Background: an optimization exercise with open tools, aiming at small area, a short achievable clock period and few clock cycles per item. Do not read the settings as production practice.
Only simulation tests tie the RTL to the original design; equivalence was not proved.
The series may have gaps, and a smaller design here may also do less where the tests do not look.
Power is estimated from default activity; no workload was simulated.

===== config.mk =====
export PLATFORM = sky130hd
export DESIGN_NAME = open_list_queue
export DESIGN_NICKNAME = open_list_queue
export VERILOG_FILES = /design/flow/design.v
export SDC_FILE = /design/flow/constraint.sdc
export NUM_CORES = 4
export LEC_CHECK = 0
export CAP_MARGIN = 20
export CORE_MARGIN = 2
export CORE_UTILIZATION = 40
export SLEW_MARGIN = 20

===== constraint.sdc =====
create_clock -name core_clock -period 6.5 [get_ports {CLK}]
set_input_delay 1.3000 -clock core_clock [delete_from_list [all_inputs] [get_ports {CLK}]]
set_output_delay 1.3000 -clock core_clock [all_outputs]
set_load 0.01 [all_outputs]

===== design.v =====
`timescale 1ns / 1ps
module open_list_queue #(
    parameter QUEUE_SIZE = 16,
    parameter DATA_WIDTH = 32,
    parameter MAP_WIDTH = 16,
    parameter MAP_HEIGHT = 16,
    parameter MAX_F = 32'hFFFFFFFF
) (
    input logic CLK,
    input logic RSTn,
    input logic i_wrt,
    input logic i_read,
    input logic i_valid,
    input logic [DATA_WIDTH-1:0] i_node_f,
    output logic o_ready_deq,
    output logic o_ready_enq,
    output logic o_ready_rep,
    output logic o_full,
    output logic o_empty,
    output logic o_valid,
    output logic [DATA_WIDTH-1:0] o_node_f
);
  localparam N = QUEUE_SIZE;
  logic [N-1:0][DATA_WIDTH-1:0] key;
  logic [N-1:0] valid;
  logic [N:0] lt;
  wire push = i_wrt & ~i_read;
  wire pop = i_read & ~i_wrt;
  wire rep = i_wrt & i_read;
  assign o_ready_deq = 1'b1;
  assign o_ready_enq = 1'b1;
  assign o_ready_rep = 1'b1;
  assign o_valid = valid[0];
  assign o_node_f = key[0];
  assign o_full = (valid[N-1] & ~pop) | (valid[N-2] & ~valid[N-1] & push);
  assign o_empty = (~valid[0] & ~push) | (valid[0] & ~valid[1] & pop);
  genvar g;
  generate
    for (g = 0; g < N; g = g + 1) begin : g_cmp
      assign lt[g] = valid[g] & (key[g] < i_node_f);
    end
  endgenerate
  assign lt[N] = 1'b0;
  always_ff @(posedge CLK) begin
    if (!RSTn) valid <= '0;
    else if (push) valid <= {valid[N-2:0], 1'b1};
    else if (pop) valid <= {1'b0, valid[N-1:1]};
  end
  generate
    for (g = 0; g < N; g = g + 1) begin : g_slot
      wire lt_prev = (g == 0) ? 1'b1 : lt[g-1];
      wire [DATA_WIDTH-1:0] left = (g == 0) ? i_node_f : key[g-1];
      wire [DATA_WIDTH-1:0] right = (g == N - 1) ? key[g] : key[g+1];
      always_ff @(posedge CLK) begin
        if (push) begin
          if (!lt[g]) key[g] <= lt_prev ? i_node_f : left;
        end else if (pop) begin
          key[g] <= right;
        end else if (rep) begin
          if (lt[g+1]) key[g] <= right;
          else if (g == 0 || lt[g]) key[g] <= i_node_f;
        end
      end
    end
  endgenerate
endmodule

===== run.sh =====
#!/bin/bash
# synth_recipe.tcl (not shown) runs the flow's synth.tcl, then flattens the netlist and writes it again
# the make line also repeats each setting of config.mk as NAME=value (left out here)
make -C /OpenROAD-flow-scripts/flow DESIGN_CONFIG=/design/flow/config.mk WORK_HOME=/design/flow/orfs CLKGATE_MAP_FILE= SYNTH_SCRIPT=/design/flow/synth_recipe.tcl finish

Run 1, met1 routing:
Scale: 1.5 px per µm. Supply wires on this layer in gray. Cells faint in the background.
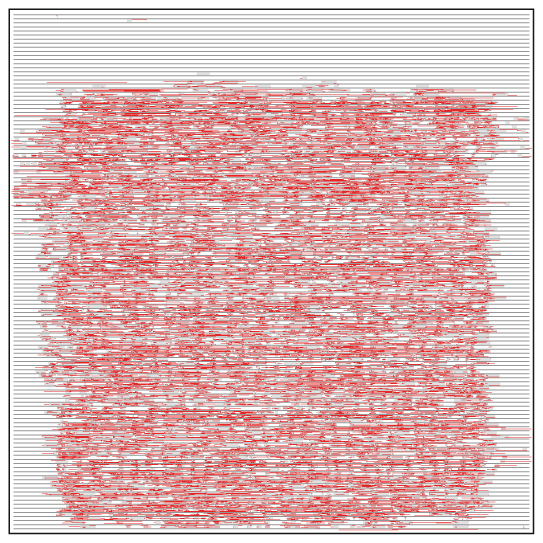
main direction: horizontal
nets with wire on the layer: 5111
longest straight run: 97.1 µm
Routed WL: 166000 µm
vias after detailed routing: 43.8k
met1 usage: 37.6%

Run 1, met2 routing:
Scale: 1.5 px per µm.
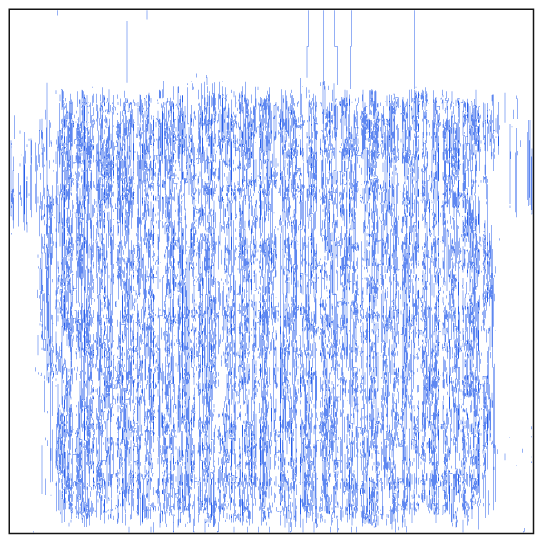
longest straight run: 187 µm
main direction: vertical
share of all routed wire: 45%

==> run notes, run 1 <==
Worst-Skew Late Latency=0.65 ns; worst-path fanout max=41; max cap viols=0; final worst slack=1.04 ns; die span in y=349 µm; first-pass GRT wire length=255000 µm; Seq pwr share=36.1%; synth top area cells=edfxtp_1, ha_1, mux2i_1; power per cell area=337 nW/µm²; DRT Pass-1 Iters=6; Congestion Overflow GR=0; Setup-failing EPs final=0; GPL Wtd Cong=0.884; Setup CP Type=input pin to register; worst IR drop on VDD=0.198 mV; clk slew on worst S/H paths=0.05 ns; Leak Pwr=20.5 nW; Layout Nets=5448; CP arrival=5.85 ns; layout cells sized above 1=10.7%; CTS Buf Count=72; fillcell total=11.3k; dpl ws=0.482 ns; Syn Inst Count=5014; Post-synth top cells=edfxtp_1, ha_1, a21oi_1, clkbuf_1, o21ai_0; Final Critical Period=5.46 ns; Ports=75; #FFs+latches synth=528; Cells after DPL=6372; internal power consumption=10.6 mW; DR DRC count=0; maximum number of pins on one net before global-route repair=176; setup bufs post-CTS=0; post-route clock period utilization=84.0%; Clock Skews=0.0213 ns; Worst-Margin Slew=1.12 ns; initial antenna violation count=4; Slew headroom=25.6%; Core Area=118000 µm²; Hold Buf Count CTS=0; Worst Hold Class=register to register; Synth Cell Area=47500 µm²; CTS root buf=clkbuf_16; power share of the clock group=21.4%; switching power=7.12 mW; status=timing/DRC/antenna clean; register area share after synthesis=33.1%; Final Hold Viols=0; HPWL Detailed=120000 µm; startpoint types=input pin; ys flop type=edfxtp_1; die span in x=349 µm; vias in the first global route=41.7k; P&R area growth vs syn=10.7%; GRT Total Usage=26.4%; Crit. End Element=register; Port Buffers=70; number of synthesized flops with an enable pin=512; top-area cell type share of the netlist area=32.4%; Distinct cells, synth=85; Non-Filler Instances=6496; syn avg cell area=9.47 µm²; vias per cell=6.74; DR iter-0 viols=4610; RSZ-0062 raised after global routing=false; CTS tree=built; post-synth top area cell=edfxtp_1; post-cts sizing count=0; count leader, synth=edfxtp_1; Clock Path Buffers=3; Starting Density=40.3%; die footprint=121000 µm²; storage element area=15700 µm²; CTS Sinks=528; Multi-input gate area=29700 µm²; Req. time, crit path=6.89 ns; Sw Ratio=40.2%; CTS H-tree lvls=3; async set-or-reset flop fraction in the synthesized netlist=0%; Final Max Slew Viols=0; Post-DRT Antenna Nets=0; Ys Warns=1; Avg WL per Cell=25.5 µm; maximum clock frequency=0.183 GHz; Logic pwr share=42.6%; Rows=126
Testbench counts for the RTL of run 1, summed over its fixed seeds: cycles 24,000, items 24,000.
Run 1, metal 3:
Scale: 1.5 px per µm.
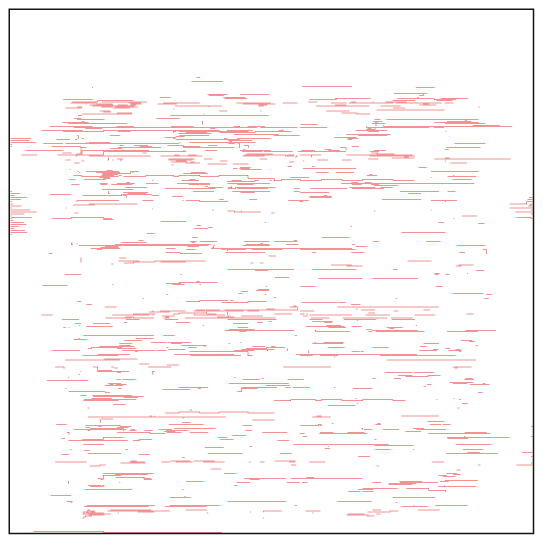
nets with wire on the layer: 469
main direction: horizontal
M3 GR Usage: 3.87%

run 1: cells by family (layout without fill, tap and decap cells):
| family | count (synthesis) | count (layout) | share of synthesized area, % |
|---|---|---|---|
| AOI/OAI and AO/OA | 2015 | 2015 | 30.1 |
| and+or+nand+nor | 950 | 950 | 9.77 |
| adders and majority gates | 500 | 500 | 13.2 |
| muxes | 397 | 397 | 8.70 |
| buffers and inverters | 623 | 566 | 5.25 |
| other | 1 | 4 | 0.00790 |
| DFF | 528 | 528 | 33.1 |
run 1: power groups by stage:
stage | registers, mW | clock network, mW | logic (mW)
after floorplan | 5.99 | 0 | 5.59
after global placement | 6.42 | 0 | 7.22
after detailed placement | 6.42 | 0 | 7.44
after CTS | 6.37 | 3.84 | 7.46
after global routing | 6.55 | 3.96 | 8.40
final | 6.40 | 3.79 | 7.55
run 1: critical path: stages:
cell and delay, ns:
clkdlybuf4s50_1 0.48, inv_1 0.17, ha_1 0.36, nand4_1 0.22
nor4_1 0.64, o311ai_1 0.42, a31oi_1 0.34, o21a_4 0.51
buf_4 0.63, nand2_1 0.11, buf_4 0.28, o221a_2 0.33
run 1: layout make-up:
type | instances | share of cell area, %
flip-flops and latches | 528 | 29.9
well taps | 1536 | 3.66
repair buffers | 288 | 4.89
clock inverters | 24 | 0.252
diodes | 1 | 0.00476
multi-input cells | 3865 | 56.5
inverters | 156 | 1.17
clock buffers | 98 | 3.73
run 1: routing by layer:
layer | share of wire, % | GRT usage (%) | vias up
met5 | 0.015 | 0 | -
met3 | 7.2 | 3.87 | 284
met2 | 45 | 41.2 | 1765
met4 | 3.2 | 8.08 | 4
li1 | - | - | 20100
met1 | 45 | 37.6 | 21600
run 1: cells in the final DEF, fill, tap and decap left out, drive strengths merged, types with 34 or more instances in the layout:
cell type	netlist	routed
buf	88	218
a31oi	35	35
a21boi	34	34
a311oi	66	66
a21oi	386	386
a21o	118	118
nand4	63	63
nand2b	49	49
edfxtp	512	512
clkbuf	379	98
inv	153	153
o32ai	97	97
a211oi	277	277
a221o	38	38
nor2	251	251
clkdlybuf4s50	0	70
mux2	125	125
o21ai	318	318
ha	500	500
nand2	180	180
nand3	120	120
mux2i	272	272
or4	36	36
or3	36	36
a22o	66	66
o211a	46	46
a2111oi	98	98
o221a	34	34
nor3	146	146
a221oi	73	73
o22ai	130	130
o2111ai	35	35
a211o	36	36
run 1: per-stage QoR:
stage	power [mW]	instance area, µm²	hold slack (ns)	setup TNS, ns	utilization [%]
after floorplan	11.6	47500	0.489	-669.98	-
after global placement	13.6	50400	0.506	0	42.8
after detailed placement	13.9	50500	0.516	0	42.8
after CTS	17.7	52600	0.529	0	44.6
after global routing	18.9	52600	0.566	0	44.6
final	17.7	52600	0.531	0	44.6
run 1: registers in the layout, indices dropped and copies added (netlist names):
name / cells
key: 512
valid: 16
run 1: path summary, 6_finish.rpt:
kind | from | end | slack (ns) | depth (start not counted)
worst min register to register | valid[12] | valid[12] | 0.53 | 1
worst max-delay path | i_node_f[23] | key[158] | 1.04 | 12
worst min-delay path | valid[12] | valid[12] | 0.53 | 1
worst max register to register | key[183] | key[158] | 1.89 | 10
==> run 2: changes to the inputs <==
--- a/design.v
+++ b/design.v
@@ -34,10 +34,22 @@
   assign o_node_f = key[0];
   assign o_full = (valid[N-1] & ~pop) | (valid[N-2] & ~valid[N-1] & push);
   assign o_empty = (~valid[0] & ~push) | (valid[0] & ~valid[1] & pop);
+  function automatic logic less(input logic [DATA_WIDTH-1:0] a, input logic [DATA_WIDTH-1:0] b);
+    logic [DATA_WIDTH-1:0] l, m;
+    integer s, k;
+    l = ~a & b;
+    m = a & ~b;
+    for (s = 1; s < DATA_WIDTH; s = s * 2)
+      for (k = 0; k + s < DATA_WIDTH; k = k + 2 * s) begin
+        l[k] = l[k+s] | (~m[k+s] & l[k]);
+        m[k] = m[k+s] | (~l[k+s] & m[k]);
+      end
+    less = l[0];
+  endfunction
   genvar g;
   generate
     for (g = 0; g < N; g = g + 1) begin : g_cmp
-      assign lt[g] = valid[g] & (key[g] < i_node_f);
+      assign lt[g] = valid[g] & less(key[g], i_node_f);
     end
   endgenerate
   assign lt[N] = 1'b0;
@@ -49,17 +61,15 @@
   generate
     for (g = 0; g < N; g = g + 1) begin : g_slot
       wire lt_prev = (g == 0) ? 1'b1 : lt[g-1];
-      wire [DATA_WIDTH-1:0] left = (g == 0) ? i_node_f : key[g-1];
-      wire [DATA_WIDTH-1:0] right = (g == N - 1) ? key[g] : key[g+1];
+      wire [DATA_WIDTH-1:0] left = (g == 0) ? {DATA_WIDTH{1'b0}} : key[g-1];
+      wire [DATA_WIDTH-1:0] right = (g == N - 1) ? {DATA_WIDTH{1'b0}} : key[g+1];
+      wire sel_l = push & ~lt[g] & ~lt_prev;
+      wire sel_r = pop | (rep & lt[g+1]);
+      wire sel_k = (push & ~lt[g] & lt_prev) | (rep & ~lt[g+1] & (lt[g] | (g == 0)));
+      wire [DATA_WIDTH-1:0] nxt = ({DATA_WIDTH{sel_l}} & left) | ({DATA_WIDTH{sel_r}} & right) |
+                                  ({DATA_WIDTH{sel_k}} & i_node_f);
       always_ff @(posedge CLK) begin
-        if (push) begin
-          if (!lt[g]) key[g] <= lt_prev ? i_node_f : left;
-        end else if (pop) begin
-          key[g] <= right;
-        end else if (rep) begin
-          if (lt[g+1]) key[g] <= right;
-          else if (g == 0 || lt[g]) key[g] <= i_node_f;
-        end
+        if (sel_l | sel_r | sel_k) key[g] <= nxt;
       end
     end
   endgenerate
--- a/config.mk
+++ b/config.mk
@@ -8,4 +8,5 @@
 export CAP_MARGIN = 20
 export CORE_MARGIN = 2
 export CORE_UTILIZATION = 40
+export SETUP_SLACK_MARGIN = 2.5
 export SLEW_MARGIN = 20
Run 2, met2 routing:
Scale: 1.5 px per µm.
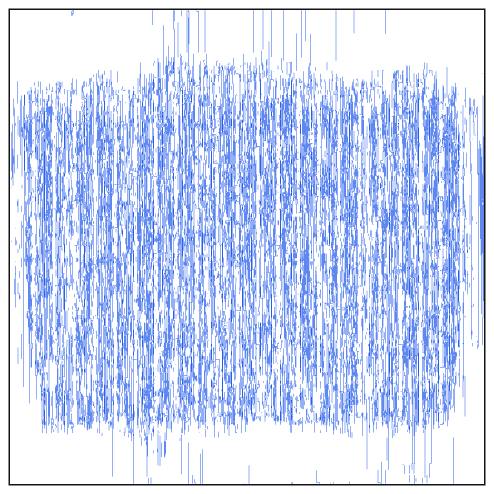
wire length on this layer: 71.8 mm
share of all routed wire: 43%
longest straight run: 125 µm

Run 2, met1 routing:
Scale: 1.5 px per µm. Supply wires on this layer in gray. Cells faint in the background.
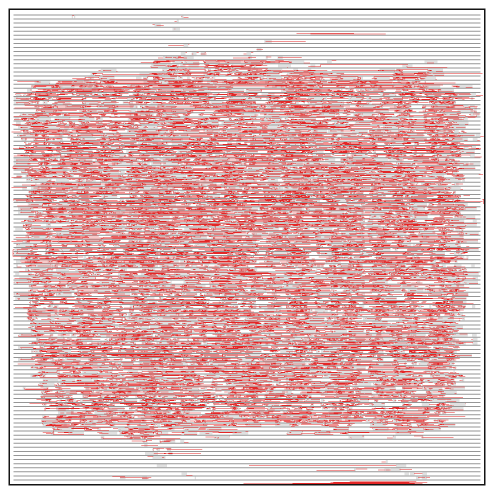
nets with wire on the layer: 4006
share of all routed wire: 40%
wire length on this layer: 66.7 mm
main direction: horizontal
Routed WL: 165000 µm
vias after detailed routing: 37.4k
met1 usage: 42.9%

Run 2, metal 4:
Scale: 1 px per µm. Supply wires on this layer in gray.
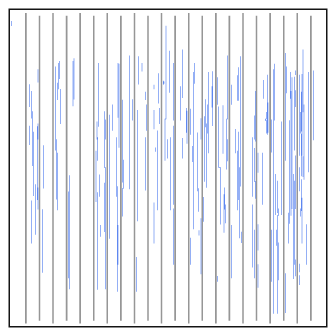
main direction: vertical
wire length on this layer: 8140 µm
nets with wire on the layer: 119
share of all routed wire: 4.9%
longest straight run: 244 µm

==> run notes, run 2 <==
Port Buffers=70; worst reg2reg setup slack=2.52 ns; Cells after DPL=5131; register area share after synthesis=40.3%; Non-Filler Instances=5493; synth top area cells=edfxtp_1, maj3_1, a221o_1; maximum clock frequency=0.233 GHz; worst-path fanout max=5; Final Critical Period=4.29 ns; Post-synth top cells=edfxtp_1, maj3_1, nand2_1, a221o_1, nor2_1; DR iter-0 viols=5455; CP arrival=4.66 ns; syn avg cell area=9.67 µm²; DP Area=41300 µm²; CTS Buf Count=66; die footprint=99900 µm²; Starting Density=40.3%; vias in the first global route=34.4k; most frequent cells in the layout=edfxtp_1, nand2_1, maj3_1; Ys Warns=1; status=timing/DRC/antenna clean; maximum number of pins on one net before global-route repair=89; Congestion Overflow GR=0; Crit. End Element=register; CTS Sinks=528; CTS root buf=clkbuf_16; P&R area growth vs syn=24.9%; Top reg by flops=key; initial antenna violation count=0; Synth Cell Area=39000 µm²; Final Hold Viols=0; Worst-Skew Late Latency=0.64 ns; post-route clock period utilization=66.0%; Leak Pwr=16.5 nW; Worst R2R Path Depth=14; first-pass GRT wire length=231000 µm; Hold Buf Count CTS=0; Slew headroom=29.2%; Final Max Slew Viols=0; Clock Skews=0.0313 ns; RSZ-0062 raised after global routing=true; r2r endpoint=key[147]; worst IR drop on VDD=0.162 mV; worst r2r src=key[164]; Layout Nets=4205; Power, Total=10.5 mW; Syn Inst Count=4029; Avg WL per Cell=30.1 µm; Distinct cells, synth=95; CTS tree=built; fin area=48700 µm²
Testbench counts for the RTL of run 2, summed over its fixed seeds: cycles 24,000, items 24,000.
run 2: worst min path at each step:
stage | from | to | slack [ns] | cells after the start
2_1_floorplan | key[389] | key[357] | 0.53 | 2
3_3_place_gp | key[406] | key[374] | 0.56 | 2
3_5_place_dp | key[389] | key[357] | 0.56 | 2
4_1_cts | key[406] | key[374] | 0.58 | 2
5_1_grt | key[480] | key[448] | 0.61 | 1
6_report | key[405] | key[373] | 0.59 | 2
run 2: cell type report:
type | count | area (µm²)
Clock buffer | 89 | 1840
Inverter | 137 | 668
Sequential cell | 528 | 15700
Timing Repair inverter | 6 | 47.5
Fill cell | 8543 | 47900
Clock inverter | 30 | 210
Timing Repair Buffer | 426 | 5270
Antenna cell | 1 | 2.50
Multi-Input combinational cell | 3000 | 23300
Tap cell | 1276 | 1600
run 2: cell families (layout without fill, tap and decap cells):
group	count (synthesis)	count (layout)	synth area share, %
other	1	4	0.00963
AOI/OAI and AO/OA	1405	1418	27.2
buffers and inverters	529	688	6.07
muxes	70	70	1.89
adders and majority gates	435	435	11.3
and+or+nand+nor	1061	1074	13.2
DFF	528	528	40.3
run 2: timing repair:
action,4_1_cts,5_1_grt
setup endpoints to repair,1026,995
gates cloned,38,30
gates resized for setup,391,258
pin swaps,102,155
hold endpoints to repair,0,0
buffers inserted,117,57
run 2: critical path, stage by stage:
cell and delay, ns:
buf_12 0.11, buf_12 0.13, maj3_2 0.31, maj3_2 0.32, maj3_2 0.36, a211oi_4 0.31
o211ai_1 0.39, a31oi_4 0.32, buf_6 0.15, nand2b_4 0.21, buf_6 0.14, buf_12 0.09
buf_12 0.13, o22ai_4 0.07, a221o_1 0.30
run 2: power breakdown:
group          switching [mW]  internal (mW)
Combinational            1.32          0.976
Clock                    1.61           2.11
Sequential              0.374           4.10
Total                    3.31           7.19
run 2: layer usage:
metal / part of all wire, % / GRT usage (%)
met2: 43 / 47.1
met3: 11 / 4.76
met5: 0 / 0
met4: 4.9 / 12.7
met1: 40 / 42.9
run 2: per-stage QoR:
step	worst slack, ns	utilization (%)
2_1_floorplan	1.34	-
3_3_place_gp	0.690	42.8
3_5_place_dp	0.668	42.8
4_1_cts	2.42	48.1
5_1_grt	2.26	50.4
6_report	2.21	50.4
==> run 3: changes to the inputs <==
--- a/design.v
+++ b/design.v
@@ -21,7 +21,7 @@
     output logic [DATA_WIDTH-1:0] o_node_f
 );
   localparam N = QUEUE_SIZE;
-  logic [N-1:0][DATA_WIDTH-1:0] key;
+  logic [N-1:0][DATA_WIDTH-1:0] key;   
   logic [N-1:0] valid;
   logic [N:0] lt;
   wire push = i_wrt & ~i_read;
@@ -35,21 +35,16 @@
   assign o_full = (valid[N-1] & ~pop) | (valid[N-2] & ~valid[N-1] & push);
   assign o_empty = (~valid[0] & ~push) | (valid[0] & ~valid[1] & pop);
   function automatic logic less(input logic [DATA_WIDTH-1:0] a, input logic [DATA_WIDTH-1:0] b);
-    logic [DATA_WIDTH-1:0] l, m;
-    integer s, k;
-    l = ~a & b;
-    m = a & ~b;
-    for (s = 1; s < DATA_WIDTH; s = s * 2)
-      for (k = 0; k + s < DATA_WIDTH; k = k + 2 * s) begin
-        l[k] = l[k+s] | (~m[k+s] & l[k]);
-        m[k] = m[k+s] | (~l[k+s] & m[k]);
-      end
-    less = l[0];
+    logic l;
+    integer k;
+    l = 1'b0;
+    for (k = 0; k < DATA_WIDTH; k = k + 1) l = (~a[k] & b[k]) | (~a[k] & l) | (b[k] & l);
+    less = l;
   endfunction
   genvar g;
   generate
     for (g = 0; g < N; g = g + 1) begin : g_cmp
-      assign lt[g] = valid[g] & less(key[g], i_node_f);
+      assign lt[g] = valid[g] & less((g % 2) ? ~key[g] : key[g], i_node_f);
     end
   endgenerate
   assign lt[N] = 1'b0;
@@ -58,16 +53,18 @@
     else if (push) valid <= {valid[N-2:0], 1'b1};
     else if (pop) valid <= {1'b0, valid[N-1:1]};
   end
+  wire [DATA_WIDTH-1:0] key_n = ~i_node_f;
   generate
     for (g = 0; g < N; g = g + 1) begin : g_slot
       wire lt_prev = (g == 0) ? 1'b1 : lt[g-1];
-      wire [DATA_WIDTH-1:0] left = (g == 0) ? {DATA_WIDTH{1'b0}} : key[g-1];
+      wire [DATA_WIDTH-1:0] left = (g == 0) ? key_n : key[g-1];
       wire [DATA_WIDTH-1:0] right = (g == N - 1) ? {DATA_WIDTH{1'b0}} : key[g+1];
+      wire [DATA_WIDTH-1:0] kin = (g % 2) ? i_node_f : key_n;
       wire sel_l = push & ~lt[g] & ~lt_prev;
       wire sel_r = pop | (rep & lt[g+1]);
       wire sel_k = (push & ~lt[g] & lt_prev) | (rep & ~lt[g+1] & (lt[g] | (g == 0)));
-      wire [DATA_WIDTH-1:0] nxt = ({DATA_WIDTH{sel_l}} & left) | ({DATA_WIDTH{sel_r}} & right) |
-                                  ({DATA_WIDTH{sel_k}} & i_node_f);
+      wire [DATA_WIDTH-1:0] nxt = ~(({DATA_WIDTH{sel_l}} & left) | ({DATA_WIDTH{sel_r}} & right) |
+                                    ({DATA_WIDTH{sel_k}} & kin));
       always_ff @(posedge CLK) begin
         if (sel_l | sel_r | sel_k) key[g] <= nxt;
       end
--- a/config.mk
+++ b/config.mk
@@ -7,6 +7,6 @@
 export LEC_CHECK = 0
 export CAP_MARGIN = 20
 export CORE_MARGIN = 2
-export CORE_UTILIZATION = 40
+export CORE_UTILIZATION = 60
 export SETUP_SLACK_MARGIN = 2.5
 export SLEW_MARGIN = 20
Run 3, metal 4:
Scale: 1.5 px per µm. Supply wires on this layer in gray.
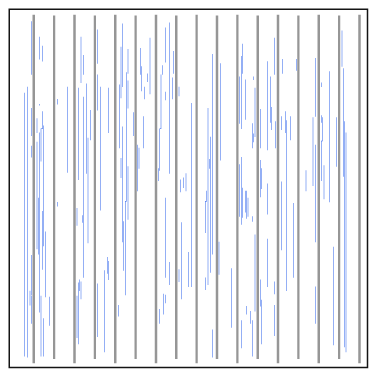
wire length on this layer: 5440 µm
share of all routed wire: 4.4%
longest straight run: 180 µm
nets with wire on the layer: 122

Run 3, met2 routing:
Scale: 2 px per µm.
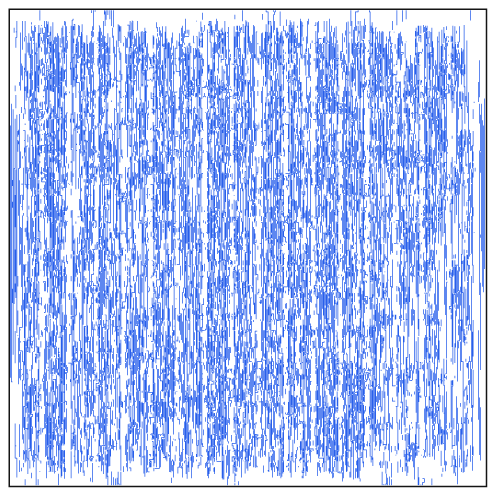
main direction: vertical
nets with wire on the layer: 2775
Routed WL: 125000 µm
vias after detailed routing: 31.8k

Run 3, congestion heat map:
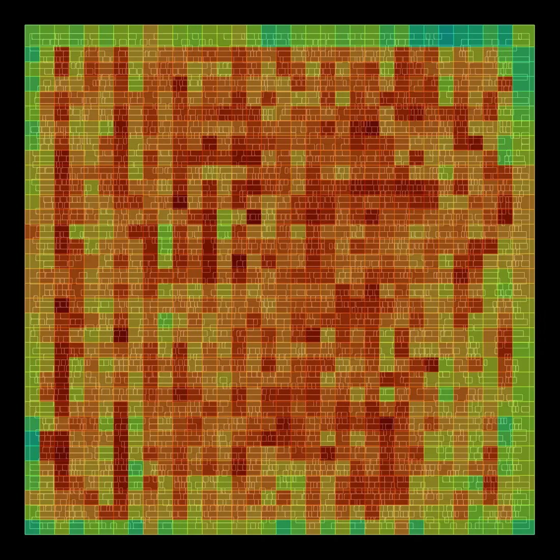
GRT Total Usage: 42.6%
M2 GR Usage: 66.0%
GRT busiest layer: met2
Avg WL per Cell: 31.5 µm
post-layout util: 71.8%

==> run notes, run 3 <==
status=timing/DRC/antenna clean; dpl ws=0.666 ns; Logic pwr share=17.5%; Layout Nets=3261; #FFs+latches synth=528; register area share after synthesis=47.8%; Ports=75; worst reg2reg setup slack=2.95 ns; clk slew on worst S/H paths=0.06 ns; vias per cell=8.03; Ys Warns=1; Worst Hold Class=register to register; mux share of post-synthesis cell area=1.44%; Crit. End Element=register; maximum clock frequency=0.249 GHz; Rows=85; CTS Buf Count=59; HPWL Detailed=80500 µm; Slew headroom=30.2%; syn avg cell area=10.3 µm²; P&R area growth vs syn=17.9%; CTS H-tree lvls=2; die footprint=56600 µm²; Post-synth top cells=edfxtp_1, nor2_1, clkbuf_1, a221oi_1, a222oi_1; CP Buf/Inv Count=2; Starting Density=60.9%; fillcell total=3884; layout cells sized above 1=16.8%; CP arrival=4.39 ns; max reg flops=512; Congestion Overflow GR=0; Setup CP Type=input pin to register; Final Hold Viols=0; die span in y=238 µm; post-route clock period utilization=61.9%; CTS root buf=clkbuf_16; count leader, synth=edfxtp_1; switching power=2.78 mW; internal power consumption=6.67 mW; DP Area=34200 µm²; first-pass GRT wire length=187000 µm; CTS Sinks=528; Syn Inst Count=3181; Distinct cells, synth=98; fin area=38700 µm²; DR DRC count=0; GPL Wtd Cong=0.912; Worst-Margin Slew=1.05 ns; power share of the clock group=36.1%; slowest cell on the critical path=a32o_2; CTS tree=built; Synth Cell Area=32800 µm²; vias in the first global route=29.6k; Post-DRT Antenna Nets=0; Worst-Skew Late Latency=0.65 ns; synth top area cells=edfxtp_1, a222oi_1, a221oi_1; Synth Area in Adders=1.76%; Synth Area in XOR/XNOR=0%; Top reg by flops=key; Req. time, crit path=6.87 ns; Clock Skews=0.0276 ns; slowest stage delay, CP=0.46 ns; maximum number of pins on one net before global-route repair=48; final setup TNS=0 ns; top-area cell type share of the netlist area=46.8%; ys flop type=edfxtp_1; DR iter-0 viols=6243; Leak Pwr=12.8 nW; power per cell area=244 nW/µm²; largest family of logic cells by synthesized area=compound AO/OA/AOI/OAI gates; Port Buffers=70; Final Max Slew Viols=0; die span in x=238 µm; Sw Ratio=29.5%; simple-gate share of the synthesized area=11.2%; final worst slack=2.48 ns; worst-path fanout max=11; initial antenna violation count=2; Worst path top cell family by delay=compound AO/OA/AOI/OAI gates; post-synth top area cell=edfxtp_1; number of synthesized flops with an enable pin=512; worst IR drop on VDD=0.224 mV; Compound-Gate Fraction of Synth Area=32.4%; commonest non-fill, non-tap cell in the layout=edfxtp_1; most frequent cells in the layout=edfxtp_1, nor2_1, a222oi_1; RSZ-0062 raised after global routing=true; max cap viols=0; Core Area=53900 µm²; ant diodes=0; Clock Path Buffers=3; DRT Pass-1 Iters=12; largest registers=key: 512 flops, valid: 16 flops; storage element area=15700 µm²; Multi-input gate area=16700 µm²
Testbench counts for the RTL of run 3, summed over its fixed seeds: cycles 24,000, items 24,000.
[run 3: cell types whose count changed in the layout (fill, tap and decap cells not counted), sizes merged, moves of 66 or more]
cell and change:
a221o -247, maj3 -378, nand2 -230, o221ai -66, a22oi +76, nand2b -102, a221oi +194, nor2b -88
nor2 +91, o211ai -128, buf -124, a222oi +199
[run 3: worst paths after layout]
kind	startpoint	endpoint	depth (start not counted)
worst min register to register	key[256]	key[288]	1
worst max register to register	key[453]	key[441]	11
worst min-delay path	key[256]	key[288]	1
worst max-delay path	i_node_f[18]	key[108]	11
[run 3: logic make-up after synthesis]
| kind of cell | count (synthesis) |
|---|---|
| other | 1 |
| adder cells (fa/ha/maj) | 57 |
| multiplexers | 47 |
| AO/OA/AOI/OAI | 1362 |
| AND/OR/NAND/NOR | 765 |
| buffers and inverters | 421 |
| flip-flops | 528 |
[run 3: cell type report]
cell class | count | area share [%]
Sequential cell | 528 | 40.5
Timing Repair Buffer | 286 | 8.01
Multi-Input combinational cell | 2258 | 43.2
Inverter | 87 | 1.04
Clock buffer | 75 | 4.02
Tap cell | 696 | 2.25
Clock inverter | 35 | 0.876
Timing Repair inverter | 1 | 0.0194
[run 3: repair_timing]
item	CTS	global route
hold buffers	0	0
setup endpoints to repair	1026	966
resized for setup	267	128
buffers inserted	67	21
cloned	28	8
pin swaps	53	31
[run 3: power groups by stage]
stage / Sequential [mW] / Clock [mW] / Combinational [mW]
2_1_floorplan: 4.31 / 0 / 0.987
3_3_place_gp: 4.44 / 0 / 1.33
3_5_place_dp: 4.45 / 0 / 1.37
4_1_cts: 4.38 / 3.40 / 1.53
5_1_grt: 4.41 / 3.53 / 1.75
6_report: 4.39 / 3.41 / 1.65
[run 3: stage by stage]
| stage | cells | power, mW |
|---|---|---|
| floorplan | 3183 | 5.30 |
| global placement | 3731 | 5.77 |
| detailed placement | 3732 | 5.82 |
| CTS | 3937 | 9.31 |
| global route | 3966 | 9.69 |
| finish | 3966 | 9.45 |
[run 3: layer usage]
metal	vias up	global-route usage (%)	routed length, µm
li1	13400	-	-
met1	15400	58.9	46300
met2	2741	66.0	55300
met3	347	10.0	17800
met4	4	15.2	5440
met5	-	0	25
[run 3: worst reg2reg max path, stage by stage, from the launching register on]
cell,delay (ns)
edfxtp_1,0.45
nor2b_1,0.18
maj3_1,0.35
maj3_1,0.37
a211oi_2,0.30
o211a_1,0.32
o21ai_0,0.17
nand3_1,0.14
buf_6,0.17
nor2_4,0.08
or4_4,0.61
buf_12,0.17
==> run 4: changes to the inputs <==
==> flow/run.sh (new file) <==
#!/bin/bash
# The standard layout, except that the port buffers the standard flow's flow inserts are
# plain sky130_fd_sc_hd__buf_4 cells instead of the delay buffers that
# buffer_ports picks by default. Synthesis is the standard one, unchanged.
set -euo pipefail
bash standard.sh synth > synth.log 2>&1
bash standard.sh "BUFFER_PORTS_ARGS=-buffer_cell sky130_fd_sc_hd__buf_4" finish > layout.log 2>&1
==> standard.sh (new file) <==
#!/bin/bash
# synth_recipe.tcl (not shown) runs the flow's synth.tcl, then flattens the netlist and writes it again
# the make line also repeats each setting of config.mk as NAME=value (left out here)
make -C /OpenROAD-flow-scripts/flow DESIGN_CONFIG=/design/flow/config.mk WORK_HOME=/design/flow/orfs CLKGATE_MAP_FILE= SYNTH_SCRIPT=/design/flow/synth_recipe.tcl "${@:-finish}"
removed: run.sh
Run 4, metal 4:
Scale: 1.5 px per µm. Supply wires on this layer in gray.
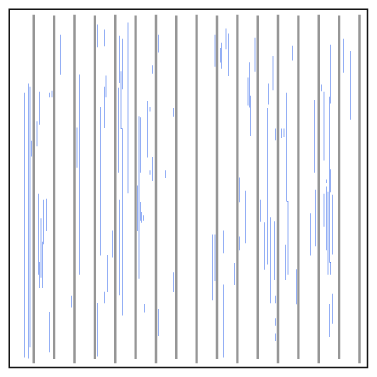
nets with wire on the layer: 77
main direction: vertical
vias after detailed routing: 30.8k
Routed WL: 118000 µm

Run 4, metal 3:
Scale: 2 px per µm.
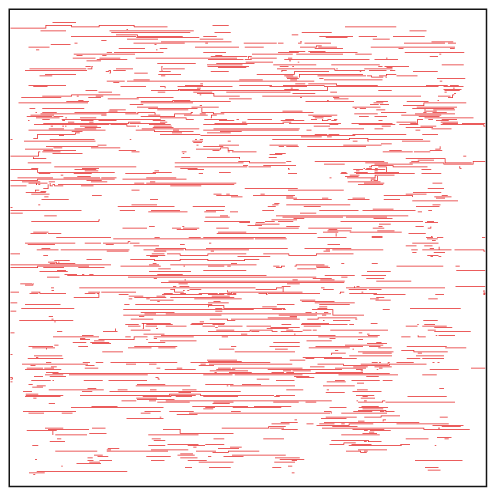
main direction: horizontal
wire length on this layer: 14500 µm

Run 4, met2 routing:
Scale: 2 px per µm.
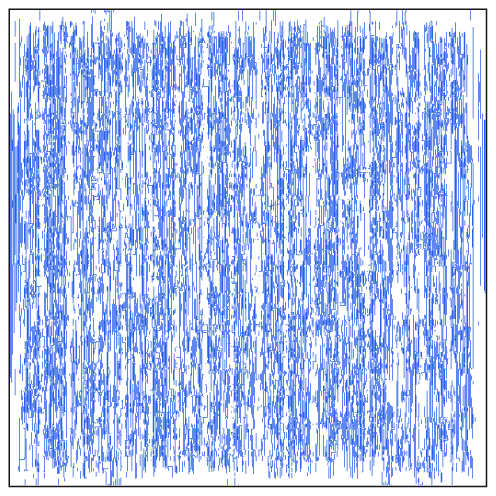
share of all routed wire: 46%
wire length on this layer: 54.0 mm
main direction: vertical
M2 GR Usage: 62.2%

==> run notes, run 4 <==
Starting Density=60.9%; Worst R2R Path Depth=9; Worst-Margin Slew=1.03 ns; number of synthesized flops with an enable pin=512; layout cells sized above 1=14.8%; Setup CP Type=input pin to register; switching power=2.71 mW; Post-synth top cells=edfxtp_1, nor2_1, clkbuf_1, a221oi_1, a222oi_1; post-synth top area cell=edfxtp_1; Core Area=53900 µm²; Distinct cells, synth=98; Crit. End Element=register; fillcell total=3927; CTS tree=built; DR iter-0 viols=5982; GRT Total Usage=39.7%; power per cell area=249 nW/µm²; Hold Buf Count CTS=0; commonest non-fill, non-tap cell in the layout=edfxtp_1; vias per cell=7.95; top-area cell type share of the netlist area=46.8%; final worst slack=2.43 ns; CP arrival=4.42 ns; die span in x=238 µm; DR DRC count=0; Clock Path Buffers=3; RSZ-0062 raised after global routing=true; Congestion Overflow GR=0; Multi-input gate area=16300 µm²; syn avg cell area=10.3 µm²; vias in the first global route=27.9k; Leak Pwr=12.1 nW; fin area=37300 µm²; #FFs+latches synth=528; Synth Cell Area=32800 µm²; Worst-Skew Late Latency=0.65 ns; first-pass GRT wire length=176000 µm; status=timing/DRC/antenna clean; Sw Ratio=29.1%; storage element area=15700 µm²; startpoint types=input pin
run 4: changes by cell type in the layout (fill, tap and decap cells not counted), sizes merged, moves of 3 or more:
cell	change
clkdlybuf4s50	-36
buf	-23
clkbuf	-11
inv	-8
bufbuf	-4
clkinv	+4
clkinvlp	+3
run 4: area by class of cell:
class / instances / share of cell area, %
diodes: 1 / 0.00670
repair buffers: 207 / 5.81
clock inverters: 35 / 0.888
multi-input cells: 2248 / 43.7
clock buffers: 75 / 4.14
well taps: 696 / 2.33
flip-flops and latches: 528 / 42.0
inverters: 87 / 1.09
run 4: power groups by stage:
stage / logic (mW) / registers, mW / clock network, mW
finish: 1.55 / 4.39 / 3.36
global route: 1.64 / 4.41 / 3.49
CTS: 1.43 / 4.38 / 3.38
detailed placement: 1.34 / 4.45 / 0
global placement: 1.29 / 4.44 / 0
floorplan: 0.987 / 4.31 / 0
run 4: worst min path at each step:
| stage | startpoint | end | slack (ns) |
|---|---|---|---|
| after floorplan | valid[1] | valid[0] | 0.55 |
| after global placement | key[62] | key[30] | 0.61 |
| after detailed placement | key[38] | key[6] | 0.62 |
| after CTS | key[38] | key[6] | 0.63 |
| after global routing | key[56] | key[24] | 0.65 |
| final | key[56] | key[24] | 0.64 |
run 4: layer usage:
layer / part of all wire (%) / GRT usage [%]
met3: 12 / 6.22
met1: 39 / 56.8
met5: 0.037 / 0
met4: 3.0 / 12.7
met2: 46 / 62.2
run 4: kinds of logic after synthesis:
kind of cell               after synthesis  share of synthesized area, %
AOI/OAI and AO/OA                     1362                          32.4
and+or+nand+nor                        765                          11.2
DFF                                    528                          47.8
buffers and inverters                  421                          5.36
adders and majority gates               57                          1.76
muxes                                   47                          1.44
other                                    1                        0.0114
run 4: through the flow:
step	power (mW)	hold slack [ns]	cells
6_report	9.30	0.639	3877
4_1_cts	9.18	0.633	3838
3_3_place_gp	5.73	0.613	3680
3_5_place_dp	5.78	0.622	3680
2_1_floorplan	5.30	0.547	3183
5_1_grt	9.54	0.650	3876
run 4: repair_timing:
action / in CTS / in global routing
setup buffers: 41 / 30
resized for setup: 96 / 109
pin swaps: 14 / 27
gates cloned: 7 / 8
endpoints found under the setup margin: 970 / 946
run 4: critical path: stages:
cell and delay [ns]:
buf_6 0.20, buf_8 0.21, a2111oi_0 0.09, or4_1 0.42, a211o_1 0.25, o211ai_1 0.40
a41oi_2 0.33, a21oi_2 0.30, and3_4 0.31, a22o_2 0.42, a222oi_1 0.19
==> run 5: changes to the inputs <==
--- a/design.v
+++ b/design.v
@@ -50,8 +50,7 @@
   assign lt[N] = 1'b0;
   always_ff @(posedge CLK) begin
     if (!RSTn) valid <= '0;
-    else if (push) valid <= {valid[N-2:0], 1'b1};
-    else if (pop) valid <= {1'b0, valid[N-1:1]};
+    else valid <= (valid & {N{~pop}}) | {1'b0, valid[N-1:1]} | ({valid[N-2:0], 1'b1} & {N{push}});
   end
   wire [DATA_WIDTH-1:0] key_n = ~i_node_f;
   generate
--- a/config.mk
+++ b/config.mk
@@ -7,6 +7,6 @@
 export LEC_CHECK = 0
 export CAP_MARGIN = 20
 export CORE_MARGIN = 2
-export CORE_UTILIZATION = 60
+export CORE_UTILIZATION = 50
 export SETUP_SLACK_MARGIN = 2.5
 export SLEW_MARGIN = 20
Run 5, metal 4:
Scale: 1.5 px per µm. Supply wires on this layer in gray.
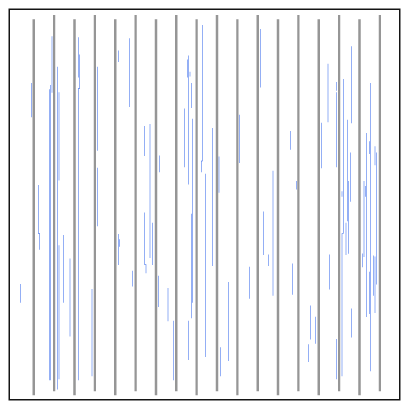
longest straight run: 215 µm
nets with wire on the layer: 57
main direction: vertical
Routed WL: 128000 µm
vias after detailed routing: 30.9k

Run 5, met1 routing:
Scale: 2 px per µm. Supply wires on this layer in gray. Cells faint in the background.
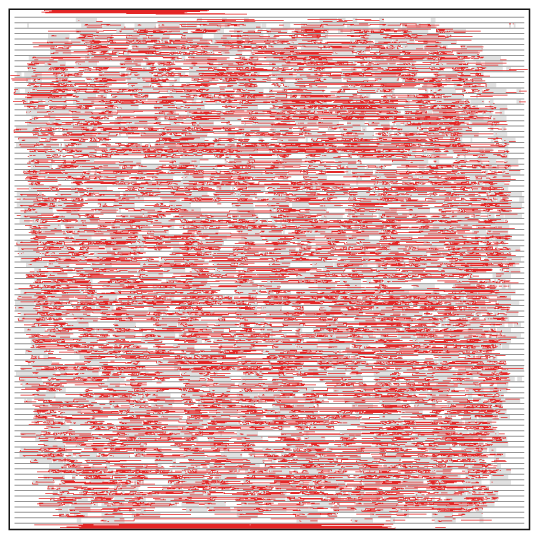
share of all routed wire: 41%
wire length on this layer: 51.8 mm
main direction: horizontal
met1 usage: 50.9%

Run 5, congestion heat map:
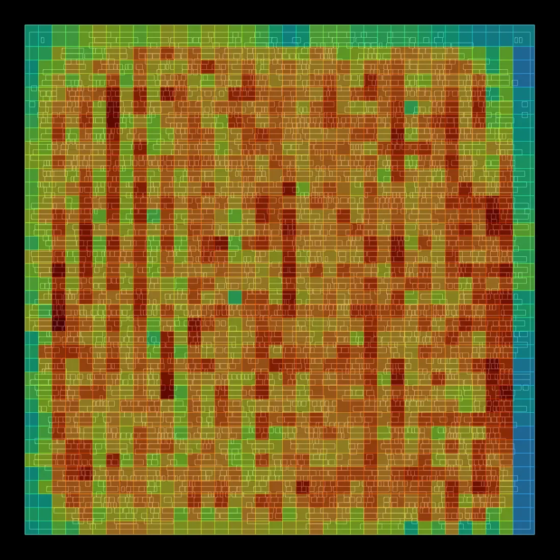
post-layout util: 59.9%
M3 GR Usage: 7.34%
GRT Total Usage: 35.4%

==> run notes, run 5 <==
largest registers=key: 512 flops, valid: 16 flops; layout cells sized above 1=17.5%; GPL Wtd Cong=0.906; Port Buffers=70; Worst Hold Class=register to register; worst-path fanout max=8; Congestion Overflow GR=0; number of synthesized flops with an enable pin=512; #FFs+latches synth=528; die footprint=67300 µm²; Req. time, crit path=6.82 ns; Ys Warns=1; Top reg by flops=key; max cap viols=0; Worst-Margin Slew=1.13 ns; met2 wire len=56600 µm; Post-synth top cells=edfxtp_1, a222oi_1, clkbuf_1, nor2_1, a221oi_1; CTS H-tree lvls=3; slowest stage delay, CP=0.51 ns; DRT met1 WL=51800 µm; Hold Buf Count CTS=0; DR iter-0 viols=6441; top-area cell type share of the netlist area=47.2%; CTS tree=built; Synth Cell Area=32600 µm²; Crit. End Element=register; Sw Ratio=32.2%; Final Max Slew Viols=0; CTS Sinks=528; HPWL Detailed=85700 µm; internal power consumption=7.67 mW; post-route clock period utilization=62.6%; status=timing/DRC/antenna clean; power per cell area=293 nW/µm²; final setup TNS=0 ns; post-synth top area cell=edfxtp_1; Layout Nets=3138; Syn Inst Count=3100; Clock Path Buffers=3; CP cell instances=buf_16, nor2b_4, a2111oi_4, or4b_4, a311oi_4, nor4_4, buf_4, buf_6, a32oi_4, nand3_4, o32ai_4, buf_12, clkbuf_16, a222oi_1; max reg flops=512; Ports=75; most frequent cells in the layout=edfxtp_1, a222oi_1, nor2_1; Core Area=64500 µm²; switching power=3.65 mW; Clock Skews=0.0172 ns; Rows=93; commonest non-fill, non-tap cell in the layout=edfxtp_1; syn avg cell area=10.5 µm²
Testbench counts for the RTL of run 5, summed over its fixed seeds: cycles 24,000, items 24,000.
## run 5: cell types whose count changed in the layout (fill, tap and decap cells not counted), moves of 58 or more
cell	change
a32o_1	+65
o22ai_1	-64
a222oi_1	+98
a221oi_1	-58
nor2_1	-106
a22o_1	-69
## run 5: repair_timing
item | in CTS | in global routing
resized for setup | 113 | 146
gates cloned | 9 | 16
buffers inserted | 42 | 32
pin swaps | 22 | 66
endpoints found under the setup margin | 1021 | 972
hold endpoints to repair | 0 | 0
## run 5: worst paths after layout
kind	start	endpoint	slack, ns	cells past startpoint
worst min-delay path	key[480]	key[448]	0.62	1
worst max register to register	key[204]	key[169]	2.85	13
worst min register to register	key[480]	key[448]	0.62	1
worst max-delay path	i_node_f[10]	key[169]	2.43	14
## run 5: layer usage
| metal | GRT usage [%] | up-vias |
|---|---|---|
| li1 | - | 13100 |
| met1 | 50.9 | 15400 |
| met2 | 53.3 | 2133 |
| met3 | 7.34 | 189 |
| met4 | 11.6 | 0 |
| met5 | 0 | - |
## run 5: layout make-up
cell class                 instances  area (µm²)
clock buffer                      85        1830
multi-input combinational       2145       16400
inverter                          88         369
timing repair buffer             272        2920
tap                              855        1070
fill                            5380       25800
sequential                       528       15700
clock inverter                    30         294
## run 5: worst max-delay path: cells and delay by family
kind / cells / cell delay, ns
buf+inv: 5 / 0.79
simple gates: 4 / 0.92
compound gates: 5 / 1.35
## run 5: power groups by stage
stage / Clock, mW / Combinational (mW) / Sequential (mW)
global placement: 0 / 2.14 / 5.05
CTS: 3.77 / 2.35 / 4.99
global route: 3.88 / 2.74 / 5.06
detailed placement: 0 / 2.20 / 5.06
floorplan: 0 / 1.57 / 4.79
finish: 3.74 / 2.57 / 5.01
## run 5: through the flow
stage	cells	setup slack (ns)	cell area [µm²]	hold WS, ns	power [mW]
2_1_floorplan	3102	2.36	33000	0.518	6.37
3_3_place_gp	3788	0.997	34200	0.593	7.19
3_5_place_dp	3789	1.09	34200	0.615	7.26
4_1_cts	3955	2.44	37400	0.627	11.1
5_1_grt	4003	2.39	38600	0.635	11.7
6_report	4003	2.43	38600	0.625	11.3
## run 5: cells by family after synthesis
family,count (synthesis),synth area share (%)
AOI/OAI and AO/OA,1367,33.2
adders and majority gates,81,2.49
buffers and inverters,442,5.35
DFF,528,48.1
muxes,6,0.188
other,1,0.0115
and+or+nand+nor,675,10.6
==> run 6: changes to the inputs <==
--- a/config.mk
+++ b/config.mk
@@ -8,5 +8,6 @@
 export CAP_MARGIN = 20
 export CORE_MARGIN = 2
 export CORE_UTILIZATION = 50
+export CTS_BUF_LIST = sky130_fd_sc_hd__clkbuf_4 sky130_fd_sc_hd__clkbuf_8
 export SETUP_SLACK_MARGIN = 2.5
 export SLEW_MARGIN = 20
Run 6, metal 3:
Scale: 2 px per µm.
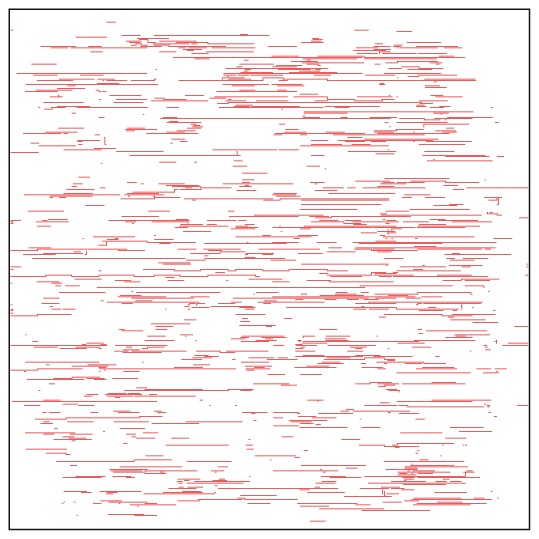
share of all routed wire: 11%
main direction: horizontal
nets with wire on the layer: 519
wire length on this layer: 13400 µm
vias after detailed routing: 30.6k
M3 GR Usage: 6.24%
Routed WL: 124000 µm

Run 6, met1 routing:
Scale: 2 px per µm. Supply wires on this layer in gray. Cells faint in the background.
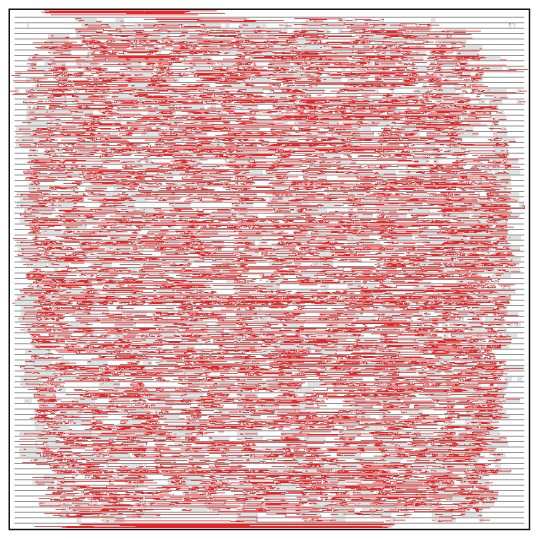
share of all routed wire: 41%
wire length on this layer: 51.2 mm
main direction: horizontal
nets with wire on the layer: 3020
longest straight run: 163 µm
met1 usage: 50.8%

Run 6, met2 routing:
Scale: 2 px per µm.
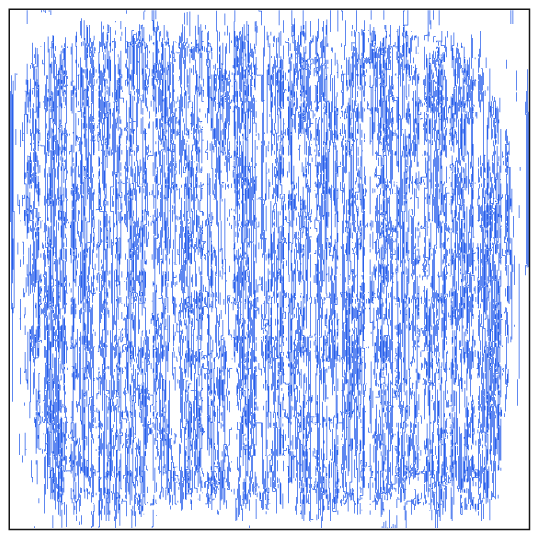
nets with wire on the layer: 2623
share of all routed wire: 45%
M2 GR Usage: 53.0%

==> run notes, run 6 <==
maximum number of pins on one net before global-route repair=67; Avg WL per Cell=30.7 µm; final worst slack=2.51 ns; Ports=75; vias in the first global route=28.6k; Crit. End Element=register; Req. time, crit path=6.93 ns; CTS H-tree lvls=3; die footprint=67300 µm²; CTS tree=built; status=timing/DRC/antenna clean; dpl ws=1.09 ns; post-synth top area cell=edfxtp_1; number of synthesized flops with an enable pin=512; worst IR drop on VDD=0.169 mV; Synth Cell Area=32600 µm²; CP arrival=4.42 ns; Hold Buf Count CTS=0; RSZ-0062 raised after global routing=true; Core Area=64500 µm²; GPL Wtd Cong=0.906; vias per cell=7.57; Rows=93; Slew headroom=25.8%; CTS Sinks=528; final setup TNS=0 ns; max cap viols=0; DRT Pass-1 Iters=14; Non-Filler Instances=4046; async set-or-reset flop fraction in the synthesized netlist=0%; CTS Buf Count=98; Post-DRT Antenna Nets=0; #FFs+latches synth=528; synth top area cells=edfxtp_1, a222oi_1, a221oi_1; Worst-Margin Slew=1.11 ns; commonest non-fill, non-tap cell in the layout=edfxtp_1; HPWL Detailed=85700 µm; layout cells sized above 1=18.4%; Top reg by flops=key; count leader, synth=edfxtp_1; Ys Warns=1; Final Hold Viols=0; Cells after DPL=3789; fillcell total=5493; Synth Area in XOR/XNOR=0%; largest family of logic cells by synthesized area=compound AO/OA/AOI/OAI gates; P&R area growth vs syn=16.3%; startpoint types=input pin; Compound-Gate Fraction of Synth Area=33.2%; Worst Hold Class=register to register; syn avg cell area=10.5 µm²; Setup CP Type=input pin to register; DR DRC count=0; power per cell area=283 nW/µm²; Distinct cells, synth=85; Worst-Skew Late Latency=0.71 ns; most frequent cells in the layout=edfxtp_1, a222oi_1, nor2_1; clk slew on worst S/H paths=0.06 ns; CTS root buf=clkbuf_8; largest registers=key: 512 flops, valid: 16 flops; Congestion Overflow GR=0; post-route clock period utilization=61.3%; WHS=0.618 ns
-- run 6: cell types whose count changed in the layout (fill, tap and decap cells not counted), moves of 14 or more --
cell / change
clkbuf_1: -14
clkbuf_8: +104
clkbuf_4: +34
clkbuf_16: -76
-- run 6: layer usage --
layer / track usage (%) / share of wire, % / vias up
met5: 0 / 0.010 / -
met4: 12.9 / 3.1 / 2
met3: 6.24 / 11 / 207
met2: 53.0 / 45 / 2018
met1: 50.8 / 41 / 15200
li1: - / - / 13200
-- run 6: timing repair --
item                                    CTS  global route
pin swaps                                16            40
buffers inserted                         24            40
endpoints found under the hold margin     0             0
gates resized for setup                  67           137
cloned                                    7             7
endpoints found under the setup margin  904           989
-- run 6: final cells by class --
type,instances,area (µm²),area share [%]
diodes,2,5.00,0.0132
clock buffers,137,1670,4.41
clock inverters,40,200,0.528
inverters,88,358,0.944
multi-input cells,2141,16300,43.1
flip-flops and latches,528,15700,41.4
well taps,855,1070,2.82
repair buffers,255,2570,6.78
-- run 6: cells by family (layout without fill, tap and decap cells) --
logic type / Yosys count / count (layout)
and+or+nand+nor: 675 / 677
muxes: 6 / 6
other: 1 / 5
AOI/OAI and AO/OA: 1367 / 1374
buffers and inverters: 442 / 520
adders and majority gates: 81 / 81
DFF: 528 / 528
-- run 6: through the flow --
| stage | total power [mW] | util [%] | area (µm²) |
|---|---|---|---|
| 2_1_floorplan | 6.37 | - | 33000 |
| 3_3_place_gp | 7.19 | 53.0 | 34200 |
| 3_5_place_dp | 7.26 | 53.0 | 34200 |
| 4_1_cts | 10.5 | 57.0 | 36800 |
| 5_1_grt | 11.1 | 58.8 | 37900 |
| 6_report | 10.7 | 58.8 | 37900 |
-- run 6: path summary, 6_finish.rpt --
kind / start / to / slack (ns) / cells after the start
setup reg to reg: key[204] / key[195] / 2.82 / 14
hold / removal: key[497] / key[465] / 0.62 / 1
setup / recovery: i_node_f[10] / key[195] / 2.51 / 15
hold reg to reg: key[497] / key[465] / 0.62 / 1
-- run 6: worst max-delay path, stage by stage --
cell	delay (ns)
buf_16	0.13
nor2b_4	0.13
a2111oi_4	0.34
or4b_4	0.51
a311oi_4	0.43
nor4_4	0.08
buf_4	0.17
buf_4	0.14
a32oi_4	0.20
nand3_4	0.18
buf_6	0.18
buf_6	0.12
nor2_4	0.18
clkbuf_16	0.21
a222oi_1	0.08
-- run 6: where the power goes --
group          switching (mW)  internal, mW  total (mW)
combinational            1.47          1.04        2.52
sequential              0.619          4.39        5.01
clock                    1.52          1.69        3.21
==> run 7: changes to the inputs <==
==> flow/run.sh (replaced) <==
#!/bin/bash
# The standard layout with two changes:
# - synthesis is the standard flow's own script, except that ABC's final mappings may
#   relax delay by 25% to recover area (abc_speed_r25.script is ORFS's
#   abc_speed.script with "&nf" replaced by "&nf -R 25"); registers, their
#   names and cells are those of the standard synthesis;
# - the port buffers are plain sky130_fd_sc_hd__buf_4 cells instead of the
#   delay buffers that buffer_ports picks by default.
set -euo pipefail
W=$PWD
{
  head -n 1 synth_recipe.tcl
  cat <<EOT
proc abc {args} {
  set i [lsearch -exact \$args -script]
  if {\$i >= 0} { lset args [expr {\$i + 1}] $W/flow/abc_speed_r25.script }
  yosys abc {*}\$args
}
EOT
  tail -n +2 synth_recipe.tcl
} > my_synth.tcl
bash standard.sh "SYNTH_SCRIPT=$W/my_synth.tcl" synth > synth.log 2>&1
bash standard.sh "BUFFER_PORTS_ARGS=-buffer_cell sky130_fd_sc_hd__buf_4" finish > layout.log 2>&1
==> flow/abc_speed_r25.script (new file) <==
&get -n
&st
&dch
&nf -R 25
&st
&syn2
&if -g -K 6
&synch2
&nf -R 25
&st
&syn2
&if -g -K 6
&synch2
&nf -R 25
&st
&syn2
&if -g -K 6
&synch2
&nf -R 25
&st
&syn2
&if -g -K 6
&synch2
&nf -R 25
&st
&syn2
&if -g -K 6
&synch2
&nf -R 25
&put
buffer -c
topo
stime -c
upsize -c
dnsize -c
--- a/config.mk
+++ b/config.mk
@@ -7,7 +7,7 @@
 export LEC_CHECK = 0
 export CAP_MARGIN = 20
 export CORE_MARGIN = 2
-export CORE_UTILIZATION = 50
+export CORE_UTILIZATION = 60
 export CTS_BUF_LIST = sky130_fd_sc_hd__clkbuf_4 sky130_fd_sc_hd__clkbuf_8
 export SETUP_SLACK_MARGIN = 2.5
 export SLEW_MARGIN = 20
Run 7, congestion heat map:
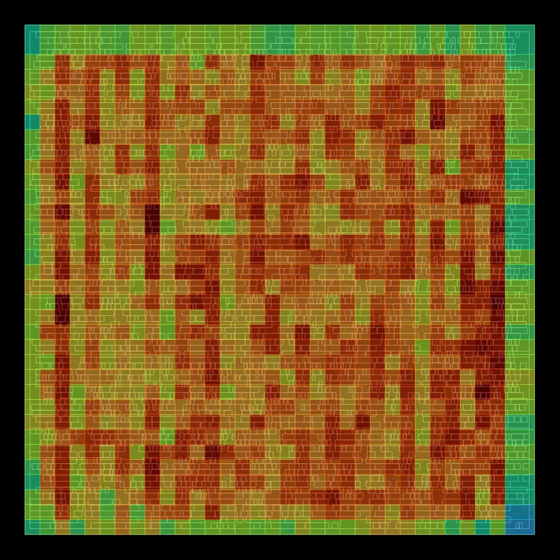
met1 usage: 56.4%
M2 GR Usage: 62.6%
M3 GR Usage: 9.85%
post-layout util: 70.6%
GRT Total Usage: 40.8%

Run 7, metal 4:
Scale: 1.5 px per µm. Supply wires on this layer in gray.
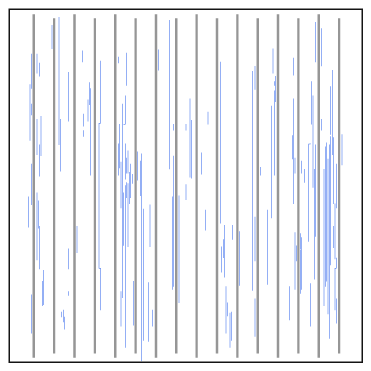
longest straight run: 146 µm
wire length on this layer: 4560 µm
main direction: vertical
share of all routed wire: 3.9%
nets with wire on the layer: 101

Run 7, metal 3:
Scale: 2 px per µm.
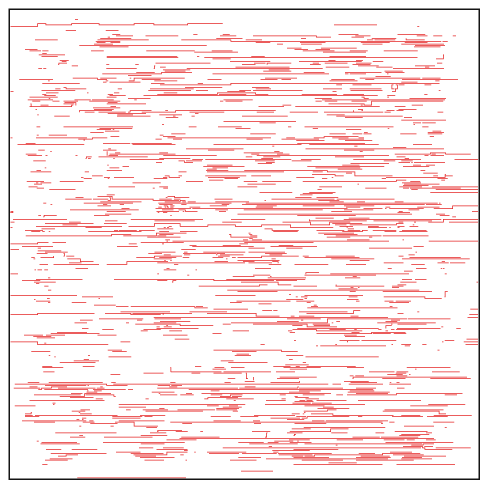
main direction: horizontal
longest straight run: 127 µm
share of all routed wire: 13%

==> run notes, run 7 <==
status=timing/DRC/antenna clean; Worst path top cell family by delay=compound AO/OA/AOI/OAI gates; worst r2r src=key[448]; Setup-failing EPs final=0; Setup CP Type=input pin to register; Routed WL=118000 µm; CTS root buf=clkbuf_8; most frequent cells in the layout=edfxtp_1, a222oi_1, nor2_1; DP Area=33000 µm²; Post-synth top cells=edfxtp_1, a222oi_1, clkbuf_1, nor2_1, a21oi_1; ys flop type=edfxtp_1; Post-DRT Antenna Nets=0; DRT Pass-1 Iters=14; CTS H-tree lvls=3; RSZ-0062 raised after global routing=true; hold_sp=key[498]; largest registers=key: 512 flops, valid: 16 flops; worst IR drop on VDD=0.186 mV; maximum number of pins on one net before global-route repair=63; fin area=37000 µm²; commonest non-fill, non-tap cell in the layout=edfxtp_1; final worst slack=2.46 ns; Top reg by flops=key; CP arrival=4.52 ns; startpoint types=input pin; hold path cells=1; initial antenna violation count=2; Rows=84; post-route clock period utilization=62.2%; Slew headroom=35.2%; CTS Sinks=528; max cap viols=0; worst reg2reg setup slack=2.84 ns; #FFs+latches synth=528; register area share after synthesis=49.3%; clk slew on worst S/H paths=0.06 ns; CTS tree=built; count leader, synth=edfxtp_1; async set-or-reset flop fraction in the synthesized netlist=0%; Worst-Skew Late Latency=0.70 ns; Synth Cell Area=31800 µm²; HPWL Detailed=77700 µm; GPL Wtd Cong=0.919; Final Max Slew Viols=0; Multi-input gate area=15600 µm²; slowest cell on the critical path=o211ai_1; Core Area=52400 µm²; worst-path fanout max=38; Worst Hold Class=register to register; Req. time, crit path=6.98 ns; Crit. End Element=register
## run 7: final cells by class
type	count	share of cell area, %
well taps	688	2.33
flip-flops and latches	528	42.4
multi-input cells	2081	42.2
clock buffers	120	4.04
repair buffers	256	7.42
inverters	90	1.14
clock inverters	38	0.416
diodes	3	0.0203
## run 7: how the worst max path moves through the flow
stage / from / end / slack [ns] / cells after the start
2_1_floorplan: i_node_f[22] / key[128] / 2.29 / 12
3_3_place_gp: i_node_f[8] / key[386] / 1.00 / 12
3_5_place_dp: i_node_f[7] / key[396] / 0.92 / 12
4_1_cts: i_node_f[2] / key[481] / 2.49 / 13
5_1_grt: i_node_f[2] / key[490] / 2.41 / 13
6_report: i_node_f[17] / key[268] / 2.46 / 15
## run 7: report_power, final
part	leakage, nW	switching (mW)	internal (mW)
Clock	0.870	1.44	1.48
Combinational	6.44	0.958	0.649
Sequential	4.79	0.360	4.11
## run 7: per-layer routing
layer,wire (µm),up-vias,GRT usage [%]
met3,15700,294,9.85
li1,-,12800,-
met1,44500,14800,56.4
met2,53400,2524,62.6
met4,4560,2,15.4
met5,8,-,0
## run 7: what timing repair did
| item | CTS | global route |
|---|---|---|
| hold buffers | 0 | 0 |
| cloned | 10 | 14 |
| gates resized for setup | 109 | 190 |
| endpoints found under the setup margin | 1022 | 1021 |
| pin swaps | 18 | 52 |
| setup buffers | 39 | 46 |
## run 7: cell families (layout without fill, tap and decap cells)
group | after synthesis | count (layout) | synth area share [%]
compound gates | 1362 | 1367 | 32.9
simple gates | 608 | 617 | 9.25
flops | 528 | 528 | 49.3
buf+inv | 432 | 504 | 5.51
fa+ha+maj | 89 | 89 | 2.85
mux | 5 | 5 | 0.161
other cells | 1 | 6 | 0.0118
## run 7: metrics by stage
stage | util (%) | std cells | hold slack [ns]
detailed placement | 62.9 | 3534 | 0.606
global placement | 62.9 | 3534 | 0.586
global route | 70.6 | 3801 | 0.621
finish | 70.6 | 3804 | 0.613
CTS | 67.8 | 3741 | 0.614
floorplan | - | 3027 | 0.521
==> run 8: changes to the inputs <==
--- a/config.mk
+++ b/config.mk
@@ -9,5 +9,5 @@
 export CORE_MARGIN = 2
 export CORE_UTILIZATION = 60
 export CTS_BUF_LIST = sky130_fd_sc_hd__clkbuf_4 sky130_fd_sc_hd__clkbuf_8
-export SETUP_SLACK_MARGIN = 2.5
+export SETUP_SLACK_MARGIN = 2.8
 export SLEW_MARGIN = 20
Run 8, met2 routing:
Scale: 2 px per µm.
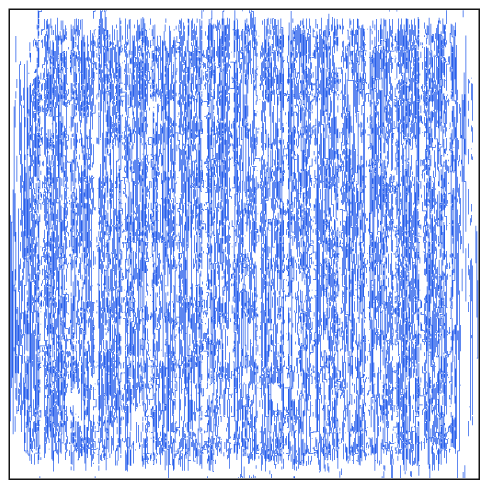
main direction: vertical
longest straight run: 197 µm

Run 8, met1 routing:
Scale: 2 px per µm. Supply wires on this layer in gray. Cells faint in the background.
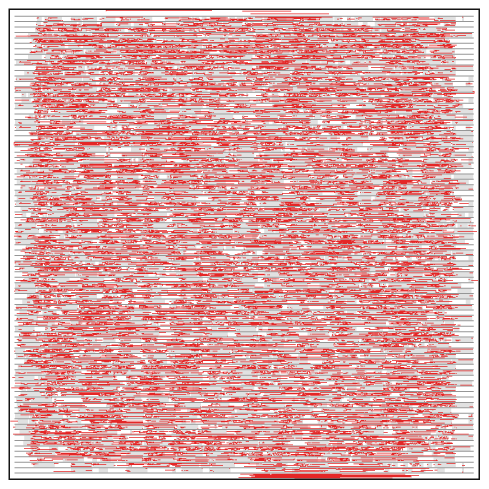
longest straight run: 84.6 µm
wire length on this layer: 43.7 mm
share of all routed wire: 33%
main direction: horizontal
vias after detailed routing: 32.0k
Routed WL: 131000 µm
met1 usage: 54.6%

Run 8, congestion heat map:
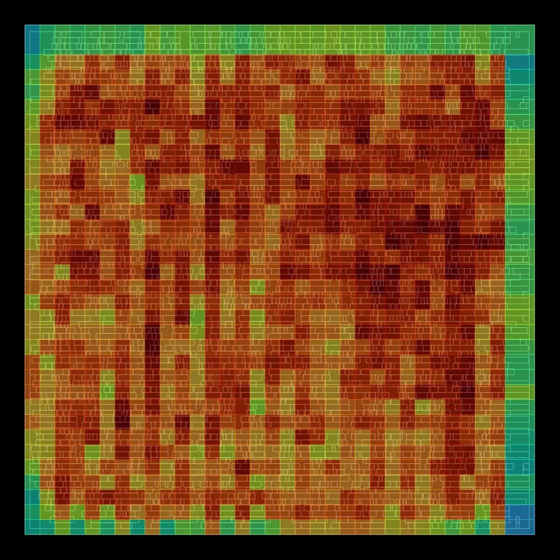
M2 GR Usage: 65.4%
GRT Total Usage: 42.3%

==> run notes, run 8 <==
RSZ-0062 raised after global routing=true; dpl ws=0.928 ns; Worst path most repeated cell=buf_12; Congestion Overflow GR=0; post-route clock period utilization=63.0%; fin area=40200 µm²; Syn Inst Count=3025; Worst-Margin Slew=1.07 ns; Slew headroom=28.6%; CTS Sinks=528; Ys Warns=1; number of synthesized flops with an enable pin=512; worst reg2reg setup slack=2.77 ns; DRT Pass-1 Iters=12; post-synth top area cell=edfxtp_1; Rows=84; Req. time, crit path=6.94 ns; worst-path fanout max=37; power per cell area=234 nW/µm²; CTS Buf Count=93; largest registers=key: 512 flops, valid: 16 flops; Ports=75; max reg flops=512; CTS root buf=clkbuf_8; Post-synth top cells=edfxtp_1, a222oi_1, clkbuf_1, nor2_1, a21oi_1; Core Area=52400 µm²; Seq pwr share=47.7%; top-area cell type share of the netlist area=48.3%; Port Buffers=70; Logic pwr share=19.5%; #FFs+latches synth=528; die span in y=234 µm; slowest cell on the critical path=o21ai_1; ys flop type=edfxtp_1; Sw Ratio=30.9%; Top reg by flops=key; DR DRC count=0; Worst Hold Class=register to register; Distinct cells, synth=83; most frequent cells in the layout=edfxtp_1, a222oi_1, nor2_1; maximum clock frequency=0.244 GHz; Synth Cell Area=31800 µm²; Hold Buf Count CTS=0; status=timing/DRC/antenna clean; internal power consumption=6.50 mW; DR iter-0 viols=6808; post-layout util=76.6%; Power, Total=9.40 mW; switching power=2.90 mW; first-pass GRT wire length=176000 µm; layout cells sized above 1=27.6%; Clock Path Buffers=3; initial antenna violation count=3; clk slew on worst S/H paths=0.06 ns; power share of the clock group=32.8%; async set-or-reset flop fraction in the synthesized netlist=0%; startpoint types=input pin; die footprint=54900 µm²; max cap viols=0; Final Hold Viols=0; DP Area=33400 µm²; maximum number of pins on one net before global-route repair=63
run 8: cell types whose count changed in the layout (fill, tap and decap cells not counted), moves of 18 or more:
cell	delta
a21oi_1	-27
clkbuf_16	+20
nor2_4	+21
a21oi_2	+22
a221oi_1	-48
clkinv_1	-25
a221oi_2	+44
buf_12	+32
nor2_1	-22
clkbuf_4	+18
run 8: worst max-delay path, delay by kind of cell:
kind	cells	cell delay (ns)
AO/OA/AOI/OAI	5	1.29
adder cells (fa/ha/maj)	1	0.37
buffers and inverters	5	0.78
AND/OR/NAND/NOR	4	0.76
run 8: power by group through the flow:
stage               clock [mW]  combinational (mW)  sequential [mW]
floorplan                    0                1.07             4.38
global placement             0                1.35             4.50
detailed placement           0                1.39             4.52
CTS                       3.05                1.59             4.45
global route              3.21                1.92             4.51
finish                    3.08                1.83             4.49
run 8: logic make-up after synthesis:
group | synth area share [%]
compound gates | 32.9
simple gates | 9.25
flops | 49.3
buf+inv | 5.51
fa+ha+maj | 2.85
mux | 0.161
other cells | 0.0118
run 8: metal layers:
| layer | global-route usage [%] | vias to the layer above | part of all wire [%] |
|---|---|---|---|
| met1 | 54.6 | 15300 | 33 |
| met4 | 28.5 | 2 | 8.9 |
| li1 | - | 13100 | - |
| met3 | 7.59 | 609 | 13 |
| met2 | 65.4 | 2968 | 44 |
| met5 | 0 | - | 0.011 |
run 8: worst paths after layout:
| path | from | end | cells past startpoint |
|---|---|---|---|
| worst max register to register | key[448] | key[416] | 15 |
| worst min-delay path | key[506] | key[474] | 1 |
| worst max-delay path | i_node_f[12] | key[190] | 15 |
| worst min register to register | key[506] | key[474] | 1 |
run 8: final cells by class:
class                   instances  area, µm²  share of cell area, %
diodes                          1       2.50                0.00623
clock buffers                 142       1690                   4.19
clock inverters                12       60.1                  0.149
inverters                      90        507                   1.26
multi-input cells            2099      17000                   42.4
flip-flops and latches        528      15700                   39.0
well taps                     688        861                   2.14
repair buffers                326       4320                   10.8
repair inverters                2       15.0                 0.0374
run 8: metrics by stage:
step | hold slack [ns] | std cells
floorplan | 0.521 | 3027
global placement | 0.576 | 3511
detailed placement | 0.594 | 3511
CTS | 0.608 | 3783
global route | 0.632 | 3888
finish | 0.608 | 3888
run 8: repair_timing:
action	CTS	global route
pin swaps	49	154
cloned	37	38
hold endpoints to repair	0	0
setup endpoints to repair	1022	973
setup buffers	81	66
resized for setup	288	236
==> run 9: changes to the inputs <==
--- a/config.mk
+++ b/config.mk
@@ -7,7 +7,7 @@
 export LEC_CHECK = 0
 export CAP_MARGIN = 20
 export CORE_MARGIN = 2
-export CORE_UTILIZATION = 60
+export CORE_UTILIZATION = 55
 export CTS_BUF_LIST = sky130_fd_sc_hd__clkbuf_4 sky130_fd_sc_hd__clkbuf_8
-export SETUP_SLACK_MARGIN = 2.8
+export SETUP_SLACK_MARGIN = 2.5
 export SLEW_MARGIN = 20
Run 9, met1 routing:
Scale: 2 px per µm. Supply wires on this layer in gray. Cells faint in the background.
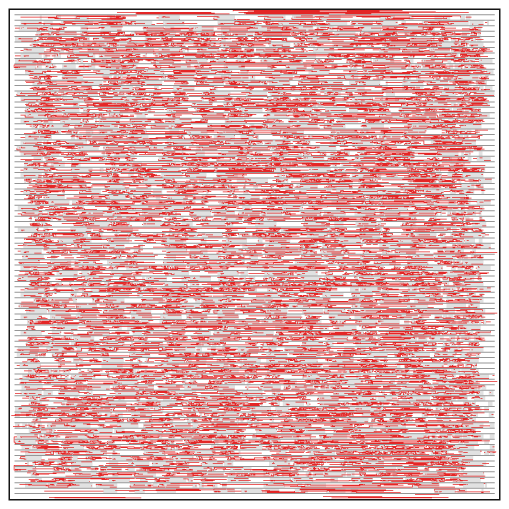
nets with wire on the layer: 2946
share of all routed wire: 40%
wire length on this layer: 47.3 mm
main direction: horizontal

Run 9, met2 routing:
Scale: 2 px per µm.
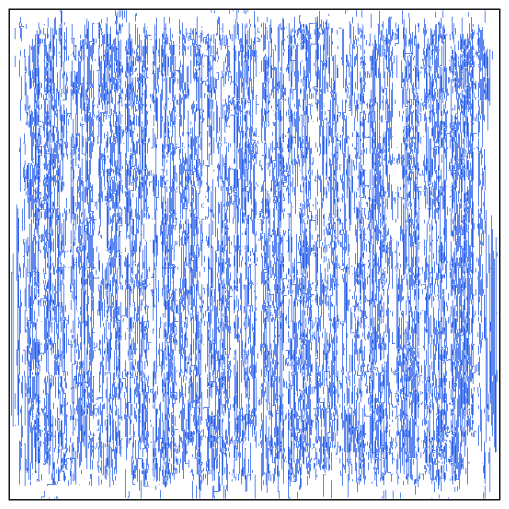
share of all routed wire: 45%
wire length on this layer: 53.3 mm
nets with wire on the layer: 2592
longest straight run: 116 µm
main direction: vertical
vias after detailed routing: 29.8k
M2 GR Usage: 57.1%

Run 9, metal 4:
Scale: 1.5 px per µm. Supply wires on this layer in gray.
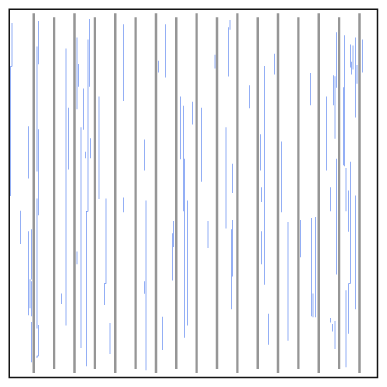
longest straight run: 184 µm
main direction: vertical

==> run notes, run 9 <==
Worst Hold Class=register to register; CTS Sinks=528; vias per cell=7.71; most frequent cells in the layout=edfxtp_1, a222oi_1, nor2_1; GRT Total Usage=37.1%; Worst-Margin Slew=0.926 ns; synth top area cells=edfxtp_1, a222oi_1, a221oi_1; P&R area growth vs syn=15.8%; commonest non-fill, non-tap cell in the layout=edfxtp_1; CTS Buf Count=93; Syn Inst Count=3025; vias in the first global route=27.8k; DR DRC count=0; max cap viols=0; largest registers=key: 512 flops, valid: 16 flops; Final Hold Viols=0; Port Buffers=70; GPL Wtd Cong=0.908; DP Area=33100 µm²; Setup CP Type=input pin to output port; Worst Setup SP=i_wrt; Clock Path Buffers=3; top-area cell type share of the netlist area=48.3%; die span in x=245 µm; syn avg cell area=10.5 µm²; Rows=88; die footprint=59800 µm²; CTS H-tree lvls=3; Final Critical Period=4.15 ns; r2r endpoint=key[473]; Post-DRT Antenna Nets=0; startpoint types=input pin; Congestion Overflow GR=0; number of synthesized flops with an enable pin=512; maximum clock frequency=0.241 GHz; layout cells sized above 1=19.1%; post-synth top area cell=edfxtp_1; worst IR drop on VDD=0.166 mV; Leak Pwr=12.0 nW; RSZ-0062 raised after global routing=true; status=timing/DRC/antenna clean; Distinct cells, synth=83; Core Area=57500 µm²; maximum number of pins on one net before global-route repair=70; final worst slack=2.35 ns; Worst-Skew Late Latency=0.70 ns; Setup-failing EPs final=0
==> run 9: cell type report <==
class / instances / area (µm²) / area share (%)
sequential: 528 / 15700 / 42.6
multi-input combinational: 2079 / 15500 / 42.1
timing repair buffer: 245 / 2520 / 6.83
clock buffer: 123 / 1520 / 4.14
tap: 765 / 957 / 2.60
inverter: 90 / 410 / 1.11
clock inverter: 38 / 226 / 0.615
antenna: 1 / 2.50 / 0.00679
==> run 9: metal layers <==
layer  GRT usage (%)  share of wire, %  vias up
met4            13.9               3.3        2
met1            52.5                40    14800
met3            6.61                11      214
li1                -                 -    12800
met5               0             0.011        -
met2            57.1                45     2022
==> run 9: cells by family after synthesis <==
kind of cell,after synthesis,synth area share [%]
compound gates,1362,32.9
simple gates,608,9.25
flops,528,49.3
buf+inv,432,5.51
fa+ha+maj,89,2.85
mux,5,0.161
other cells,1,0.0118
==> run 9: report_power, final <==
group          switching [mW]  internal [mW]
registers               0.362           4.11
logic                   0.934          0.631
clock network            1.49           1.60
total                    2.79           6.33
==> run 9: per-stage QoR <==
stage	hold slack, ns	util (%)	instances
floorplan	0.521	-	3027
global placement	0.581	57.5	3611
detailed placement	0.594	57.6	3613
CTS	0.604	62.2	3818
global route	0.636	64.1	3869
finish	0.608	64.1	3869
==> run 9: critical path, cell delays in order <==
cell and delay [ns]:
buf_6 0.19, o21ai_0 0.61, nand2_1 0.11, o21ai_0 0.33, buf_4 0.25
==> run 9: worst min path at each step <==
stage	from	end	slack (ns)	depth (start not counted)
2_1_floorplan	valid[1]	valid[0]	0.52	1
3_3_place_gp	valid[5]	valid[4]	0.58	3
3_5_place_dp	key[287]	key[255]	0.59	1
4_1_cts	key[287]	key[255]	0.60	1
5_1_grt	key[287]	key[255]	0.64	1
6_report	key[287]	key[255]	0.61	1
==> run 9: what timing repair did <==
| action | CTS | global route |
|---|---|---|
| endpoints found under the setup margin | 979 | 969 |
| gates cloned | 8 | 11 |
| pin swaps | 10 | 41 |
| setup buffers | 36 | 39 |
| hold buffers | 0 | 0 |
| hold endpoints to repair | 0 | 0 |
| gates resized for setup | 114 | 132 |

re-timing with driven ports:
How much do the figures lean on ideal ports? The routed layouts below were timed once more, with nothing changed but the port constraints.
Step 1, drivers: a clkbuf_16 drives CLK and a buf_2 each remaining input, both assumed.
Step 2 moves the port delays by t, midway between the first and last clock arrival at a register: inputs arrive t later, outputs are due t later. That takes back most of the time a late clock gives input paths.
a / b / c = ideal / step 1 / step 2; a / b = the first two.
run	shift t [ns]	setup WS [ns]	hold slack, ns	worst setup path at the end	worst register clock-pin slew, ns
run 1	0.704	1.040 / 1.084 / 0.380	0.531 / 0.531 / 0.531	input to register	0.06 / 0.06
run 2	0.697	2.212 / 2.180 / 1.483	0.586 / 0.586 / 0.586	input to register	0.07 / 0.07
run 3	0.704	2.477 / 2.507 / 1.803	0.619 / 0.619 / 0.619	input to register	0.07 / 0.07
run 4	0.704	2.434 / 2.409 / 1.705	0.639 / 0.639 / 0.639	input to register	0.06 / 0.06
run 5	0.663	2.431 / 2.340 / 1.677	0.625 / 0.625 / 0.625	input to register	0.06 / 0.06
run 6	0.762	2.513 / 2.453 / 1.691	0.618 / 0.618 / 0.618	input to register	0.07 / 0.07
run 7	0.740	2.460 / 2.334 / 1.594	0.613 / 0.613 / 0.613	input to register	0.07 / 0.07
run 8	0.756	2.406 / 2.354 / 1.599	0.608 / 0.608 / 0.608	input to register	0.06 / 0.06
run 9	0.740	2.348 / 2.240 / 1.657	0.608 / 0.608 / 0.608	input to register	0.07 / 0.07
After both steps setup and hold are still met in every run listed. For run 7, which loses most, drivers alone change the setup slack by -0.126 ns; drivers and shift together by -0.866 ns.
